What follows belongs to an exercise in optimizing a design on an open flow for small area and a short achievable clock period; a production flow would make more cautious choices. Function was checked by simulation only, so behaviour that the tests miss may differ from the original. Some runs may be left out. An edit can pass the tests and still lose a function that they never use. Power is estimated from default activity; no workload was simulated.

run_1/gate_families.png
Scale: 3 px per um.
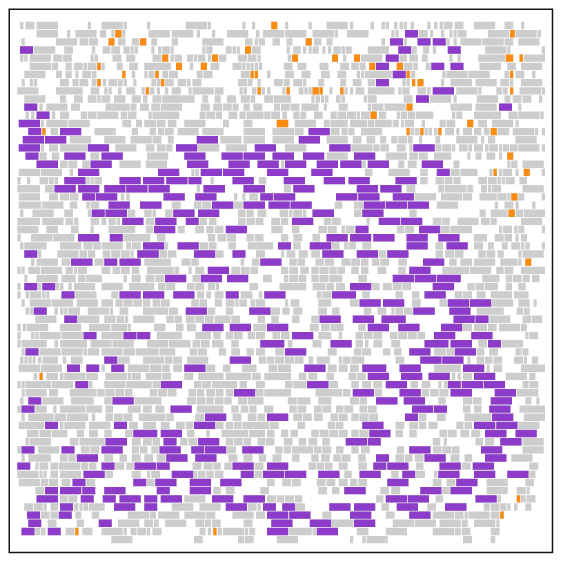
run_1/metal_stack.png
Scale: 2 px per um. Two of the layers only.
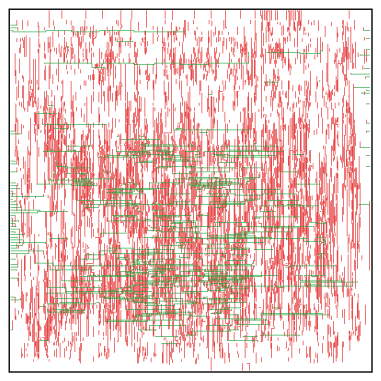
run_1/final_routing.png
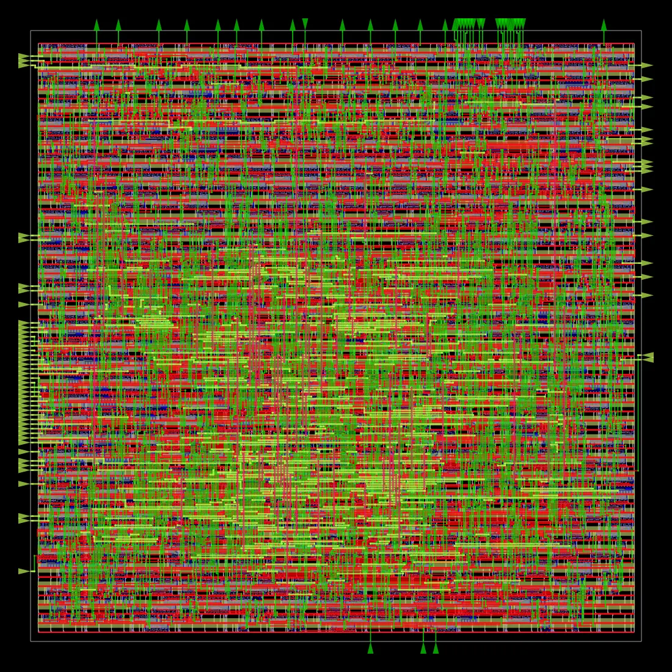
run_1/wire_density.png
Scale: 2 px per um. 36 x 36 tiles, from dark blue (low) to red (high), scaled to the fullest tile. Values are wire area over tile area, all layers added.
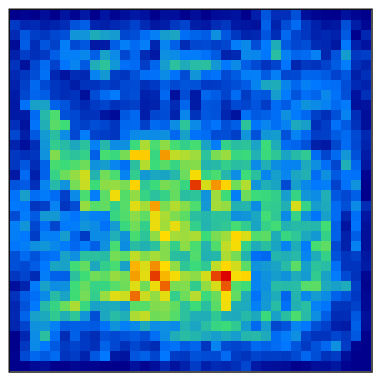
## flow/design.v in outline (module list and top-level ports)
// module float_mul: 2661 lines
// module fa: 4 lines
// module g_and2: 3 lines
// module g_aoi21: 3 lines
// module g_inv: 3 lines
// module g_nand2: 3 lines
// module g_nor2: 3 lines
// module g_oai21: 3 lines
// module g_or2: 3 lines
// module g_xnor2: 3 lines
// module g_xor2: 3 lines
module float_mul(
	input wire clk,
	input wire [31:0] v1,
	input wire [31:0] v2,
	output wire [31:0] vres
);
  // ...
==> flow/flow/run.sh <==
#!/bin/bash
set -euo pipefail
bash standard.sh "BUFFER_PORTS_ARGS=-buffer_cell sky130_fd_sc_hd__buf_1" finish > standard_make.log 2>&1
==> flow/standard.sh <==
#!/bin/bash
# synth_recipe.tcl (not shown) runs the flow's synth.tcl, then flattens the netlist and writes it again
# the make line also repeats each setting of config.mk as NAME=value (left out here)
make -C /OpenROAD-flow-scripts/flow DESIGN_CONFIG=/design/flow/config.mk WORK_HOME=/design/flow/orfs CLKGATE_MAP_FILE= SYNTH_SCRIPT=/design/flow/synth_recipe.tcl "${@:-finish}"
==> flow/config.mk <==
export PLATFORM = sky130hd
export DESIGN_NAME = float_mul
export DESIGN_NICKNAME = float_mul
export VERILOG_FILES = /design/flow/design.v
export SDC_FILE = /design/flow/constraint.sdc
export NUM_CORES = 4
export LEC_CHECK = 0
export ABC_CLOCK_PERIOD_IN_PS = 1500
export CAP_MARGIN = 20
export CORE_MARGIN = 2
export CORE_UTILIZATION = 60
export SETUP_SLACK_MARGIN = 5
export SLEW_MARGIN = 20
export SYNTH_HIERARCHICAL = 1
export SYNTH_MINIMUM_KEEP_SIZE = 0
==> flow/constraint.sdc <==
create_clock -name core_clock -period 8.5 [get_ports {clk}]
set_input_delay 1.7000 -clock core_clock [delete_from_list [all_inputs] [get_ports {clk}]]
set_output_delay 1.7000 -clock core_clock [all_outputs]
set_load 0.01 [all_outputs]
==> results.toml, run 1 <==
[logic_synthesis]
synthTopCellsByArea = "fa_1 (27%), dfxtp_1 (20%), xnor2_1 (13%), a22oi_1 (10%), ha_1 (5.7%)"
yosysTopAreaCell = "fa_1"
synthDistinctLibCells = 39
yosysWarningCount = 7
synth_flop_cell = "dfxtp_1"
synth.top_cell.area_share_pct = 27.3
synth_edf_count = 0
async_reset_ff_share_pct = 0
syn_nets = 2246

[timing]
fin_worst_skew_ns = 0.0237
final-hold-violation-count = 0
drv_slew = 0
fmax_mhz = 287
worst_pin_slew_ns = 0.499

[power_and_ir_drop]
power_frac_comb_pct = 74.8
clock_power_share_pct = 8.8
p_int_uw = 4670
peakVddDrop_uv = 416
swShare_pct = 48.4
power_density_nw_per_um2 = 427

[final_layout]
drive_above_1_share_pct = 12.3
area_delta_synth_final_pct = 13.3
largest_reg_flops = 76
layout.nets = 2306
diodes = 0
fin_cells = 2310
mostFrequentLayoutCells = "xnor2_1 (281), fa_1 (248), a22oi_1 (244), dfxtp_1 (162), inv_1 (113)"

[die]
start_util_pct = 61.0
rows = 64
fp.dieW_um = 181
die_area_um2 = 32600
io_pins = 97

[placement]
dp_cells = 2245
dp_hpwl_um = 33100
portBuffers = 96

[clock_network]
insertion_delay_ns = 0.47
htree_levels = 4
cts.clk_slew.worst_paths_ns = 0.07
clk_path_buf_depth = 2
cts-root-buf = "clkbuf_16"
ctsHoldBuffers = 0

[hold_path]
hold_path.class = "register to register"

[critical_path]
cpMaxStageDelayCell = "fa_2"
regToRegSetupSlack_ns = 5.02
required_ns = 8.83
rr_worst_depth = 8
worstSetupStartpointType = "register"
critPathMaxStageDelay_ns = 0.54
path_cells = "buf_12 -> a22oi_1 -> xnor2_1 -> fa_1 -> fa_1 -> fa_2 -> fa_1 -> fa_1"

[detailed_routing]
dr.pass1.iters = 7
vias = 14300
drt_iter0_drc = 1469
route.detailed.drc = 0

[grt]
grt_use_total_pct = 30.1
grt_pass1_vias = 14800
overflow = 0

[status]
status = "complete, no violations"

[flow_run]
drv_cap = 0
Back to the opening pictures, gate_families.png:
| color | family | cells | most used |
|---|---|---|---|
| orange | NOR gates | 56 | nor2_1 |
| purple | adder and majority cells | 340 | fa_1 |

Back to the opening pictures, metal_stack.png:
| color | layer | wire length |
|---|---|---|
| red | met2 | 23.6 mm |
| green | met3 | 4,600 um |

Back to the opening pictures, final_routing.png:
wire length on met1: 20,800 um
routed wl met3: 4600 um
Met2 Wirelength: 23,600 um
final WL: 50,500 um

Back to the opening pictures, wire_density.png:
fullest tile: 0.91
mean over tiles: 0.26
densest ninth of the die: middle
tiles over half the peak: 15%
nearly empty tiles: 3.8%

run 1: Yosys cell counts, types with 4 or more instances:
cell,number
a211oi_1,23
a21oi_1,17
a21oi_2,38
a22oi_1,261
a31oi_1,22
and2_1,63
buf_2,26
buf_6,4
clkbuf_1,112
dfxtp_1,185
fa_1,255
ha_1,85
inv_1,113
mux2_2,12
nand2_1,108
nor2_1,29
nor2b_1,25
o21ai_1,22
or2_1,15
xnor2_1,281
xor2_1,116
run 1: timing repair:
item | CTS | global route
pin swaps | 0 | 21
endpoints found under the setup margin | 79 | 56
setup buffers | 1 | 22
cloned | 0 | 10
hold endpoints to repair | 0 | 0
gates resized for setup | 55 | 151
run 1: metal layers:
| layer | up-vias | global-route usage (%) | share of wire [%] | routed length [um] |
|---|---|---|---|---|
| met5 | - | 0 | 0 | 0 |
| met4 | 0 | 11.1 | 3.0 | 1520 |
| met3 | 142 | 6.18 | 9.1 | 4600 |
| met2 | 763 | 48.7 | 47 | 23600 |
| met1 | 7120 | 40.1 | 41 | 20800 |
| li1 | 6240 | - | - | - |
run 1: power by group through the flow:
stage | combinational, uW | clock (uW) | sequential [uW]
2_1_floorplan | 5170 | 0 | 1510
5_1_grt | 7740 | 856 | 1520
3_5_place_dp | 6560 | 0 | 1500
4_1_cts | 6640 | 819 | 1480
3_3_place_gp | 6360 | 0 | 1490
6_report | 6770 | 800 | 1480
run 1: through the flow:
step / cell area [um2] / util (%) / total power, uW / hold WS (ns) / worst slack [ns]
finish: 21200 / 69.1 / 9050 / 0.329 / 5.02
global route: 21200 / 69.1 / 10100 / 0.332 / 4.96
CTS: 20100 / 65.7 / 8940 / 0.329 / 4.97
detailed placement: 19400 / 63.2 / 8060 / 0.312 / 4.41
global placement: 19400 / 63.2 / 7850 / 0.310 / 4.49
floorplan: 18700 / - / 6680 / 0.310 / 5.00
run 1: layout make-up:
class / instances / area [um2] / share of cell area, %
multi-input combinational: 1400 / 14200 / 67.0
sequential: 185 / 3770 / 17.8
timing repair buffer: 184 / 1720 / 8.09
tap: 396 / 495 / 2.34
clock buffer: 18 / 429 / 2.02
inverter: 113 / 424 / 2.00
clock inverter: 14 / 160 / 0.755
run 1: logic make-up after synthesis:
logic type                 share of synthesized area (%)
xor gates and xnor gates                            18.6
AOI/OAI and AO/OA                                   15.5
adders and majority gates                           33.0
buffers and inverters                               5.49
and+or+nand+nor                                     6.52
DFF                                                 19.8
muxes                                               1.19
run 1: worst max-delay path: cells and delay by family (launching register included):
| family | cells | cell delay [ns] |
|---|---|---|
| adder cells (fa/ha/maj) | 5 | 2.41 |
| flip-flops | 1 | 0.37 |
| AO/OA/AOI/OAI | 1 | 0.20 |
| XOR/XNOR | 1 | 0.18 |
| buffers and inverters | 1 | 0.16 |
run_1/zoom.png
Window x 33 to 58, y 123 to 148 um. Cells in gray, sequential cells in the stronger gray; small squares are vias.
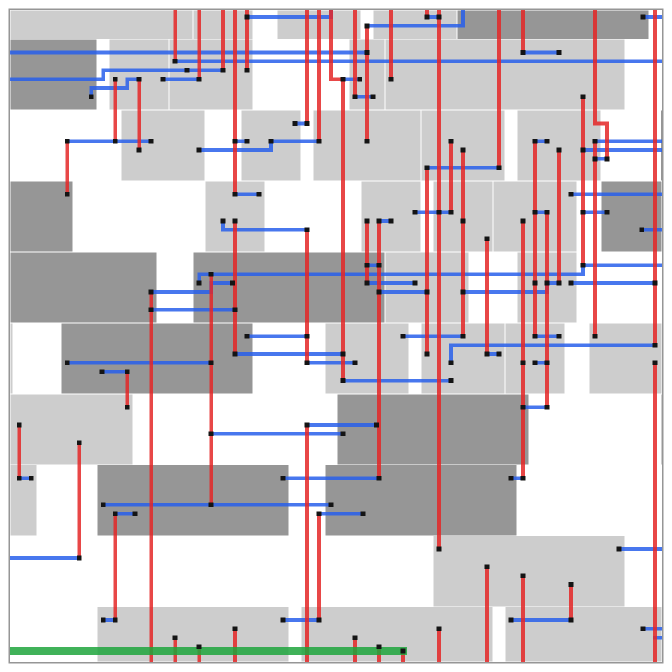

==> run 2, diff against run 1 <==
--- a/flow/design.v
+++ b/flow/design.v
@@ -369,7 +369,6 @@
 	wire s352;
 	wire c353;
 	wire lg354;
-	wire lp355;
 	wire lg356;
 	wire lp357;
 	wire lg358;
@@ -387,7 +386,6 @@
 	wire lg370;
 	wire lp371;
 	wire lg372;
-	wire lp373;
 	wire lg374;
 	wire lp375;
 	wire lg376;
@@ -396,26 +394,11 @@
 	wire lp379;
 	wire lg380;
 	wire lp381;
-	wire lg382;
-	wire lp383;
 	wire lg384;
-	wire lp385;
-	wire lg386;
-	wire lp387;
 	wire lg388;
 	wire lp389;
-	wire lg390;
-	wire lp391;
-	wire lg392;
-	wire lp393;
-	wire lg394;
-	wire lp395;
 	wire lg396;
-	wire lp397;
-	wire lg398;
-	wire lp399;
 	wire lg400;
-	wire lp401;
 	wire s402;
 	wire c403;
 	wire s404;
@@ -1067,7 +1050,6 @@
 	wire p1050;
 	wire g1051;
 	wire p1052;
-	wire g1053;
 	wire p1054;
 	wire k1055;
 	wire k1056;
@@ -1117,7 +1099,6 @@
 	wire p1100;
 	wire g1101;
 	wire p1102;
-	wire g1103;
 	wire p1104;
 	wire q1105;
 	wire q1106;
@@ -1745,7 +1726,6 @@
 	fa u_s350 (.a(s318), .b(c333), .c(s334), .s(s350), .co(c351));
 	fa u_s352 (.a(s322), .b(c335), .c(s336), .s(s352), .co(c353));
 	assign lg354 = bneg[0] & pp1;
-	assign lp355 = bneg[0] ^ pp1;
 	assign lg356 = s338 & pp27;
 	assign lp357 = s338 ^ pp27;
 	assign lg358 = c339 & s340;
@@ -1763,7 +1743,6 @@
 	assign lg370 = c351 & s352;
 	assign lp371 = c351 ^ s352;
 	assign lg372 = 1'b0 | (pp2 & lg354);
-	assign lp373 = pp2 & lp355;
 	assign lg374 = lg358 | (lp359 & lg356);
 	assign lp375 = lp359 & lp357;
 	assign lg376 = lg362 | (lp363 & lg360);
@@ -1772,26 +1751,11 @@
 	assign lp379 = lp367 & lp365;
 	assign lg380 = lg370 | (lp371 & lg368);
 	assign lp381 = lp371 & lp369;
-	assign lg382 = lg356 | (lp357 & lg372);
-	assign lp383 = lp357 & lp373;
 	assign lg384 = lg374 | (lp375 & lg372);
-	assign lp385 = lp375 & lp373;
-	assign lg386 = lg364 | (lp365 & lg376);
-	assign lp387 = lp365 & lp377;
 	assign lg388 = lg378 | (lp379 & lg376);
 	assign lp389 = lp379 & lp377;
-	assign lg390 = lg360 | (lp361 & lg384);
-	assign lp391 = lp361 & lp385;
-	assign lg392 = lg376 | (lp377 & lg384);
-	assign lp393 = lp377 & lp385;
-	assign lg394 = lg386 | (lp387 & lg384);
-	assign lp395 = lp387 & lp385;
 	assign lg396 = lg388 | (lp389 & lg384);
-	assign lp397 = lp389 & lp385;
-	assign lg398 = lg368 | (lp369 & lg396);
-	assign lp399 = lp369 & lp397;
 	assign lg400 = lg380 | (lp381 & lg396);
-	assign lp401 = lp381 & lp397;
 	fa u_s402 (.a(bneg[5]), .b(pp11), .c(pp35), .s(s402), .co(c403));
 	assign s404 = bneg[8] ^ pp17;
 	assign c405 = bneg[8] & pp17;
@@ -2201,7 +2165,6 @@
 	g_xor2 u_p1050 (.a(r2[70]), .b(r2[71]), .y(p1050));
 	g_and2 u_g1051 (.a(r2[72]), .b(r2[73]), .y(g1051));
 	g_xor2 u_p1052 (.a(r2[72]), .b(r2[73]), .y(p1052));
-	g_and2 u_g1053 (.a(r2[74]), .b(r2[75]), .y(g1053));
 	g_xor2 u_p1054 (.a(r2[74]), .b(r2[75]), .y(p1054));
 	g_and2 u_k1055 (.a(r2[24]), .b(r2[25]), .y(k1055));
 	g_or2 u_k1056 (.a(r2[24]), .b(r2[25]), .y(k1056));
@@ -2251,7 +2214,6 @@
 	g_xor2 u_p1100 (.a(p1050), .b(g1047), .y(p1100));
 	g_and2 u_g1101 (.a(p1052), .b(g1049), .y(g1101));
 	g_xor2 u_p1102 (.a(p1052), .b(g1049), .y(p1102));
-	g_and2 u_g1103 (.a(p1054), .b(g1051), .y(g1103));
 	g_xor2 u_p1104 (.a(p1054), .b(g1051), .y(p1104));
 	g_aoi21 u_q1105 (.a(p1060), .b(g1057), .c(g1059), .y(q1105));
 	g_nand2 u_q1106 (.a(p1060), .b(p1058), .y(q1106));
--- a/flow/config.mk
+++ b/flow/config.mk
@@ -9,7 +9,10 @@
 export CAP_MARGIN = 20
 export CORE_MARGIN = 2
 export CORE_UTILIZATION = 60
+export CTS_CLUSTER_DIAMETER = 100
+export CTS_CLUSTER_SIZE = 30
 export SETUP_SLACK_MARGIN = 5
 export SLEW_MARGIN = 20
 export SYNTH_HIERARCHICAL = 1
 export SYNTH_MINIMUM_KEEP_SIZE = 0
+export TNS_END_PERCENT = 5
run_2/zoom.png
Window x 33 to 58, y 123 to 148 um. Cells in gray, sequential cells in the stronger gray; small squares are vias.
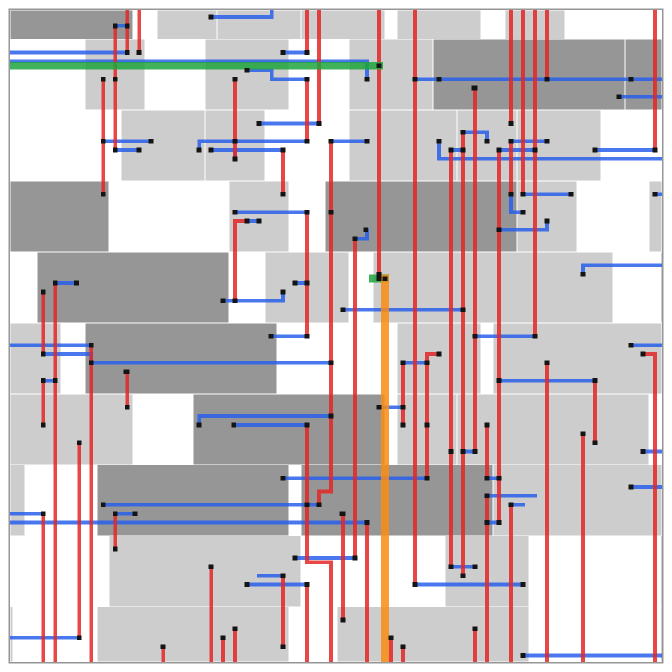
| color | layer |
|---|---|
| red | met2 |
| green | met3 |
| blue | met1 |
| orange | met4 |
sequential cells in the window: 8
cells with their middle in the window: 30
most frequent: dfxtp_1 (8), fa_1 (7)

run_2/metal_stack.png
Scale: 2 px per um. Two of the layers only.
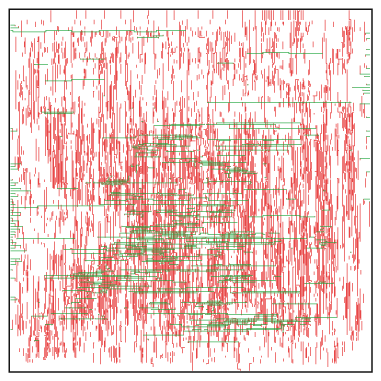
| color | layer | wire length |
|---|---|---|
| red | met2 | 22.3 mm |
| green | met3 | 4,300 um |

==> run 2 against run 1 <==
Still clean on timing, DRC and antenna. Utilization fell by 1.8 points. Hold slack improved by 0.00059 ns. Sequential power barely moved. Global-route usage barely moved. Synthesized cell count did not move. Area after synthesis barely moved. Clock skew fell by 0.013 ns. Register-to-register slack improved by 0.04 ns. Cell count fell by 0.69%. Critical endpoint unchanged. Largest cell class unchanged. Largest power group unchanged. Highest routed layer unchanged.
==> results.toml, run 2 <==
[clock_network]
cts-root-buf = "clkbuf_16"
clk_path_buf_depth = 2
insertion_delay_ns = 0.46
cts.clk_slew.worst_paths_ns = 0.07

[logic_synthesis]
synthDistinctLibCells = 40
syn_nets = 2246
yosysTopAreaCell = "fa_1"
synthTopCellsByArea = "fa_1 (27%), dfxtp_1 (20%), xnor2_1 (13%), a22oi_1 (10%), ha_1 (5.7%)"
synth.most_common_cell = "xnor2_1"
synth_common_cells = "xnor2_1 (281), a22oi_1 (261), fa_1 (255), dfxtp_1 (185), xor2_1 (116)"
async_reset_ff_share_pct = 0
synth_edf_count = 0

[placement]
portBuffers = 96
dp_cells = 2245
dp_hpwl_um = 32800

[flow_run]
drv_cap = 0

[die]
die_area_um2 = 32600
fp.dieW_um = 181
start_util_pct = 61.0
rows = 64
io_pins = 97

[final_layout]
layout.nets = 2290
mostFrequentLayoutCells = "xnor2_1 (279), a22oi_1 (257), fa_1 (253), dfxtp_1 (171), inv_1 (113)"
design_area_um2 = 20600
area_delta_synth_final_pct = 10.4
diodes = 0

[critical_path]
worstSetupStartpointType = "register"
regToRegSetupSlack_ns = 5.05
critPathMaxStageDelay_ns = 0.59

[grt]
grt_use_total_pct = 30.1
overflow = 0

[timing]
worst_pin_slew_ns = 0.540
drv_slew = 0

[status]
status = "complete, no violations"

[power_and_ir_drop]
peakVddDrop_uv = 347

[detailed_routing]
drt_iter0_drc = 1360
dr.pass1.iters = 6
run_2/gate_families.png
Scale: 3 px per um.
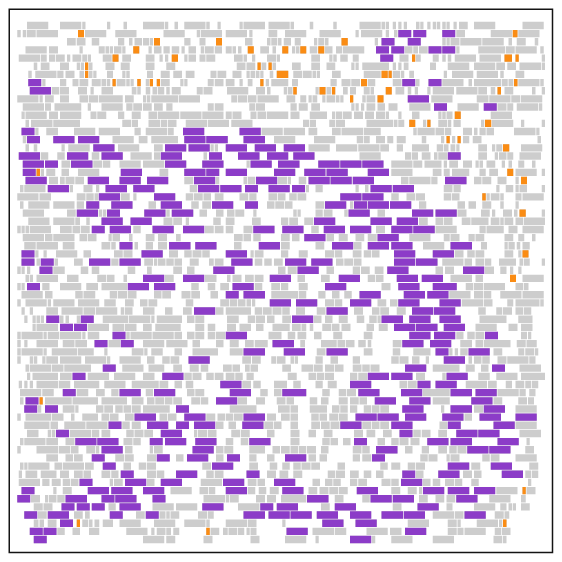
| color | family | cells | most used |
|---|---|---|---|
| orange | NOR gates | 55 | nor2_1 |
| purple | adder and majority cells | 340 | fa_1 |

## run 2: cell types whose count changed after synthesis
cell	delta
and2b_1	+1
buf_4	+2
buf_6	-2
nor2b_1	-1
## run 2: repair_timing
action	4_1_cts	5_1_grt
setup endpoints to repair	75	59
gates cloned	0	1
hold buffers	0	0
pin swaps	1	8
resized for setup	50	85
setup buffers	0	16
## run 2: report_power, final
part           internal (uW)  total (uW)  switching, uW
registers               1310        1470            158
logic                   2880        6660           3780
clock network            394         792            398
total                   4590        8920           4340
## run 2: area by class of cell
cell class | instances | area (um2) | share of cell area [%]
inverter | 113 | 424 | 2.05
tap | 396 | 495 | 2.40
clock buffer | 18 | 429 | 2.08
multi-input combinational | 1400 | 14100 | 68.4
clock inverter | 14 | 155 | 0.751
timing repair buffer | 168 | 1260 | 6.11
sequential | 185 | 3760 | 18.2
## run 2: routing by layer
metal  vias up  track usage [%]  part of all wire (%)
li1       6204                -                     -
met1      6960             40.7                    43
met2       692             47.3                    46
met3        95             7.86                   8.9
met4         0             10.1                   2.4
met5         -                0                     0
## run 2: critical path: cells and delay by family, from the launching register on
family | cells | cell delay [ns]
AO/OA/AOI/OAI | 1 | 0.12
XOR/XNOR | 1 | 0.16
adder cells (fa/ha/maj) | 5 | 2.49
buffers and inverters | 1 | 0.23
flip-flops | 1 | 0.32
## run 2: cell families (layout without fill, tap and decap cells)
| group | count (synthesis) | after routing | share of synthesized area [%] |
|---|---|---|---|
| XOR/XNOR | 397 | 397 | 18.6 |
| AO/OA/AOI/OAI | 396 | 396 | 15.5 |
| adder cells (fa/ha/maj) | 340 | 340 | 33.0 |
| buffers and inverters | 256 | 313 | 5.45 |
| AND/OR/NAND/NOR | 250 | 250 | 6.53 |
| flip-flops | 185 | 185 | 19.8 |
| multiplexers | 17 | 17 | 1.19 |
## run 2: metrics by stage
step	hold slack, ns	power [uW]	setup WS, ns
after CTS	0.330	8900	4.94
after floorplan	0.310	6660	5.00
after global routing	0.335	9980	4.94
after detailed placement	0.312	8030	4.44
after global placement	0.310	7860	4.48
final	0.330	8920	5.05
run_2/wire_density.png
Scale: 2 px per um. 36 x 36 tiles, from dark blue (low) to red (high), scaled to the fullest tile. Values are wire area over tile area, all layers added.
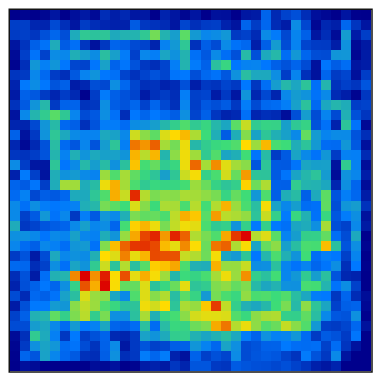

==> run 3, diff against run 2 <==
--- a/flow/design.v
+++ b/flow/design.v
@@ -1218,76 +1218,6 @@
 	wire q1220;
 	wire q1221;
 	wire q1222;
-	wire n1223;
-	wire h1224;
-	wire h1225;
-	wire h1226;
-	wire h1227;
-	wire h1228;
-	wire h1229;
-	wire h1230;
-	wire h1231;
-	wire h1232;
-	wire h1233;
-	wire h1234;
-	wire h1235;
-	wire h1236;
-	wire h1237;
-	wire h1238;
-	wire h1239;
-	wire h1240;
-	wire h1241;
-	wire h1242;
-	wire h1243;
-	wire h1244;
-	wire h1245;
-	wire h1246;
-	wire h1247;
-	wire h1248;
-	wire h1249;
-	wire h1250;
-	wire h1251;
-	wire h1252;
-	wire h1253;
-	wire h1254;
-	wire h1255;
-	wire h1256;
-	wire h1257;
-	wire h1258;
-	wire h1259;
-	wire h1260;
-	wire h1261;
-	wire h1262;
-	wire h1263;
-	wire h1264;
-	wire h1265;
-	wire h1266;
-	wire h1267;
-	wire h1268;
-	wire h1269;
-	wire h1270;
-	wire h1271;
-	wire h1272;
-	wire h1273;
-	wire h1274;
-	wire h1275;
-	wire h1276;
-	wire h1277;
-	wire h1278;
-	wire h1279;
-	wire h1280;
-	wire h1281;
-	wire h1282;
-	wire h1283;
-	wire h1284;
-	wire h1285;
-	wire h1286;
-	wire h1287;
-	wire h1288;
-	wire h1289;
-	wire h1290;
-	wire h1291;
-	wire h1292;
 	wire k1293;
 	wire k1294;
 	wire k1295;
@@ -1302,83 +1232,130 @@
 	wire k1304;
 	wire k1305;
 	wire k1306;
-	wire k1307;
-	wire m1308;
-	wire m1309;
-	wire m1310;
+	wire n1307;
+	wire h1308;
+	wire h1309;
+	wire h1310;
 	wire m1311;
-	wire m1312;
-	wire m1313;
-	wire m1314;
+	wire h1312;
+	wire h1313;
+	wire h1314;
 	wire m1315;
-	wire m1316;
-	wire m1317;
-	wire m1318;
-	wire m1319;
-	wire m1320;
+	wire n1316;
+	wire h1317;
+	wire h1318;
+	wire h1319;
+	wire h1320;
 	wire m1321;
-	wire m1322;
-	wire m1323;
-	wire m1324;
-	wire m1325;
-	wire m1326;
+	wire h1322;
+	wire h1323;
+	wire n1324;
+	wire h1325;
+	wire h1326;
 	wire m1327;
-	wire m1328;
-	wire m1329;
-	wire m1330;
-	wire m1331;
+	wire h1328;
+	wire h1329;
+	wire h1330;
+	wire h1331;
 	wire m1332;
-	wire m1333;
-	wire m1334;
-	wire m1335;
-	wire m1336;
+	wire h1333;
+	wire h1334;
+	wire h1335;
+	wire h1336;
 	wire m1337;
-	wire m1338;
-	wire m1339;
-	wire m1340;
-	wire m1341;
+	wire h1338;
+	wire h1339;
+	wire h1340;
+	wire h1341;
 	wire m1342;
-	wire m1343;
-	wire m1344;
-	wire m1345;
-	wire m1346;
+	wire h1343;
+	wire h1344;
+	wire h1345;
+	wire h1346;
 	wire m1347;
-	wire m1348;
-	wire m1349;
-	wire m1350;
-	wire m1351;
+	wire h1348;
+	wire h1349;
+	wire h1350;
+	wire h1351;
 	wire m1352;
-	wire m1353;
-	wire m1354;
-	wire m1355;
-	wire m1356;
+	wire h1353;
+	wire h1354;
+	wire h1355;
+	wire h1356;
 	wire m1357;
-	wire m1358;
-	wire m1359;
-	wire m1360;
-	wire m1361;
+	wire h1358;
+	wire h1359;
+	wire h1360;
+	wire h1361;
 	wire m1362;
-	wire m1363;
-	wire m1364;
-	wire m1365;
-	wire m1366;
+	wire h1363;
+	wire h1364;
+	wire h1365;
+	wire h1366;
 	wire m1367;
-	wire m1368;
-	wire m1369;
-	wire m1370;
-	wire m1371;
+	wire h1368;
+	wire h1369;
+	wire h1370;
+	wire h1371;
 	wire m1372;
-	wire m1373;
-	wire m1374;
-	wire m1375;
-	wire m1376;
+	wire h1373;
+	wire h1374;
+	wire h1375;
+	wire h1376;
 	wire m1377;
-	wire m1378;
-	wire m1379;
-	wire m1380;
-	wire m1381;
+	wire h1378;
+	wire h1379;
+	wire h1380;
+	wire h1381;
 	wire m1382;
-	wire m1383;
+	wire h1383;
+	wire h1384;
+	wire h1385;
+	wire h1386;
+	wire m1387;
+	wire h1388;
+	wire h1389;
+	wire h1390;
+	wire h1391;
+	wire m1392;
+	wire h1393;
+	wire h1394;
+	wire h1395;
+	wire h1396;
+	wire m1397;
+	wire h1398;
+	wire h1399;
+	wire h1400;
+	wire h1401;
+	wire m1402;
+	wire h1403;
+	wire h1404;
+	wire h1405;
+	wire h1406;
+	wire m1407;
+	wire h1408;
+	wire h1409;
+	wire h1410;
+	wire h1411;
+	wire m1412;
+	wire h1413;
+	wire h1414;
+	wire h1415;
+	wire h1416;
+	wire m1417;
+	wire h1418;
+	wire h1419;
+	wire h1420;
+	wire h1421;
+	wire m1422;
+	wire m1423;
+	wire m1424;
+	wire m1425;
+	wire m1426;
+	wire m1427;
+	wire m1428;
+	wire m1429;
+	wire m1430;
 	wire [47:0] prod;
 	wire [23:0] mx;
 	wire [22:0] frac;
@@ -2333,76 +2310,6 @@
 	g_nand2 u_q1220 (.a(q1186), .b(q1206), .y(q1220));
 	g_aoi21 u_q1221 (.a(q1188), .b(q1205), .c(q1187), .y(q1221));
 	g_nand2 u_q1222 (.a(q1188), .b(q1206), .y(q1222));
-	g_inv u_n1223 (.a(p1058), .y(n1223));
-	g_xor2 u_h1224 (.a(p1060), .b(g1057), .y(h1224));
-	g_or2 u_h1225 (.a(g1057), .b(p1058), .y(h1225));
-	g_xor2 u_h1226 (.a(p1060), .b(h1225), .y(h1226));
-	g_xnor2 u_h1227 (.a(p1062), .b(q1105), .y(h1227));
-	g_nand2 u_h1228 (.a(q1105), .b(q1106), .y(h1228));
-	g_xor2 u_h1229 (.a(p1062), .b(h1228), .y(h1229));
-	g_xnor2 u_h1230 (.a(p1064), .b(q1129), .y(h1230));
-	g_nand2 u_h1231 (.a(q1129), .b(q1130), .y(h1231));
-	g_xor2 u_h1232 (.a(p1064), .b(h1231), .y(h1232));
-	g_xor2 u_h1233 (.a(p1066), .b(q1131), .y(h1233));
-	g_or2 u_h1234 (.a(q1131), .b(q1132), .y(h1234));
-	g_xor2 u_h1235 (.a(p1066), .b(h1234), .y(h1235));
-	g_xnor2 u_h1236 (.a(p1068), .b(q1161), .y(h1236));
-	g_nand2 u_h1237 (.a(q1161), .b(q1162), .y(h1237));
-	g_xor2 u_h1238 (.a(p1068), .b(h1237), .y(h1238));
-	g_xor2 u_h1239 (.a(p1070), .b(q1165), .y(h1239));
-	g_or2 u_h1240 (.a(q1165), .b(q1166), .y(h1240));
-	g_xor2 u_h1241 (.a(p1070), .b(h1240), .y(h1241));
-	g_xor2 u_h1242 (.a(p1072), .b(q1167), .y(h1242));
-	g_or2 u_h1243 (.a(q1167), .b(q1168), .y(h1243));
-	g_xor2 u_h1244 (.a(p1072), .b(h1243), .y(h1244));
-	g_xnor2 u_h1245 (.a(p1074), .b(q1169), .y(h1245));
-	g_nand2 u_h1246 (.a(q1169), .b(q1170), .y(h1246));
-	g_xor2 u_h1247 (.a(p1074), .b(h1246), .y(h1247));
-	g_xnor2 u_h1248 (.a(p1076), .b(q1191), .y(h1248));
-	g_nand2 u_h1249 (.a(q1191), .b(q1192), .y(h1249));
-	g_xor2 u_h1250 (.a(p1076), .b(h1249), .y(h1250));
-	g_xor2 u_h1251 (.a(p1078), .b(q1193), .y(h1251));
-	g_or2 u_h1252 (.a(q1193), .b(q1194), .y(h1252));
-	g_xor2 u_h1253 (.a(p1078), .b(h1252), .y(h1253));
-	g_xor2 u_h1254 (.a(p1080), .b(q1195), .y(h1254));
-	g_or2 u_h1255 (.a(q1195), .b(q1196), .y(h1255));
-	g_xor2 u_h1256 (.a(p1080), .b(h1255), .y(h1256));
-	g_xnor2 u_h1257 (.a(p1082), .b(q1197), .y(h1257));
-	g_nand2 u_h1258 (.a(q1197), .b(q1198), .y(h1258));
-	g_xor2 u_h1259 (.a(p1082), .b(h1258), .y(h1259));
-	g_xor2 u_h1260 (.a(p1084), .b(q1199), .y(h1260));
-	g_or2 u_h1261 (.a(q1199), .b(q1200), .y(h1261));
-	g_xor2 u_h1262 (.a(p1084), .b(h1261), .y(h1262));
-	g_xnor2 u_h1263 (.a(p1086), .b(q1201), .y(h1263));
-	g_nand2 u_h1264 (.a(q1201), .b(q1202), .y(h1264));
-	g_xor2 u_h1265 (.a(p1086), .b(h1264), .y(h1265));
-	g_xnor2 u_h1266 (.a(p1088), .b(q1203), .y(h1266));
-	g_nand2 u_h1267 (.a(q1203), .b(q1204), .y(h1267));
-	g_xor2 u_h1268 (.a(p1088), .b(h1267), .y(h1268));
-	g_xor2 u_h1269 (.a(p1090), .b(q1205), .y(h1269));
-	g_or2 u_h1270 (.a(q1205), .b(q1206), .y(h1270));
-	g_xor2 u_h1271 (.a(p1090), .b(h1270), .y(h1271));
-	g_xnor2 u_h1272 (.a(p1092), .b(q1207), .y(h1272));
-	g_nand2 u_h1273 (.a(q1207), .b(q1208), .y(h1273));
-	g_xor2 u_h1274 (.a(p1092), .b(h1273), .y(h1274));
-	g_xor2 u_h1275 (.a(p1094), .b(q1211), .y(h1275));
-	g_or2 u_h1276 (.a(q1211), .b(q1212), .y(h1276));
-	g_xor2 u_h1277 (.a(p1094), .b(h1276), .y(h1277));
-	g_xor2 u_h1278 (.a(p1096), .b(q1213), .y(h1278));
-	g_or2 u_h1279 (.a(q1213), .b(q1214), .y(h1279));
-	g_xor2 u_h1280 (.a(p1096), .b(h1279), .y(h1280));
-	g_xnor2 u_h1281 (.a(p1098), .b(q1215), .y(h1281));
-	g_nand2 u_h1282 (.a(q1215), .b(q1216), .y(h1282));
-	g_xor2 u_h1283 (.a(p1098), .b(h1282), .y(h1283));
-	g_xor2 u_h1284 (.a(p1100), .b(q1217), .y(h1284));
-	g_or2 u_h1285 (.a(q1217), .b(q1218), .y(h1285));
-	g_xor2 u_h1286 (.a(p1100), .b(h1285), .y(h1286));
-	g_xnor2 u_h1287 (.a(p1102), .b(q1219), .y(h1287));
-	g_nand2 u_h1288 (.a(q1219), .b(q1220), .y(h1288));
-	g_xor2 u_h1289 (.a(p1102), .b(h1288), .y(h1289));
-	g_xnor2 u_h1290 (.a(p1104), .b(q1221), .y(h1290));
-	g_nand2 u_h1291 (.a(q1221), .b(q1222), .y(h1291));
-	g_xor2 u_h1292 (.a(p1104), .b(h1291), .y(h1292));
 	g_or2 u_k1293 (.a(p1006), .b(k1055), .y(k1293));
 	g_or2 u_k1294 (.a(p1006), .b(k1056), .y(k1294));
 	g_and2 u_k1295 (.a(p1006), .b(k1055), .y(k1295));
@@ -2417,163 +2324,210 @@
 	g_xor2 u_k1304 (.a(p1006), .b(k1056), .y(k1304));
 	g_xor2 u_k1305 (.a(p1006), .b(n1303), .y(k1305));
 	assign k1306 = n1004 ? k1305 : k1304;
-	assign k1307 = k1300 ? h1292 : h1290;
+	g_inv u_n1307 (.a(k1300), .y(n1307));
+	g_oai21 u_h1308 (.a(q1222), .b(n1307), .c(q1221), .y(h1308));
+	g_xor2 u_h1309 (.a(p1104), .b(h1308), .y(h1309));
 	wire [22:0] fa_;
 	wire [22:0] fb_;
-	assign m1308 = k1302 ? n1223 : p1058;
-	assign fa_[0] = m1308;
+	g_xor2 u_h1310 (.a(p1058), .b(k1302), .y(h1310));
+	assign fa_[0] = h1310;
 	assign fb_[0] = k1306;
-	assign m1309 = k1307 ? fa_[0] : fb_[0];
-	assign frac[0] = m1309;
-	assign m1310 = k1302 ? h1226 : h1224;
-	assign fa_[1] = m1310;
-	assign m1311 = k1301 ? n1223 : p1058;
-	assign fb_[1] = m1311;
-	assign m1312 = k1307 ? fa_[1] : fb_[1];
-	assign frac[1] = m1312;
-	assign m1313 = k1302 ? h1229 : h1227;
-	assign fa_[2] = m1313;
-	assign m1314 = k1301 ? h1226 : h1224;
-	assign fb_[2] = m1314;
-	assign m1315 = k1307 ? fa_[2] : fb_[2];
-	assign frac[2] = m1315;
-	assign m1316 = k1302 ? h1232 : h1230;
-	assign fa_[3] = m1316;
-	assign m1317 = k1301 ? h1229 : h1227;
-	assign fb_[3] = m1317;
-	assign m1318 = k1307 ? fa_[3] : fb_[3];
-	assign frac[3] = m1318;
-	assign m1319 = k1302 ? h1235 : h1233;
-	assign fa_[4] = m1319;
-	assign m1320 = k1301 ? h1232 : h1230;
-	assign fb_[4] = m1320;
-	assign m1321 = k1307 ? fa_[4] : fb_[4];
-	assign frac[4] = m1321;
-	assign m1322 = k1302 ? h1238 : h1236;
-	assign fa_[5] = m1322;
-	assign m1323 = k1301 ? h1235 : h1233;
-	assign fb_[5] = m1323;
-	assign m1324 = k1307 ? fa_[5] : fb_[5];
-	assign frac[5] = m1324;
-	assign m1325 = k1302 ? h1241 : h1239;
-	assign fa_[6] = m1325;
-	assign m1326 = k1301 ? h1238 : h1236;
-	assign fb_[6] = m1326;
-	assign m1327 = k1307 ? fa_[6] : fb_[6];
-	assign frac[6] = m1327;
-	assign m1328 = k1302 ? h1244 : h1242;
-	assign fa_[7] = m1328;
-	assign m1329 = k1301 ? h1241 : h1239;
-	assign fb_[7] = m1329;
-	assign m1330 = k1307 ? fa_[7] : fb_[7];
-	assign frac[7] = m1330;
-	assign m1331 = k1302 ? h1247 : h1245;
-	assign fa_[8] = m1331;
-	assign m1332 = k1301 ? h1244 : h1242;
-	assign fb_[8] = m1332;
-	assign m1333 = k1307 ? fa_[8] : fb_[8];
-	assign frac[8] = m1333;
-	assign m1334 = k1302 ? h1250 : h1248;
-	assign fa_[9] = m1334;
-	assign m1335 = k1301 ? h1247 : h1245;
-	assign fb_[9] = m1335;
-	assign m1336 = k1307 ? fa_[9] : fb_[9];
-	assign frac[9] = m1336;
-	assign m1337 = k1302 ? h1253 : h1251;
-	assign fa_[10] = m1337;
-	assign m1338 = k1301 ? h1250 : h1248;
-	assign fb_[10] = m1338;
-	assign m1339 = k1307 ? fa_[10] : fb_[10];
-	assign frac[10] = m1339;
-	assign m1340 = k1302 ? h1256 : h1254;
-	assign fa_[11] = m1340;
-	assign m1341 = k1301 ? h1253 : h1251;
-	assign fb_[11] = m1341;
-	assign m1342 = k1307 ? fa_[11] : fb_[11];
-	assign frac[11] = m1342;
-	assign m1343 = k1302 ? h1259 : h1257;
-	assign fa_[12] = m1343;
-	assign m1344 = k1301 ? h1256 : h1254;
-	assign fb_[12] = m1344;
-	assign m1345 = k1307 ? fa_[12] : fb_[12];
-	assign frac[12] = m1345;
-	assign m1346 = k1302 ? h1262 : h1260;
-	assign fa_[13] = m1346;
-	assign m1347 = k1301 ? h1259 : h1257;
-	assign fb_[13] = m1347;
-	assign m1348 = k1307 ? fa_[13] : fb_[13];
-	assign frac[13] = m1348;
-	assign m1349 = k1302 ? h1265 : h1263;
-	assign fa_[14] = m1349;
-	assign m1350 = k1301 ? h1262 : h1260;
-	assign fb_[14] = m1350;
-	assign m1351 = k1307 ? fa_[14] : fb_[14];
-	assign frac[14] = m1351;
-	assign m1352 = k1302 ? h1268 : h1266;
-	assign fa_[15] = m1352;
-	assign m1353 = k1301 ? h1265 : h1263;
-	assign fb_[15] = m1353;
-	assign m1354 = k1307 ? fa_[15] : fb_[15];
-	assign frac[15] = m1354;
-	assign m1355 = k1302 ? h1271 : h1269;
-	assign fa_[16] = m1355;
-	assign m1356 = k1301 ? h1268 : h1266;
-	assign fb_[16] = m1356;
-	assign m1357 = k1307 ? fa_[16] : fb_[16];
-	assign frac[16] = m1357;
-	assign m1358 = k1302 ? h1274 : h1272;
-	assign fa_[17] = m1358;
-	assign m1359 = k1301 ? h1271 : h1269;
-	assign fb_[17] = m1359;
-	assign m1360 = k1307 ? fa_[17] : fb_[17];
-	assign frac[17] = m1360;
-	assign m1361 = k1302 ? h1277 : h1275;
-	assign fa_[18] = m1361;
-	assign m1362 = k1301 ? h1274 : h1272;
-	assign fb_[18] = m1362;
-	assign m1363 = k1307 ? fa_[18] : fb_[18];
-	assign frac[18] = m1363;
-	assign m1364 = k1302 ? h1280 : h1278;
-	assign fa_[19] = m1364;
-	assign m1365 = k1301 ? h1277 : h1275;
-	assign fb_[19] = m1365;
-	assign m1366 = k1307 ? fa_[19] : fb_[19];
-	assign frac[19] = m1366;
-	assign m1367 = k1302 ? h1283 : h1281;
-	assign fa_[20] = m1367;
-	assign m1368 = k1301 ? h1280 : h1278;
-	assign fb_[20] = m1368;
-	assign m1369 = k1307 ? fa_[20] : fb_[20];
-	assign frac[20] = m1369;
-	assign m1370 = k1302 ? h1286 : h1284;
-	assign fa_[21] = m1370;
-	assign m1371 = k1301 ? h1283 : h1281;
-	assign fb_[21] = m1371;
-	assign m1372 = k1307 ? fa_[21] : fb_[21];
-	assign frac[21] = m1372;
-	assign m1373 = k1302 ? h1289 : h1287;
-	assign fa_[22] = m1373;
-	assign m1374 = k1301 ? h1286 : h1284;
-	assign fb_[22] = m1374;
-	assign m1375 = k1307 ? fa_[22] : fb_[22];
-	assign frac[22] = m1375;
+	assign m1311 = h1309 ? fa_[0] : fb_[0];
+	assign frac[0] = m1311;
+	g_aoi21 u_h1312 (.a(p1058), .b(k1302), .c(g1057), .y(h1312));
+	g_xnor2 u_h1313 (.a(p1060), .b(h1312), .y(h1313));
+	assign fa_[1] = h1313;
+	g_xor2 u_h1314 (.a(p1058), .b(k1301), .y(h1314));
+	assign fb_[1] = h1314;
+	assign m1315 = h1309 ? fa_[1] : fb_[1];
+	assign frac[1] = m1315;
+	g_inv u_n1316 (.a(k1302), .y(n1316));
+	g_oai21 u_h1317 (.a(q1106), .b(n1316), .c(q1105), .y(h1317));
+	g_xor2 u_h1318 (.a(p1062), .b(h1317), .y(h1318));
+	assign fa_[2] = h1318;
+	g_aoi21 u_h1319 (.a(p1058), .b(k1301), .c(g1057), .y(h1319));
+	g_xnor2 u_h1320 (.a(p1060), .b(h1319), .y(h1320));
+	assign fb_[2] = h1320;
+	assign m1321 = h1309 ? fa_[2] : fb_[2];
+	assign frac[2] = m1321;
+	g_oai21 u_h1322 (.a(q1130), .b(n1316), .c(q1129), .y(h1322));
+	g_xor2 u_h1323 (.a(p1064), .b(h1322), .y(h1323));
+	assign fa_[3] = h1323;
+	g_inv u_n1324 (.a(k1301), .y(n1324));
+	g_oai21 u_h1325 (.a(q1106), .b(n1324), .c(q1105), .y(h1325));
+	g_xor2 u_h1326 (.a(p1062), .b(h1325), .y(h1326));
+	assign fb_[3] = h1326;
+	assign m1327 = h1309 ? fa_[3] : fb_[3];
+	assign frac[3] = m1327;
+	g_aoi21 u_h1328 (.a(q1132), .b(k1302), .c(q1131), .y(h1328));
+	g_xnor2 u_h1329 (.a(p1066), .b(h1328), .y(h1329));
+	assign fa_[4] = h1329;
+	g_oai21 u_h1330 (.a(q1130), .b(n1324), .c(q1129), .y(h1330));
+	g_xor2 u_h1331 (.a(p1064), .b(h1330), .y(h1331));
+	assign fb_[4] = h1331;
+	assign m1332 = h1309 ? fa_[4] : fb_[4];
+	assign frac[4] = m1332;
+	g_oai21 u_h1333 (.a(q1162), .b(n1316), .c(q1161), .y(h1333));
+	g_xor2 u_h1334 (.a(p1068), .b(h1333), .y(h1334));
+	assign fa_[5] = h1334;
+	g_aoi21 u_h1335 (.a(q1132), .b(k1301), .c(q1131), .y(h1335));
+	g_xnor2 u_h1336 (.a(p1066), .b(h1335), .y(h1336));
+	assign fb_[5] = h1336;
+	assign m1337 = h1309 ? fa_[5] : fb_[5];
+	assign frac[5] = m1337;
+	g_aoi21 u_h1338 (.a(q1166), .b(k1302), .c(q1165), .y(h1338));
+	g_xnor2 u_h1339 (.a(p1070), .b(h1338), .y(h1339));
+	assign fa_[6] = h1339;
+	g_oai21 u_h1340 (.a(q1162), .b(n1324), .c(q1161), .y(h1340));
+	g_xor2 u_h1341 (.a(p1068), .b(h1340), .y(h1341));
+	assign fb_[6] = h1341;
+	assign m1342 = h1309 ? fa_[6] : fb_[6];
+	assign frac[6] = m1342;
+	g_aoi21 u_h1343 (.a(q1168), .b(k1302), .c(q1167), .y(h1343));
+	g_xnor2 u_h1344 (.a(p1072), .b(h1343), .y(h1344));
+	assign fa_[7] = h1344;
+	g_aoi21 u_h1345 (.a(q1166), .b(k1301), .c(q1165), .y(h1345));
+	g_xnor2 u_h1346 (.a(p1070), .b(h1345), .y(h1346));
+	assign fb_[7] = h1346;
+	assign m1347 = h1309 ? fa_[7] : fb_[7];
+	assign frac[7] = m1347;
+	g_oai21 u_h1348 (.a(q1170), .b(n1316), .c(q1169), .y(h1348));
+	g_xor2 u_h1349 (.a(p1074), .b(h1348), .y(h1349));
+	assign fa_[8] = h1349;
+	g_aoi21 u_h1350 (.a(q1168), .b(k1301), .c(q1167), .y(h1350));
+	g_xnor2 u_h1351 (.a(p1072), .b(h1350), .y(h1351));
+	assign fb_[8] = h1351;
+	assign m1352 = h1309 ? fa_[8] : fb_[8];
+	assign frac[8] = m1352;
+	g_oai21 u_h1353 (.a(q1192), .b(n1316), .c(q1191), .y(h1353));
+	g_xor2 u_h1354 (.a(p1076), .b(h1353), .y(h1354));
+	assign fa_[9] = h1354;
+	g_oai21 u_h1355 (.a(q1170), .b(n1324), .c(q1169), .y(h1355));
+	g_xor2 u_h1356 (.a(p1074), .b(h1355), .y(h1356));
+	assign fb_[9] = h1356;
+	assign m1357 = h1309 ? fa_[9] : fb_[9];
+	assign frac[9] = m1357;
+	g_aoi21 u_h1358 (.a(q1194), .b(k1302), .c(q1193), .y(h1358));
+	g_xnor2 u_h1359 (.a(p1078), .b(h1358), .y(h1359));
+	assign fa_[10] = h1359;
+	g_oai21 u_h1360 (.a(q1192), .b(n1324), .c(q1191), .y(h1360));
+	g_xor2 u_h1361 (.a(p1076), .b(h1360), .y(h1361));
+	assign fb_[10] = h1361;
+	assign m1362 = h1309 ? fa_[10] : fb_[10];
+	assign frac[10] = m1362;
+	g_aoi21 u_h1363 (.a(q1196), .b(k1302), .c(q1195), .y(h1363));
+	g_xnor2 u_h1364 (.a(p1080), .b(h1363), .y(h1364));
+	assign fa_[11] = h1364;
+	g_aoi21 u_h1365 (.a(q1194), .b(k1301), .c(q1193), .y(h1365));
+	g_xnor2 u_h1366 (.a(p1078), .b(h1365), .y(h1366));
+	assign fb_[11] = h1366;
+	assign m1367 = h1309 ? fa_[11] : fb_[11];
+	assign frac[11] = m1367;
+	g_oai21 u_h1368 (.a(q1198), .b(n1316), .c(q1197), .y(h1368));
+	g_xor2 u_h1369 (.a(p1082), .b(h1368), .y(h1369));
+	assign fa_[12] = h1369;
+	g_aoi21 u_h1370 (.a(q1196), .b(k1301), .c(q1195), .y(h1370));
+	g_xnor2 u_h1371 (.a(p1080), .b(h1370), .y(h1371));
+	assign fb_[12] = h1371;
+	assign m1372 = h1309 ? fa_[12] : fb_[12];
+	assign frac[12] = m1372;
+	g_aoi21 u_h1373 (.a(q1200), .b(k1302), .c(q1199), .y(h1373));
+	g_xnor2 u_h1374 (.a(p1084), .b(h1373), .y(h1374));
+	assign fa_[13] = h1374;
+	g_oai21 u_h1375 (.a(q1198), .b(n1324), .c(q1197), .y(h1375));
+	g_xor2 u_h1376 (.a(p1082), .b(h1375), .y(h1376));
+	assign fb_[13] = h1376;
+	assign m1377 = h1309 ? fa_[13] : fb_[13];
+	assign frac[13] = m1377;
+	g_oai21 u_h1378 (.a(q1202), .b(n1316), .c(q1201), .y(h1378));
+	g_xor2 u_h1379 (.a(p1086), .b(h1378), .y(h1379));
+	assign fa_[14] = h1379;
+	g_aoi21 u_h1380 (.a(q1200), .b(k1301), .c(q1199), .y(h1380));
+	g_xnor2 u_h1381 (.a(p1084), .b(h1380), .y(h1381));
+	assign fb_[14] = h1381;
+	assign m1382 = h1309 ? fa_[14] : fb_[14];
+	assign frac[14] = m1382;
+	g_oai21 u_h1383 (.a(q1204), .b(n1316), .c(q1203), .y(h1383));
+	g_xor2 u_h1384 (.a(p1088), .b(h1383), .y(h1384));
+	assign fa_[15] = h1384;
+	g_oai21 u_h1385 (.a(q1202), .b(n1324), .c(q1201), .y(h1385));
+	g_xor2 u_h1386 (.a(p1086), .b(h1385), .y(h1386));
+	assign fb_[15] = h1386;
+	assign m1387 = h1309 ? fa_[15] : fb_[15];
+	assign frac[15] = m1387;
+	g_aoi21 u_h1388 (.a(q1206), .b(k1302), .c(q1205), .y(h1388));
+	g_xnor2 u_h1389 (.a(p1090), .b(h1388), .y(h1389));
+	assign fa_[16] = h1389;
+	g_oai21 u_h1390 (.a(q1204), .b(n1324), .c(q1203), .y(h1390));
+	g_xor2 u_h1391 (.a(p1088), .b(h1390), .y(h1391));
+	assign fb_[16] = h1391;
+	assign m1392 = h1309 ? fa_[16] : fb_[16];
+	assign frac[16] = m1392;
+	g_oai21 u_h1393 (.a(q1208), .b(n1316), .c(q1207), .y(h1393));
+	g_xor2 u_h1394 (.a(p1092), .b(h1393), .y(h1394));
+	assign fa_[17] = h1394;
+	g_aoi21 u_h1395 (.a(q1206), .b(k1301), .c(q1205), .y(h1395));
+	g_xnor2 u_h1396 (.a(p1090), .b(h1395), .y(h1396));
+	assign fb_[17] = h1396;
+	assign m1397 = h1309 ? fa_[17] : fb_[17];
+	assign frac[17] = m1397;
+	g_aoi21 u_h1398 (.a(q1212), .b(k1302), .c(q1211), .y(h1398));
+	g_xnor2 u_h1399 (.a(p1094), .b(h1398), .y(h1399));
+	assign fa_[18] = h1399;
+	g_oai21 u_h1400 (.a(q1208), .b(n1324), .c(q1207), .y(h1400));
+	g_xor2 u_h1401 (.a(p1092), .b(h1400), .y(h1401));
+	assign fb_[18] = h1401;
+	assign m1402 = h1309 ? fa_[18] : fb_[18];
+	assign frac[18] = m1402;
+	g_aoi21 u_h1403 (.a(q1214), .b(k1302), .c(q1213), .y(h1403));
+	g_xnor2 u_h1404 (.a(p1096), .b(h1403), .y(h1404));
+	assign fa_[19] = h1404;
+	g_aoi21 u_h1405 (.a(q1212), .b(k1301), .c(q1211), .y(h1405));
+	g_xnor2 u_h1406 (.a(p1094), .b(h1405), .y(h1406));
+	assign fb_[19] = h1406;
+	assign m1407 = h1309 ? fa_[19] : fb_[19];
+	assign frac[19] = m1407;
+	g_oai21 u_h1408 (.a(q1216), .b(n1316), .c(q1215), .y(h1408));
+	g_xor2 u_h1409 (.a(p1098), .b(h1408), .y(h1409));
+	assign fa_[20] = h1409;
+	g_aoi21 u_h1410 (.a(q1214), .b(k1301), .c(q1213), .y(h1410));
+	g_xnor2 u_h1411 (.a(p1096), .b(h1410), .y(h1411));
+	assign fb_[20] = h1411;
+	assign m1412 = h1309 ? fa_[20] : fb_[20];
+	assign frac[20] = m1412;
+	g_aoi21 u_h1413 (.a(q1218), .b(k1302), .c(q1217), .y(h1413));
+	g_xnor2 u_h1414 (.a(p1100), .b(h1413), .y(h1414));
+	assign fa_[21] = h1414;
+	g_oai21 u_h1415 (.a(q1216), .b(n1324), .c(q1215), .y(h1415));
+	g_xor2 u_h1416 (.a(p1098), .b(h1415), .y(h1416));
+	assign fb_[21] = h1416;
+	assign m1417 = h1309 ? fa_[21] : fb_[21];
+	assign frac[21] = m1417;
+	g_oai21 u_h1418 (.a(q1220), .b(n1316), .c(q1219), .y(h1418));
+	g_xor2 u_h1419 (.a(p1102), .b(h1418), .y(h1419));
+	assign fa_[22] = h1419;
+	g_aoi21 u_h1420 (.a(q1218), .b(k1301), .c(q1217), .y(h1420));
+	g_xnor2 u_h1421 (.a(p1100), .b(h1420), .y(h1421));
+	assign fb_[22] = h1421;
+	assign m1422 = h1309 ? fa_[22] : fb_[22];
+	assign frac[22] = m1422;
 	assign ex1 = e2 + 8'd1;
-	assign m1376 = k1307 ? ex1[0] : e2[0];
-	assign ex[0] = m1376;
-	assign m1377 = k1307 ? ex1[1] : e2[1];
-	assign ex[1] = m1377;
-	assign m1378 = k1307 ? ex1[2] : e2[2];
-	assign ex[2] = m1378;
-	assign m1379 = k1307 ? ex1[3] : e2[3];
-	assign ex[3] = m1379;
-	assign m1380 = k1307 ? ex1[4] : e2[4];
-	assign ex[4] = m1380;
-	assign m1381 = k1307 ? ex1[5] : e2[5];
-	assign ex[5] = m1381;
-	assign m1382 = k1307 ? ex1[6] : e2[6];
-	assign ex[6] = m1382;
-	assign m1383 = k1307 ? ex1[7] : e2[7];
-	assign ex[7] = m1383;
+	assign m1423 = h1309 ? ex1[0] : e2[0];
+	assign ex[0] = m1423;
+	assign m1424 = h1309 ? ex1[1] : e2[1];
+	assign ex[1] = m1424;
+	assign m1425 = h1309 ? ex1[2] : e2[2];
+	assign ex[2] = m1425;
+	assign m1426 = h1309 ? ex1[3] : e2[3];
+	assign ex[3] = m1426;
+	assign m1427 = h1309 ? ex1[4] : e2[4];
+	assign ex[4] = m1427;
+	assign m1428 = h1309 ? ex1[5] : e2[5];
+	assign ex[5] = m1428;
+	assign m1429 = h1309 ? ex1[6] : e2[6];
+	assign ex[6] = m1429;
+	assign m1430 = h1309 ? ex1[7] : e2[7];
+	assign ex[7] = m1430;
 	assign vres = res;
 	always @(posedge clk) begin
 		ma <= v1[22:0];
run_3/wire_density.png
Scale: 2 px per um. 36 x 36 tiles, from dark blue (low) to red (high), scaled to the fullest tile. Values are wire area over tile area, all layers added.
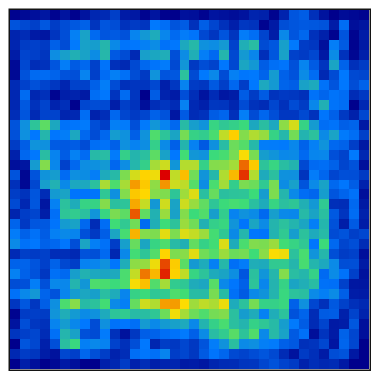
densest ninth of the die: middle
nearly empty tiles: 2.6%
fullest tile: 0.87
mean over tiles: 0.24
tiles over half the peak: 13%

run_3/zoom.png
Window x 32 to 57, y 122 to 147 um. Cells in gray, sequential cells in the stronger gray; small squares are vias.
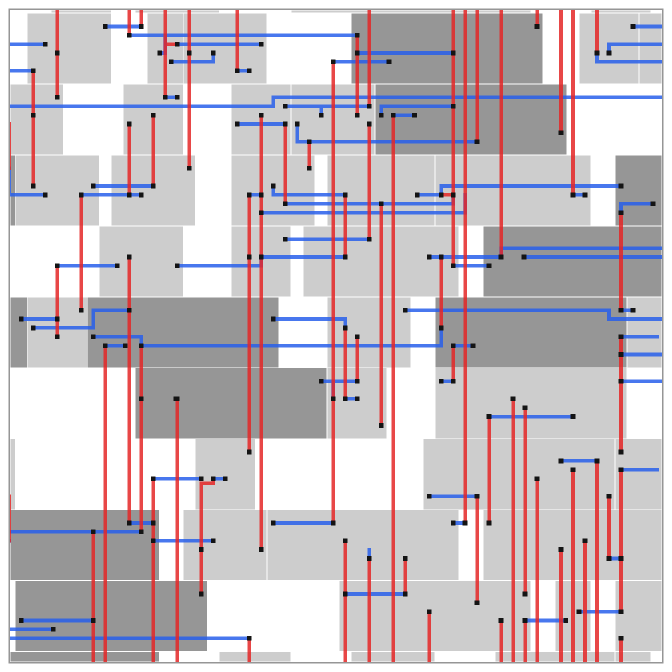
| color | layer |
|---|---|
| blue | met1 |
| red | met2 |
most frequent: and2_1 (8), dfxtp_1 (8), xor2_1 (7)
cells with their middle in the window: 35
sequential cells in the window: 8

run_3/final_routing.png
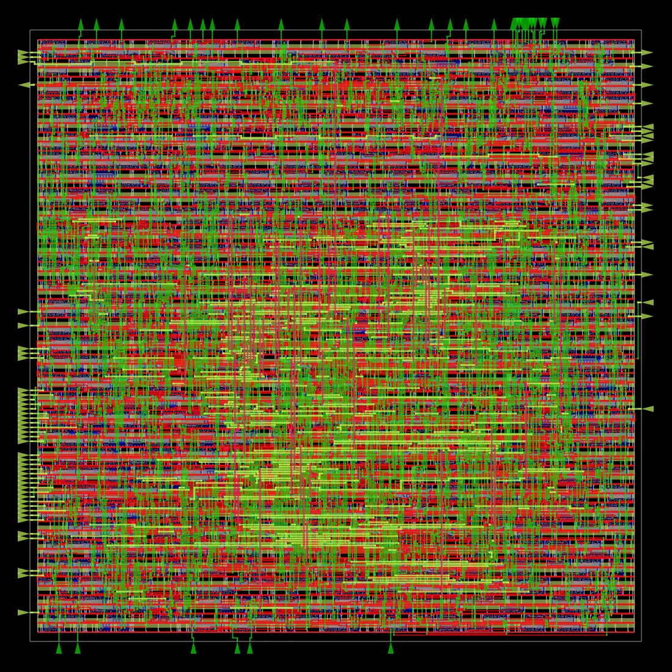
GR Util All Layers: 30.4%
routed wl met3: 4100 um
Met2 Wirelength: 22,200 um

==> run 3 against run 2 <==
Setup slack got worse by 0.019 ns. Hold slack about the same. Wire length shrank 1.4%. Clock power grew 3.3%.
==> results.toml, run 3 <==
[status]
status = "complete, no violations"

[hold_path]
hold_path.class = "register to register"

[grt]
grt_pass1_vias = 14300

[final_layout]
largest_reg_flops = 76
diodes = 0
layout.nets = 2211
area_delta_synth_final_pct = 10.1

[logic_synthesis]
synth.most_common_cell = "xnor2_1"
async_reset_ff_share_pct = 0
synth_common_cells = "xnor2_1 (293), a22oi_1 (261), fa_1 (255), dfxtp_1 (185), buf_2 (121)"
synth.top_cell.area_share_pct = 27.6
syn_nets = 2164
yosysWarningCount = 7

[timing]
drv_slew = 0
final-hold-violation-count = 0

[critical_path]
worst-path-stages = 10
worstSetupStartpointType = "register"
rr_worst_depth = 10
path_cells = "buf_6 -> a22oi_1 -> xnor2_1 -> fa_1 -> inv_1 -> ha_1 -> inv_1 -> fa_1 -> fa_1 -> fa_1"
required_ns = 8.85
cp_num_buf_inv = 3
cpMaxStageDelayCell = "fa_1"

[power_and_ir_drop]
power_density_nw_per_um2 = 413

[detailed_routing]
totalWireLength_um = 47500
m1WireLength_um = 19900
route.detailed.drc = 0
dr.pass1.iters = 6

[clock_network]
cts-root-buf = "clkbuf_16"
clk_path_buf_depth = 2
insertion_delay_ns = 0.47

[die]
die_area_um2 = 32300
io_pins = 97
[run 3: changes by cell type after synthesis, sizes merged, moves of 22 or more]
cell | previous run | this run
nor2b | 24 | 2
a211oi | 23 | 0
a31oi | 22 | 0
o21ai | 24 | 47
mux2 | 12 | 36
clkbuf | 112 | 11
nand2 | 108 | 53
buf | 31 | 121
[run 3: where the power goes]
part           switching, uW  internal (uW)
logic                   3320           2810
registers                167           1310
clock network            417            402
total                   3900           4520
[run 3: worst register-to-register path: stages, from the launching register on]
cell	delay, ns
dfxtp_1	0.33
buf_6	0.26
a22oi_1	0.15
xnor2_1	0.18
fa_1	0.55
inv_1	0.06
ha_1	0.28
inv_1	0.05
fa_1	0.51
fa_1	0.57
fa_1	0.41
[run 3: kinds of logic after synthesis]
logic type | count (synthesis) | synth area share [%]
xor gates and xnor gates | 397 | 18.8
AOI/OAI and AO/OA | 395 | 15.6
adders and majority gates | 340 | 33.3
buffers and inverters | 247 | 5.82
DFF | 185 | 20.0
and+or+nand+nor | 158 | 4.22
muxes | 37 | 2.24
[run 3: cell type report]
| class | count | area, um2 |
|---|---|---|
| Multi-Input combinational cell | 1327 | 13900 |
| Clock buffer | 17 | 425 |
| Sequential cell | 185 | 3740 |
| Fill cell | 2438 | 10100 |
| Clock inverter | 15 | 186 |
| Inverter | 115 | 432 |
| Tap cell | 396 | 495 |
| Timing Repair Buffer | 160 | 1180 |
[run 3: timing repair]
item	CTS	global route
hold buffers	0	0
resized for setup	34	100
gates cloned	0	0
endpoints found under the setup margin	77	58
buffers inserted	0	14
pin swaps	0	8
[run 3: layer usage]
layer / track usage, % / vias up
met1: 40.6 / 6624
met5: 0 / -
li1: - / 5934
met3: 7.70 / 107
met4: 9.56 / 0
met2: 48.9 / 613
[run 3: stage by stage]
step	utilization [%]	area, um2	hold WS [ns]	total power (uW)	cells
6_report	66.8	20400	0.329	8420	2215
5_1_grt	66.8	20400	0.334	9380	2215
4_1_cts	65.0	19800	0.329	8320	2201
3_5_place_dp	62.6	19100	0.313	7420	2169
3_3_place_gp	62.6	19100	0.311	7270	2169
2_1_floorplan	-	18500	0.310	6070	1759
run_3/metal_stack.png
Scale: 3 px per um. Two of the layers only.
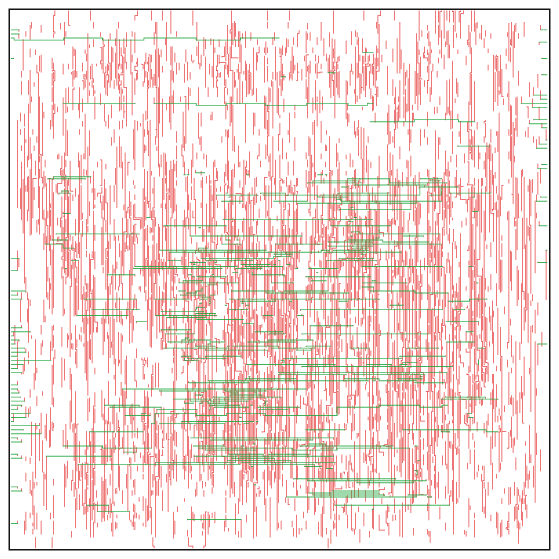

--- run 4: outline of the changes from run 3 ---
flow/design.v: 2608 -> 2608 lines; modules unchanged: 10
  float_mul: edited, 2577 -> 2577 lines
run_4/metal_stack.png
Scale: 3 px per um. Two of the layers only.
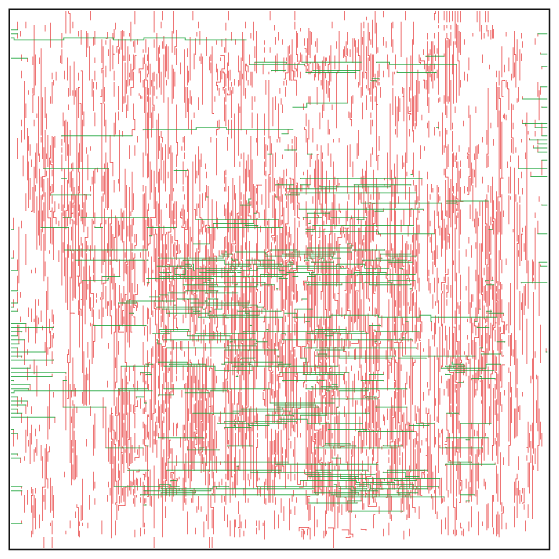
| color | layer | wire length |
|---|---|---|
| red | met2 | 22.5 mm |
| green | met3 | 4,200 um |

run_4/gate_families.png
Scale: 3 px per um.
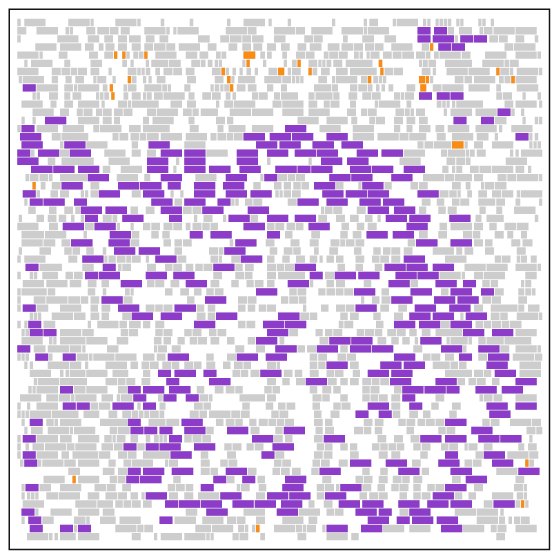
| color | family | cells | most used | where |
|---|---|---|---|---|
| orange | NOR gates | 29 | nor2_1 | spread over the die |
| purple | adder and majority cells | 341 | fa_1 | spread over the die |

==> run 4 against run 3 <==
Cell count is 0.45% lower. Utilization is 0.89 points lower. Global-route usage is 0.10 points higher. Non-clock buffer count is 8 lower. Critical path depth is 1 lower. Setup slack worse by 0.036 ns. Sequential power hardly changed. Clock skew hardly changed. Sequential share of layout area hardly changed. Critical path type unchanged. Largest cell class unchanged. Largest power group unchanged. Highest routed layer is now met5.
==> results.toml, run 4 <==
[status]
status = "complete, no violations"

[logic_synthesis]
synth_top_family_by_area = "adder cells"
synth-adder-area-share_pct = 33.4
yosysWarningCount = 7
yosys.area_share.simple_pct = 4.22
synthDistinctLibCells = 34
synth_flop_cell = "dfxtp_1"
yosysTopAreaCell = "fa_1"
yosys-mux-area-fraction_pct = 2.24
async_reset_ff_share_pct = 0
synth.top_cell.area_share_pct = 27.6
syn_nets = 2163

[die]
rows = 64
start_util_pct = 60.7
die_area_um2 = 32300

[placement]
portBuffers = 96

[power_and_ir_drop]
peakVddDrop_uv = 220
power_density_nw_per_um2 = 416
fin_total_pwr_uw = 8370

[final_layout]
mostFrequentLayoutCells = "xnor2_1 (293), a22oi_1 (261), fa_1 (255), dfxtp_1 (177), inv_1 (115)"
diodes = 0

[clock_network]
htree_levels = 4
cts-root-buf = "clkbuf_16"
insertion_delay_ns = 0.46

[critical_path]
cp_num_buf_inv = 3
critPathMaxStageDelay_ns = 0.57
rr_worst_depth = 9
required_ns = 8.84
worst-path-stages = 9
crit_family = "adder cells"

[timing]
fin_worst_skew_ns = 0.0152
worst_pin_slew_ns = 0.622
drv_slew = 0

[detailed_routing]
dr.pass1.iters = 7
drt_iter0_drc = 1111

[grt]
grt_pass1_vias = 14300
overflow = 0
grt_use_total_pct = 30.5

[flow_run]
drv_cap = 0
run_4/zoom.png
Window x 32 to 57, y 122 to 147 um. Cells in gray, sequential cells in the stronger gray; small squares are vias.
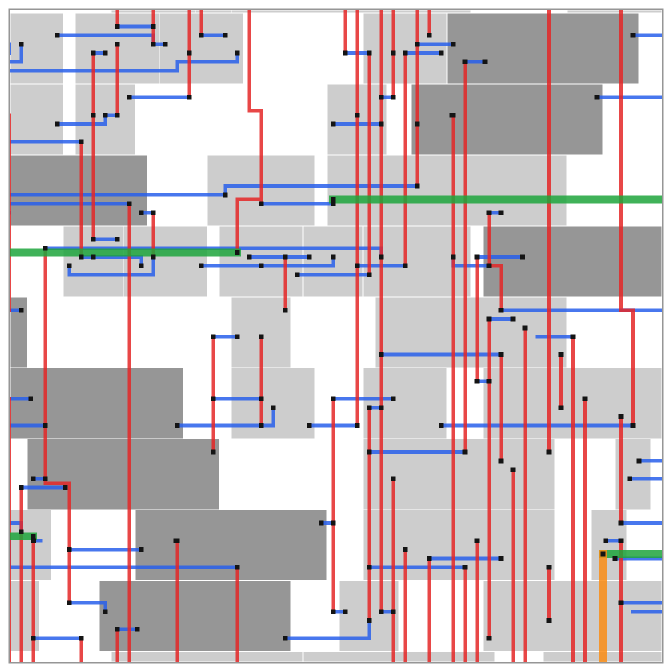
| color | layer |
|---|---|
| red | met2 |
| orange | met4 |
| green | met3 |
| blue | met1 |
most frequent: dfxtp_1 (8), xor2_1 (7), and2_1 (6)
cells with their middle in the window: 34
sequential cells in the window: 8

-- run 4: cell count changes after synthesis, moves of 2 or more --
cell / before / now
clkbuf_1: 11 / 4
o21ai_0: 2 / 4
o21ai_1: 45 / 43
o21a_1: 3 / 1
dfxtp_1: 185 / 183
buf_2: 121 / 126
-- run 4: kinds of logic after synthesis --
logic type               after synthesis
XOR/XNOR                             396
AO/OA/AOI/OAI                        395
adder cells (fa/ha/maj)              341
buffers and inverters                247
flip-flops                           183
AND/OR/NAND/NOR                      158
multiplexers                          37
-- run 4: worst reg2reg max path: stages (launching register included) --
cell,delay [ns]
dfxtp_1,0.31
buf_4,0.47
xnor2_1,0.23
fa_1,0.51
inv_1,0.04
ha_1,0.27
inv_1,0.07
fa_1,0.52
fa_1,0.57
fa_1,0.40
-- run 4: per-layer routing --
| metal | global-route usage (%) | vias up | wire length, um |
|---|---|---|---|
| li1 | - | 5916 | - |
| met1 | 40.7 | 6692 | 19700 |
| met2 | 49.5 | 708 | 22500 |
| met3 | 6.06 | 127 | 4200 |
| met4 | 11.4 | 2 | 1560 |
| met5 | 0 | - | 11 |
-- run 4: repair_timing --
item,4_1_cts,5_1_grt
buffers inserted,1,1
pin swaps,0,4
setup endpoints to repair,76,57
gates resized for setup,46,47
-- run 4: power breakdown --
| part | switching, uW | internal [uW] |
|---|---|---|
| logic | 3360 | 2740 |
| clock network | 396 | 421 |
| registers | 153 | 1300 |
-- run 4: area by class of cell --
cell class / instances / area (um2)
inverters: 115 / 432
well taps: 396 / 495
repair buffers: 152 / 1010
clock inverters: 15 / 180
fillers: 2460 / 10400
multi-input cells: 1327 / 13900
clock buffers: 17 / 425
flip-flops and latches: 183 / 3680
-- run 4: metrics by stage --
stage	util, %	setup WS, ns	std cells	hold slack [ns]	instance area (um2)
finish	65.9	5.00	2205	0.328	20100
global route	65.9	4.92	2205	0.339	20100
CTS	65.2	4.98	2204	0.328	19900
detailed placement	62.6	4.48	2171	0.312	19100
global placement	62.6	4.48	2171	0.310	19100
floorplan	-	5.11	1757	0.310	18500

-- afterwards: timing with drivers on the ports --
In the flow no input, the clock included, has a driving cell. The finished layouts below were timed again as built, in two steps. Step 1 sets driving cells, clkbuf_16 on the clock port and buf_2 on the other inputs (assumed; they add their load-dependent delay and slew). Step 2 also shifts input and output timing later by t, the mid clock arrival at the registers, as if the neighbouring blocks saw the same clock. Three values: ideal, step 1, step 2; two values: the first two.
run | t (ns) | setup WS [ns] | worst setup path at the end
run 1 | 0.514 | 5.016 / 5.016 / 5.016 | register to register
run 2 | 0.511 | 5.053 / 5.053 / 5.035 | input to register
run 3 | 0.516 | 5.034 / 5.034 / 5.034 | register to register
run 4 | 0.510 | 4.998 / 4.998 / 4.978 | input to register
After both steps every run listed still meets setup and hold. The setup slack of run 4, which loses most, moves by 0.000 ns with the drivers and by -0.020 ns with both steps.
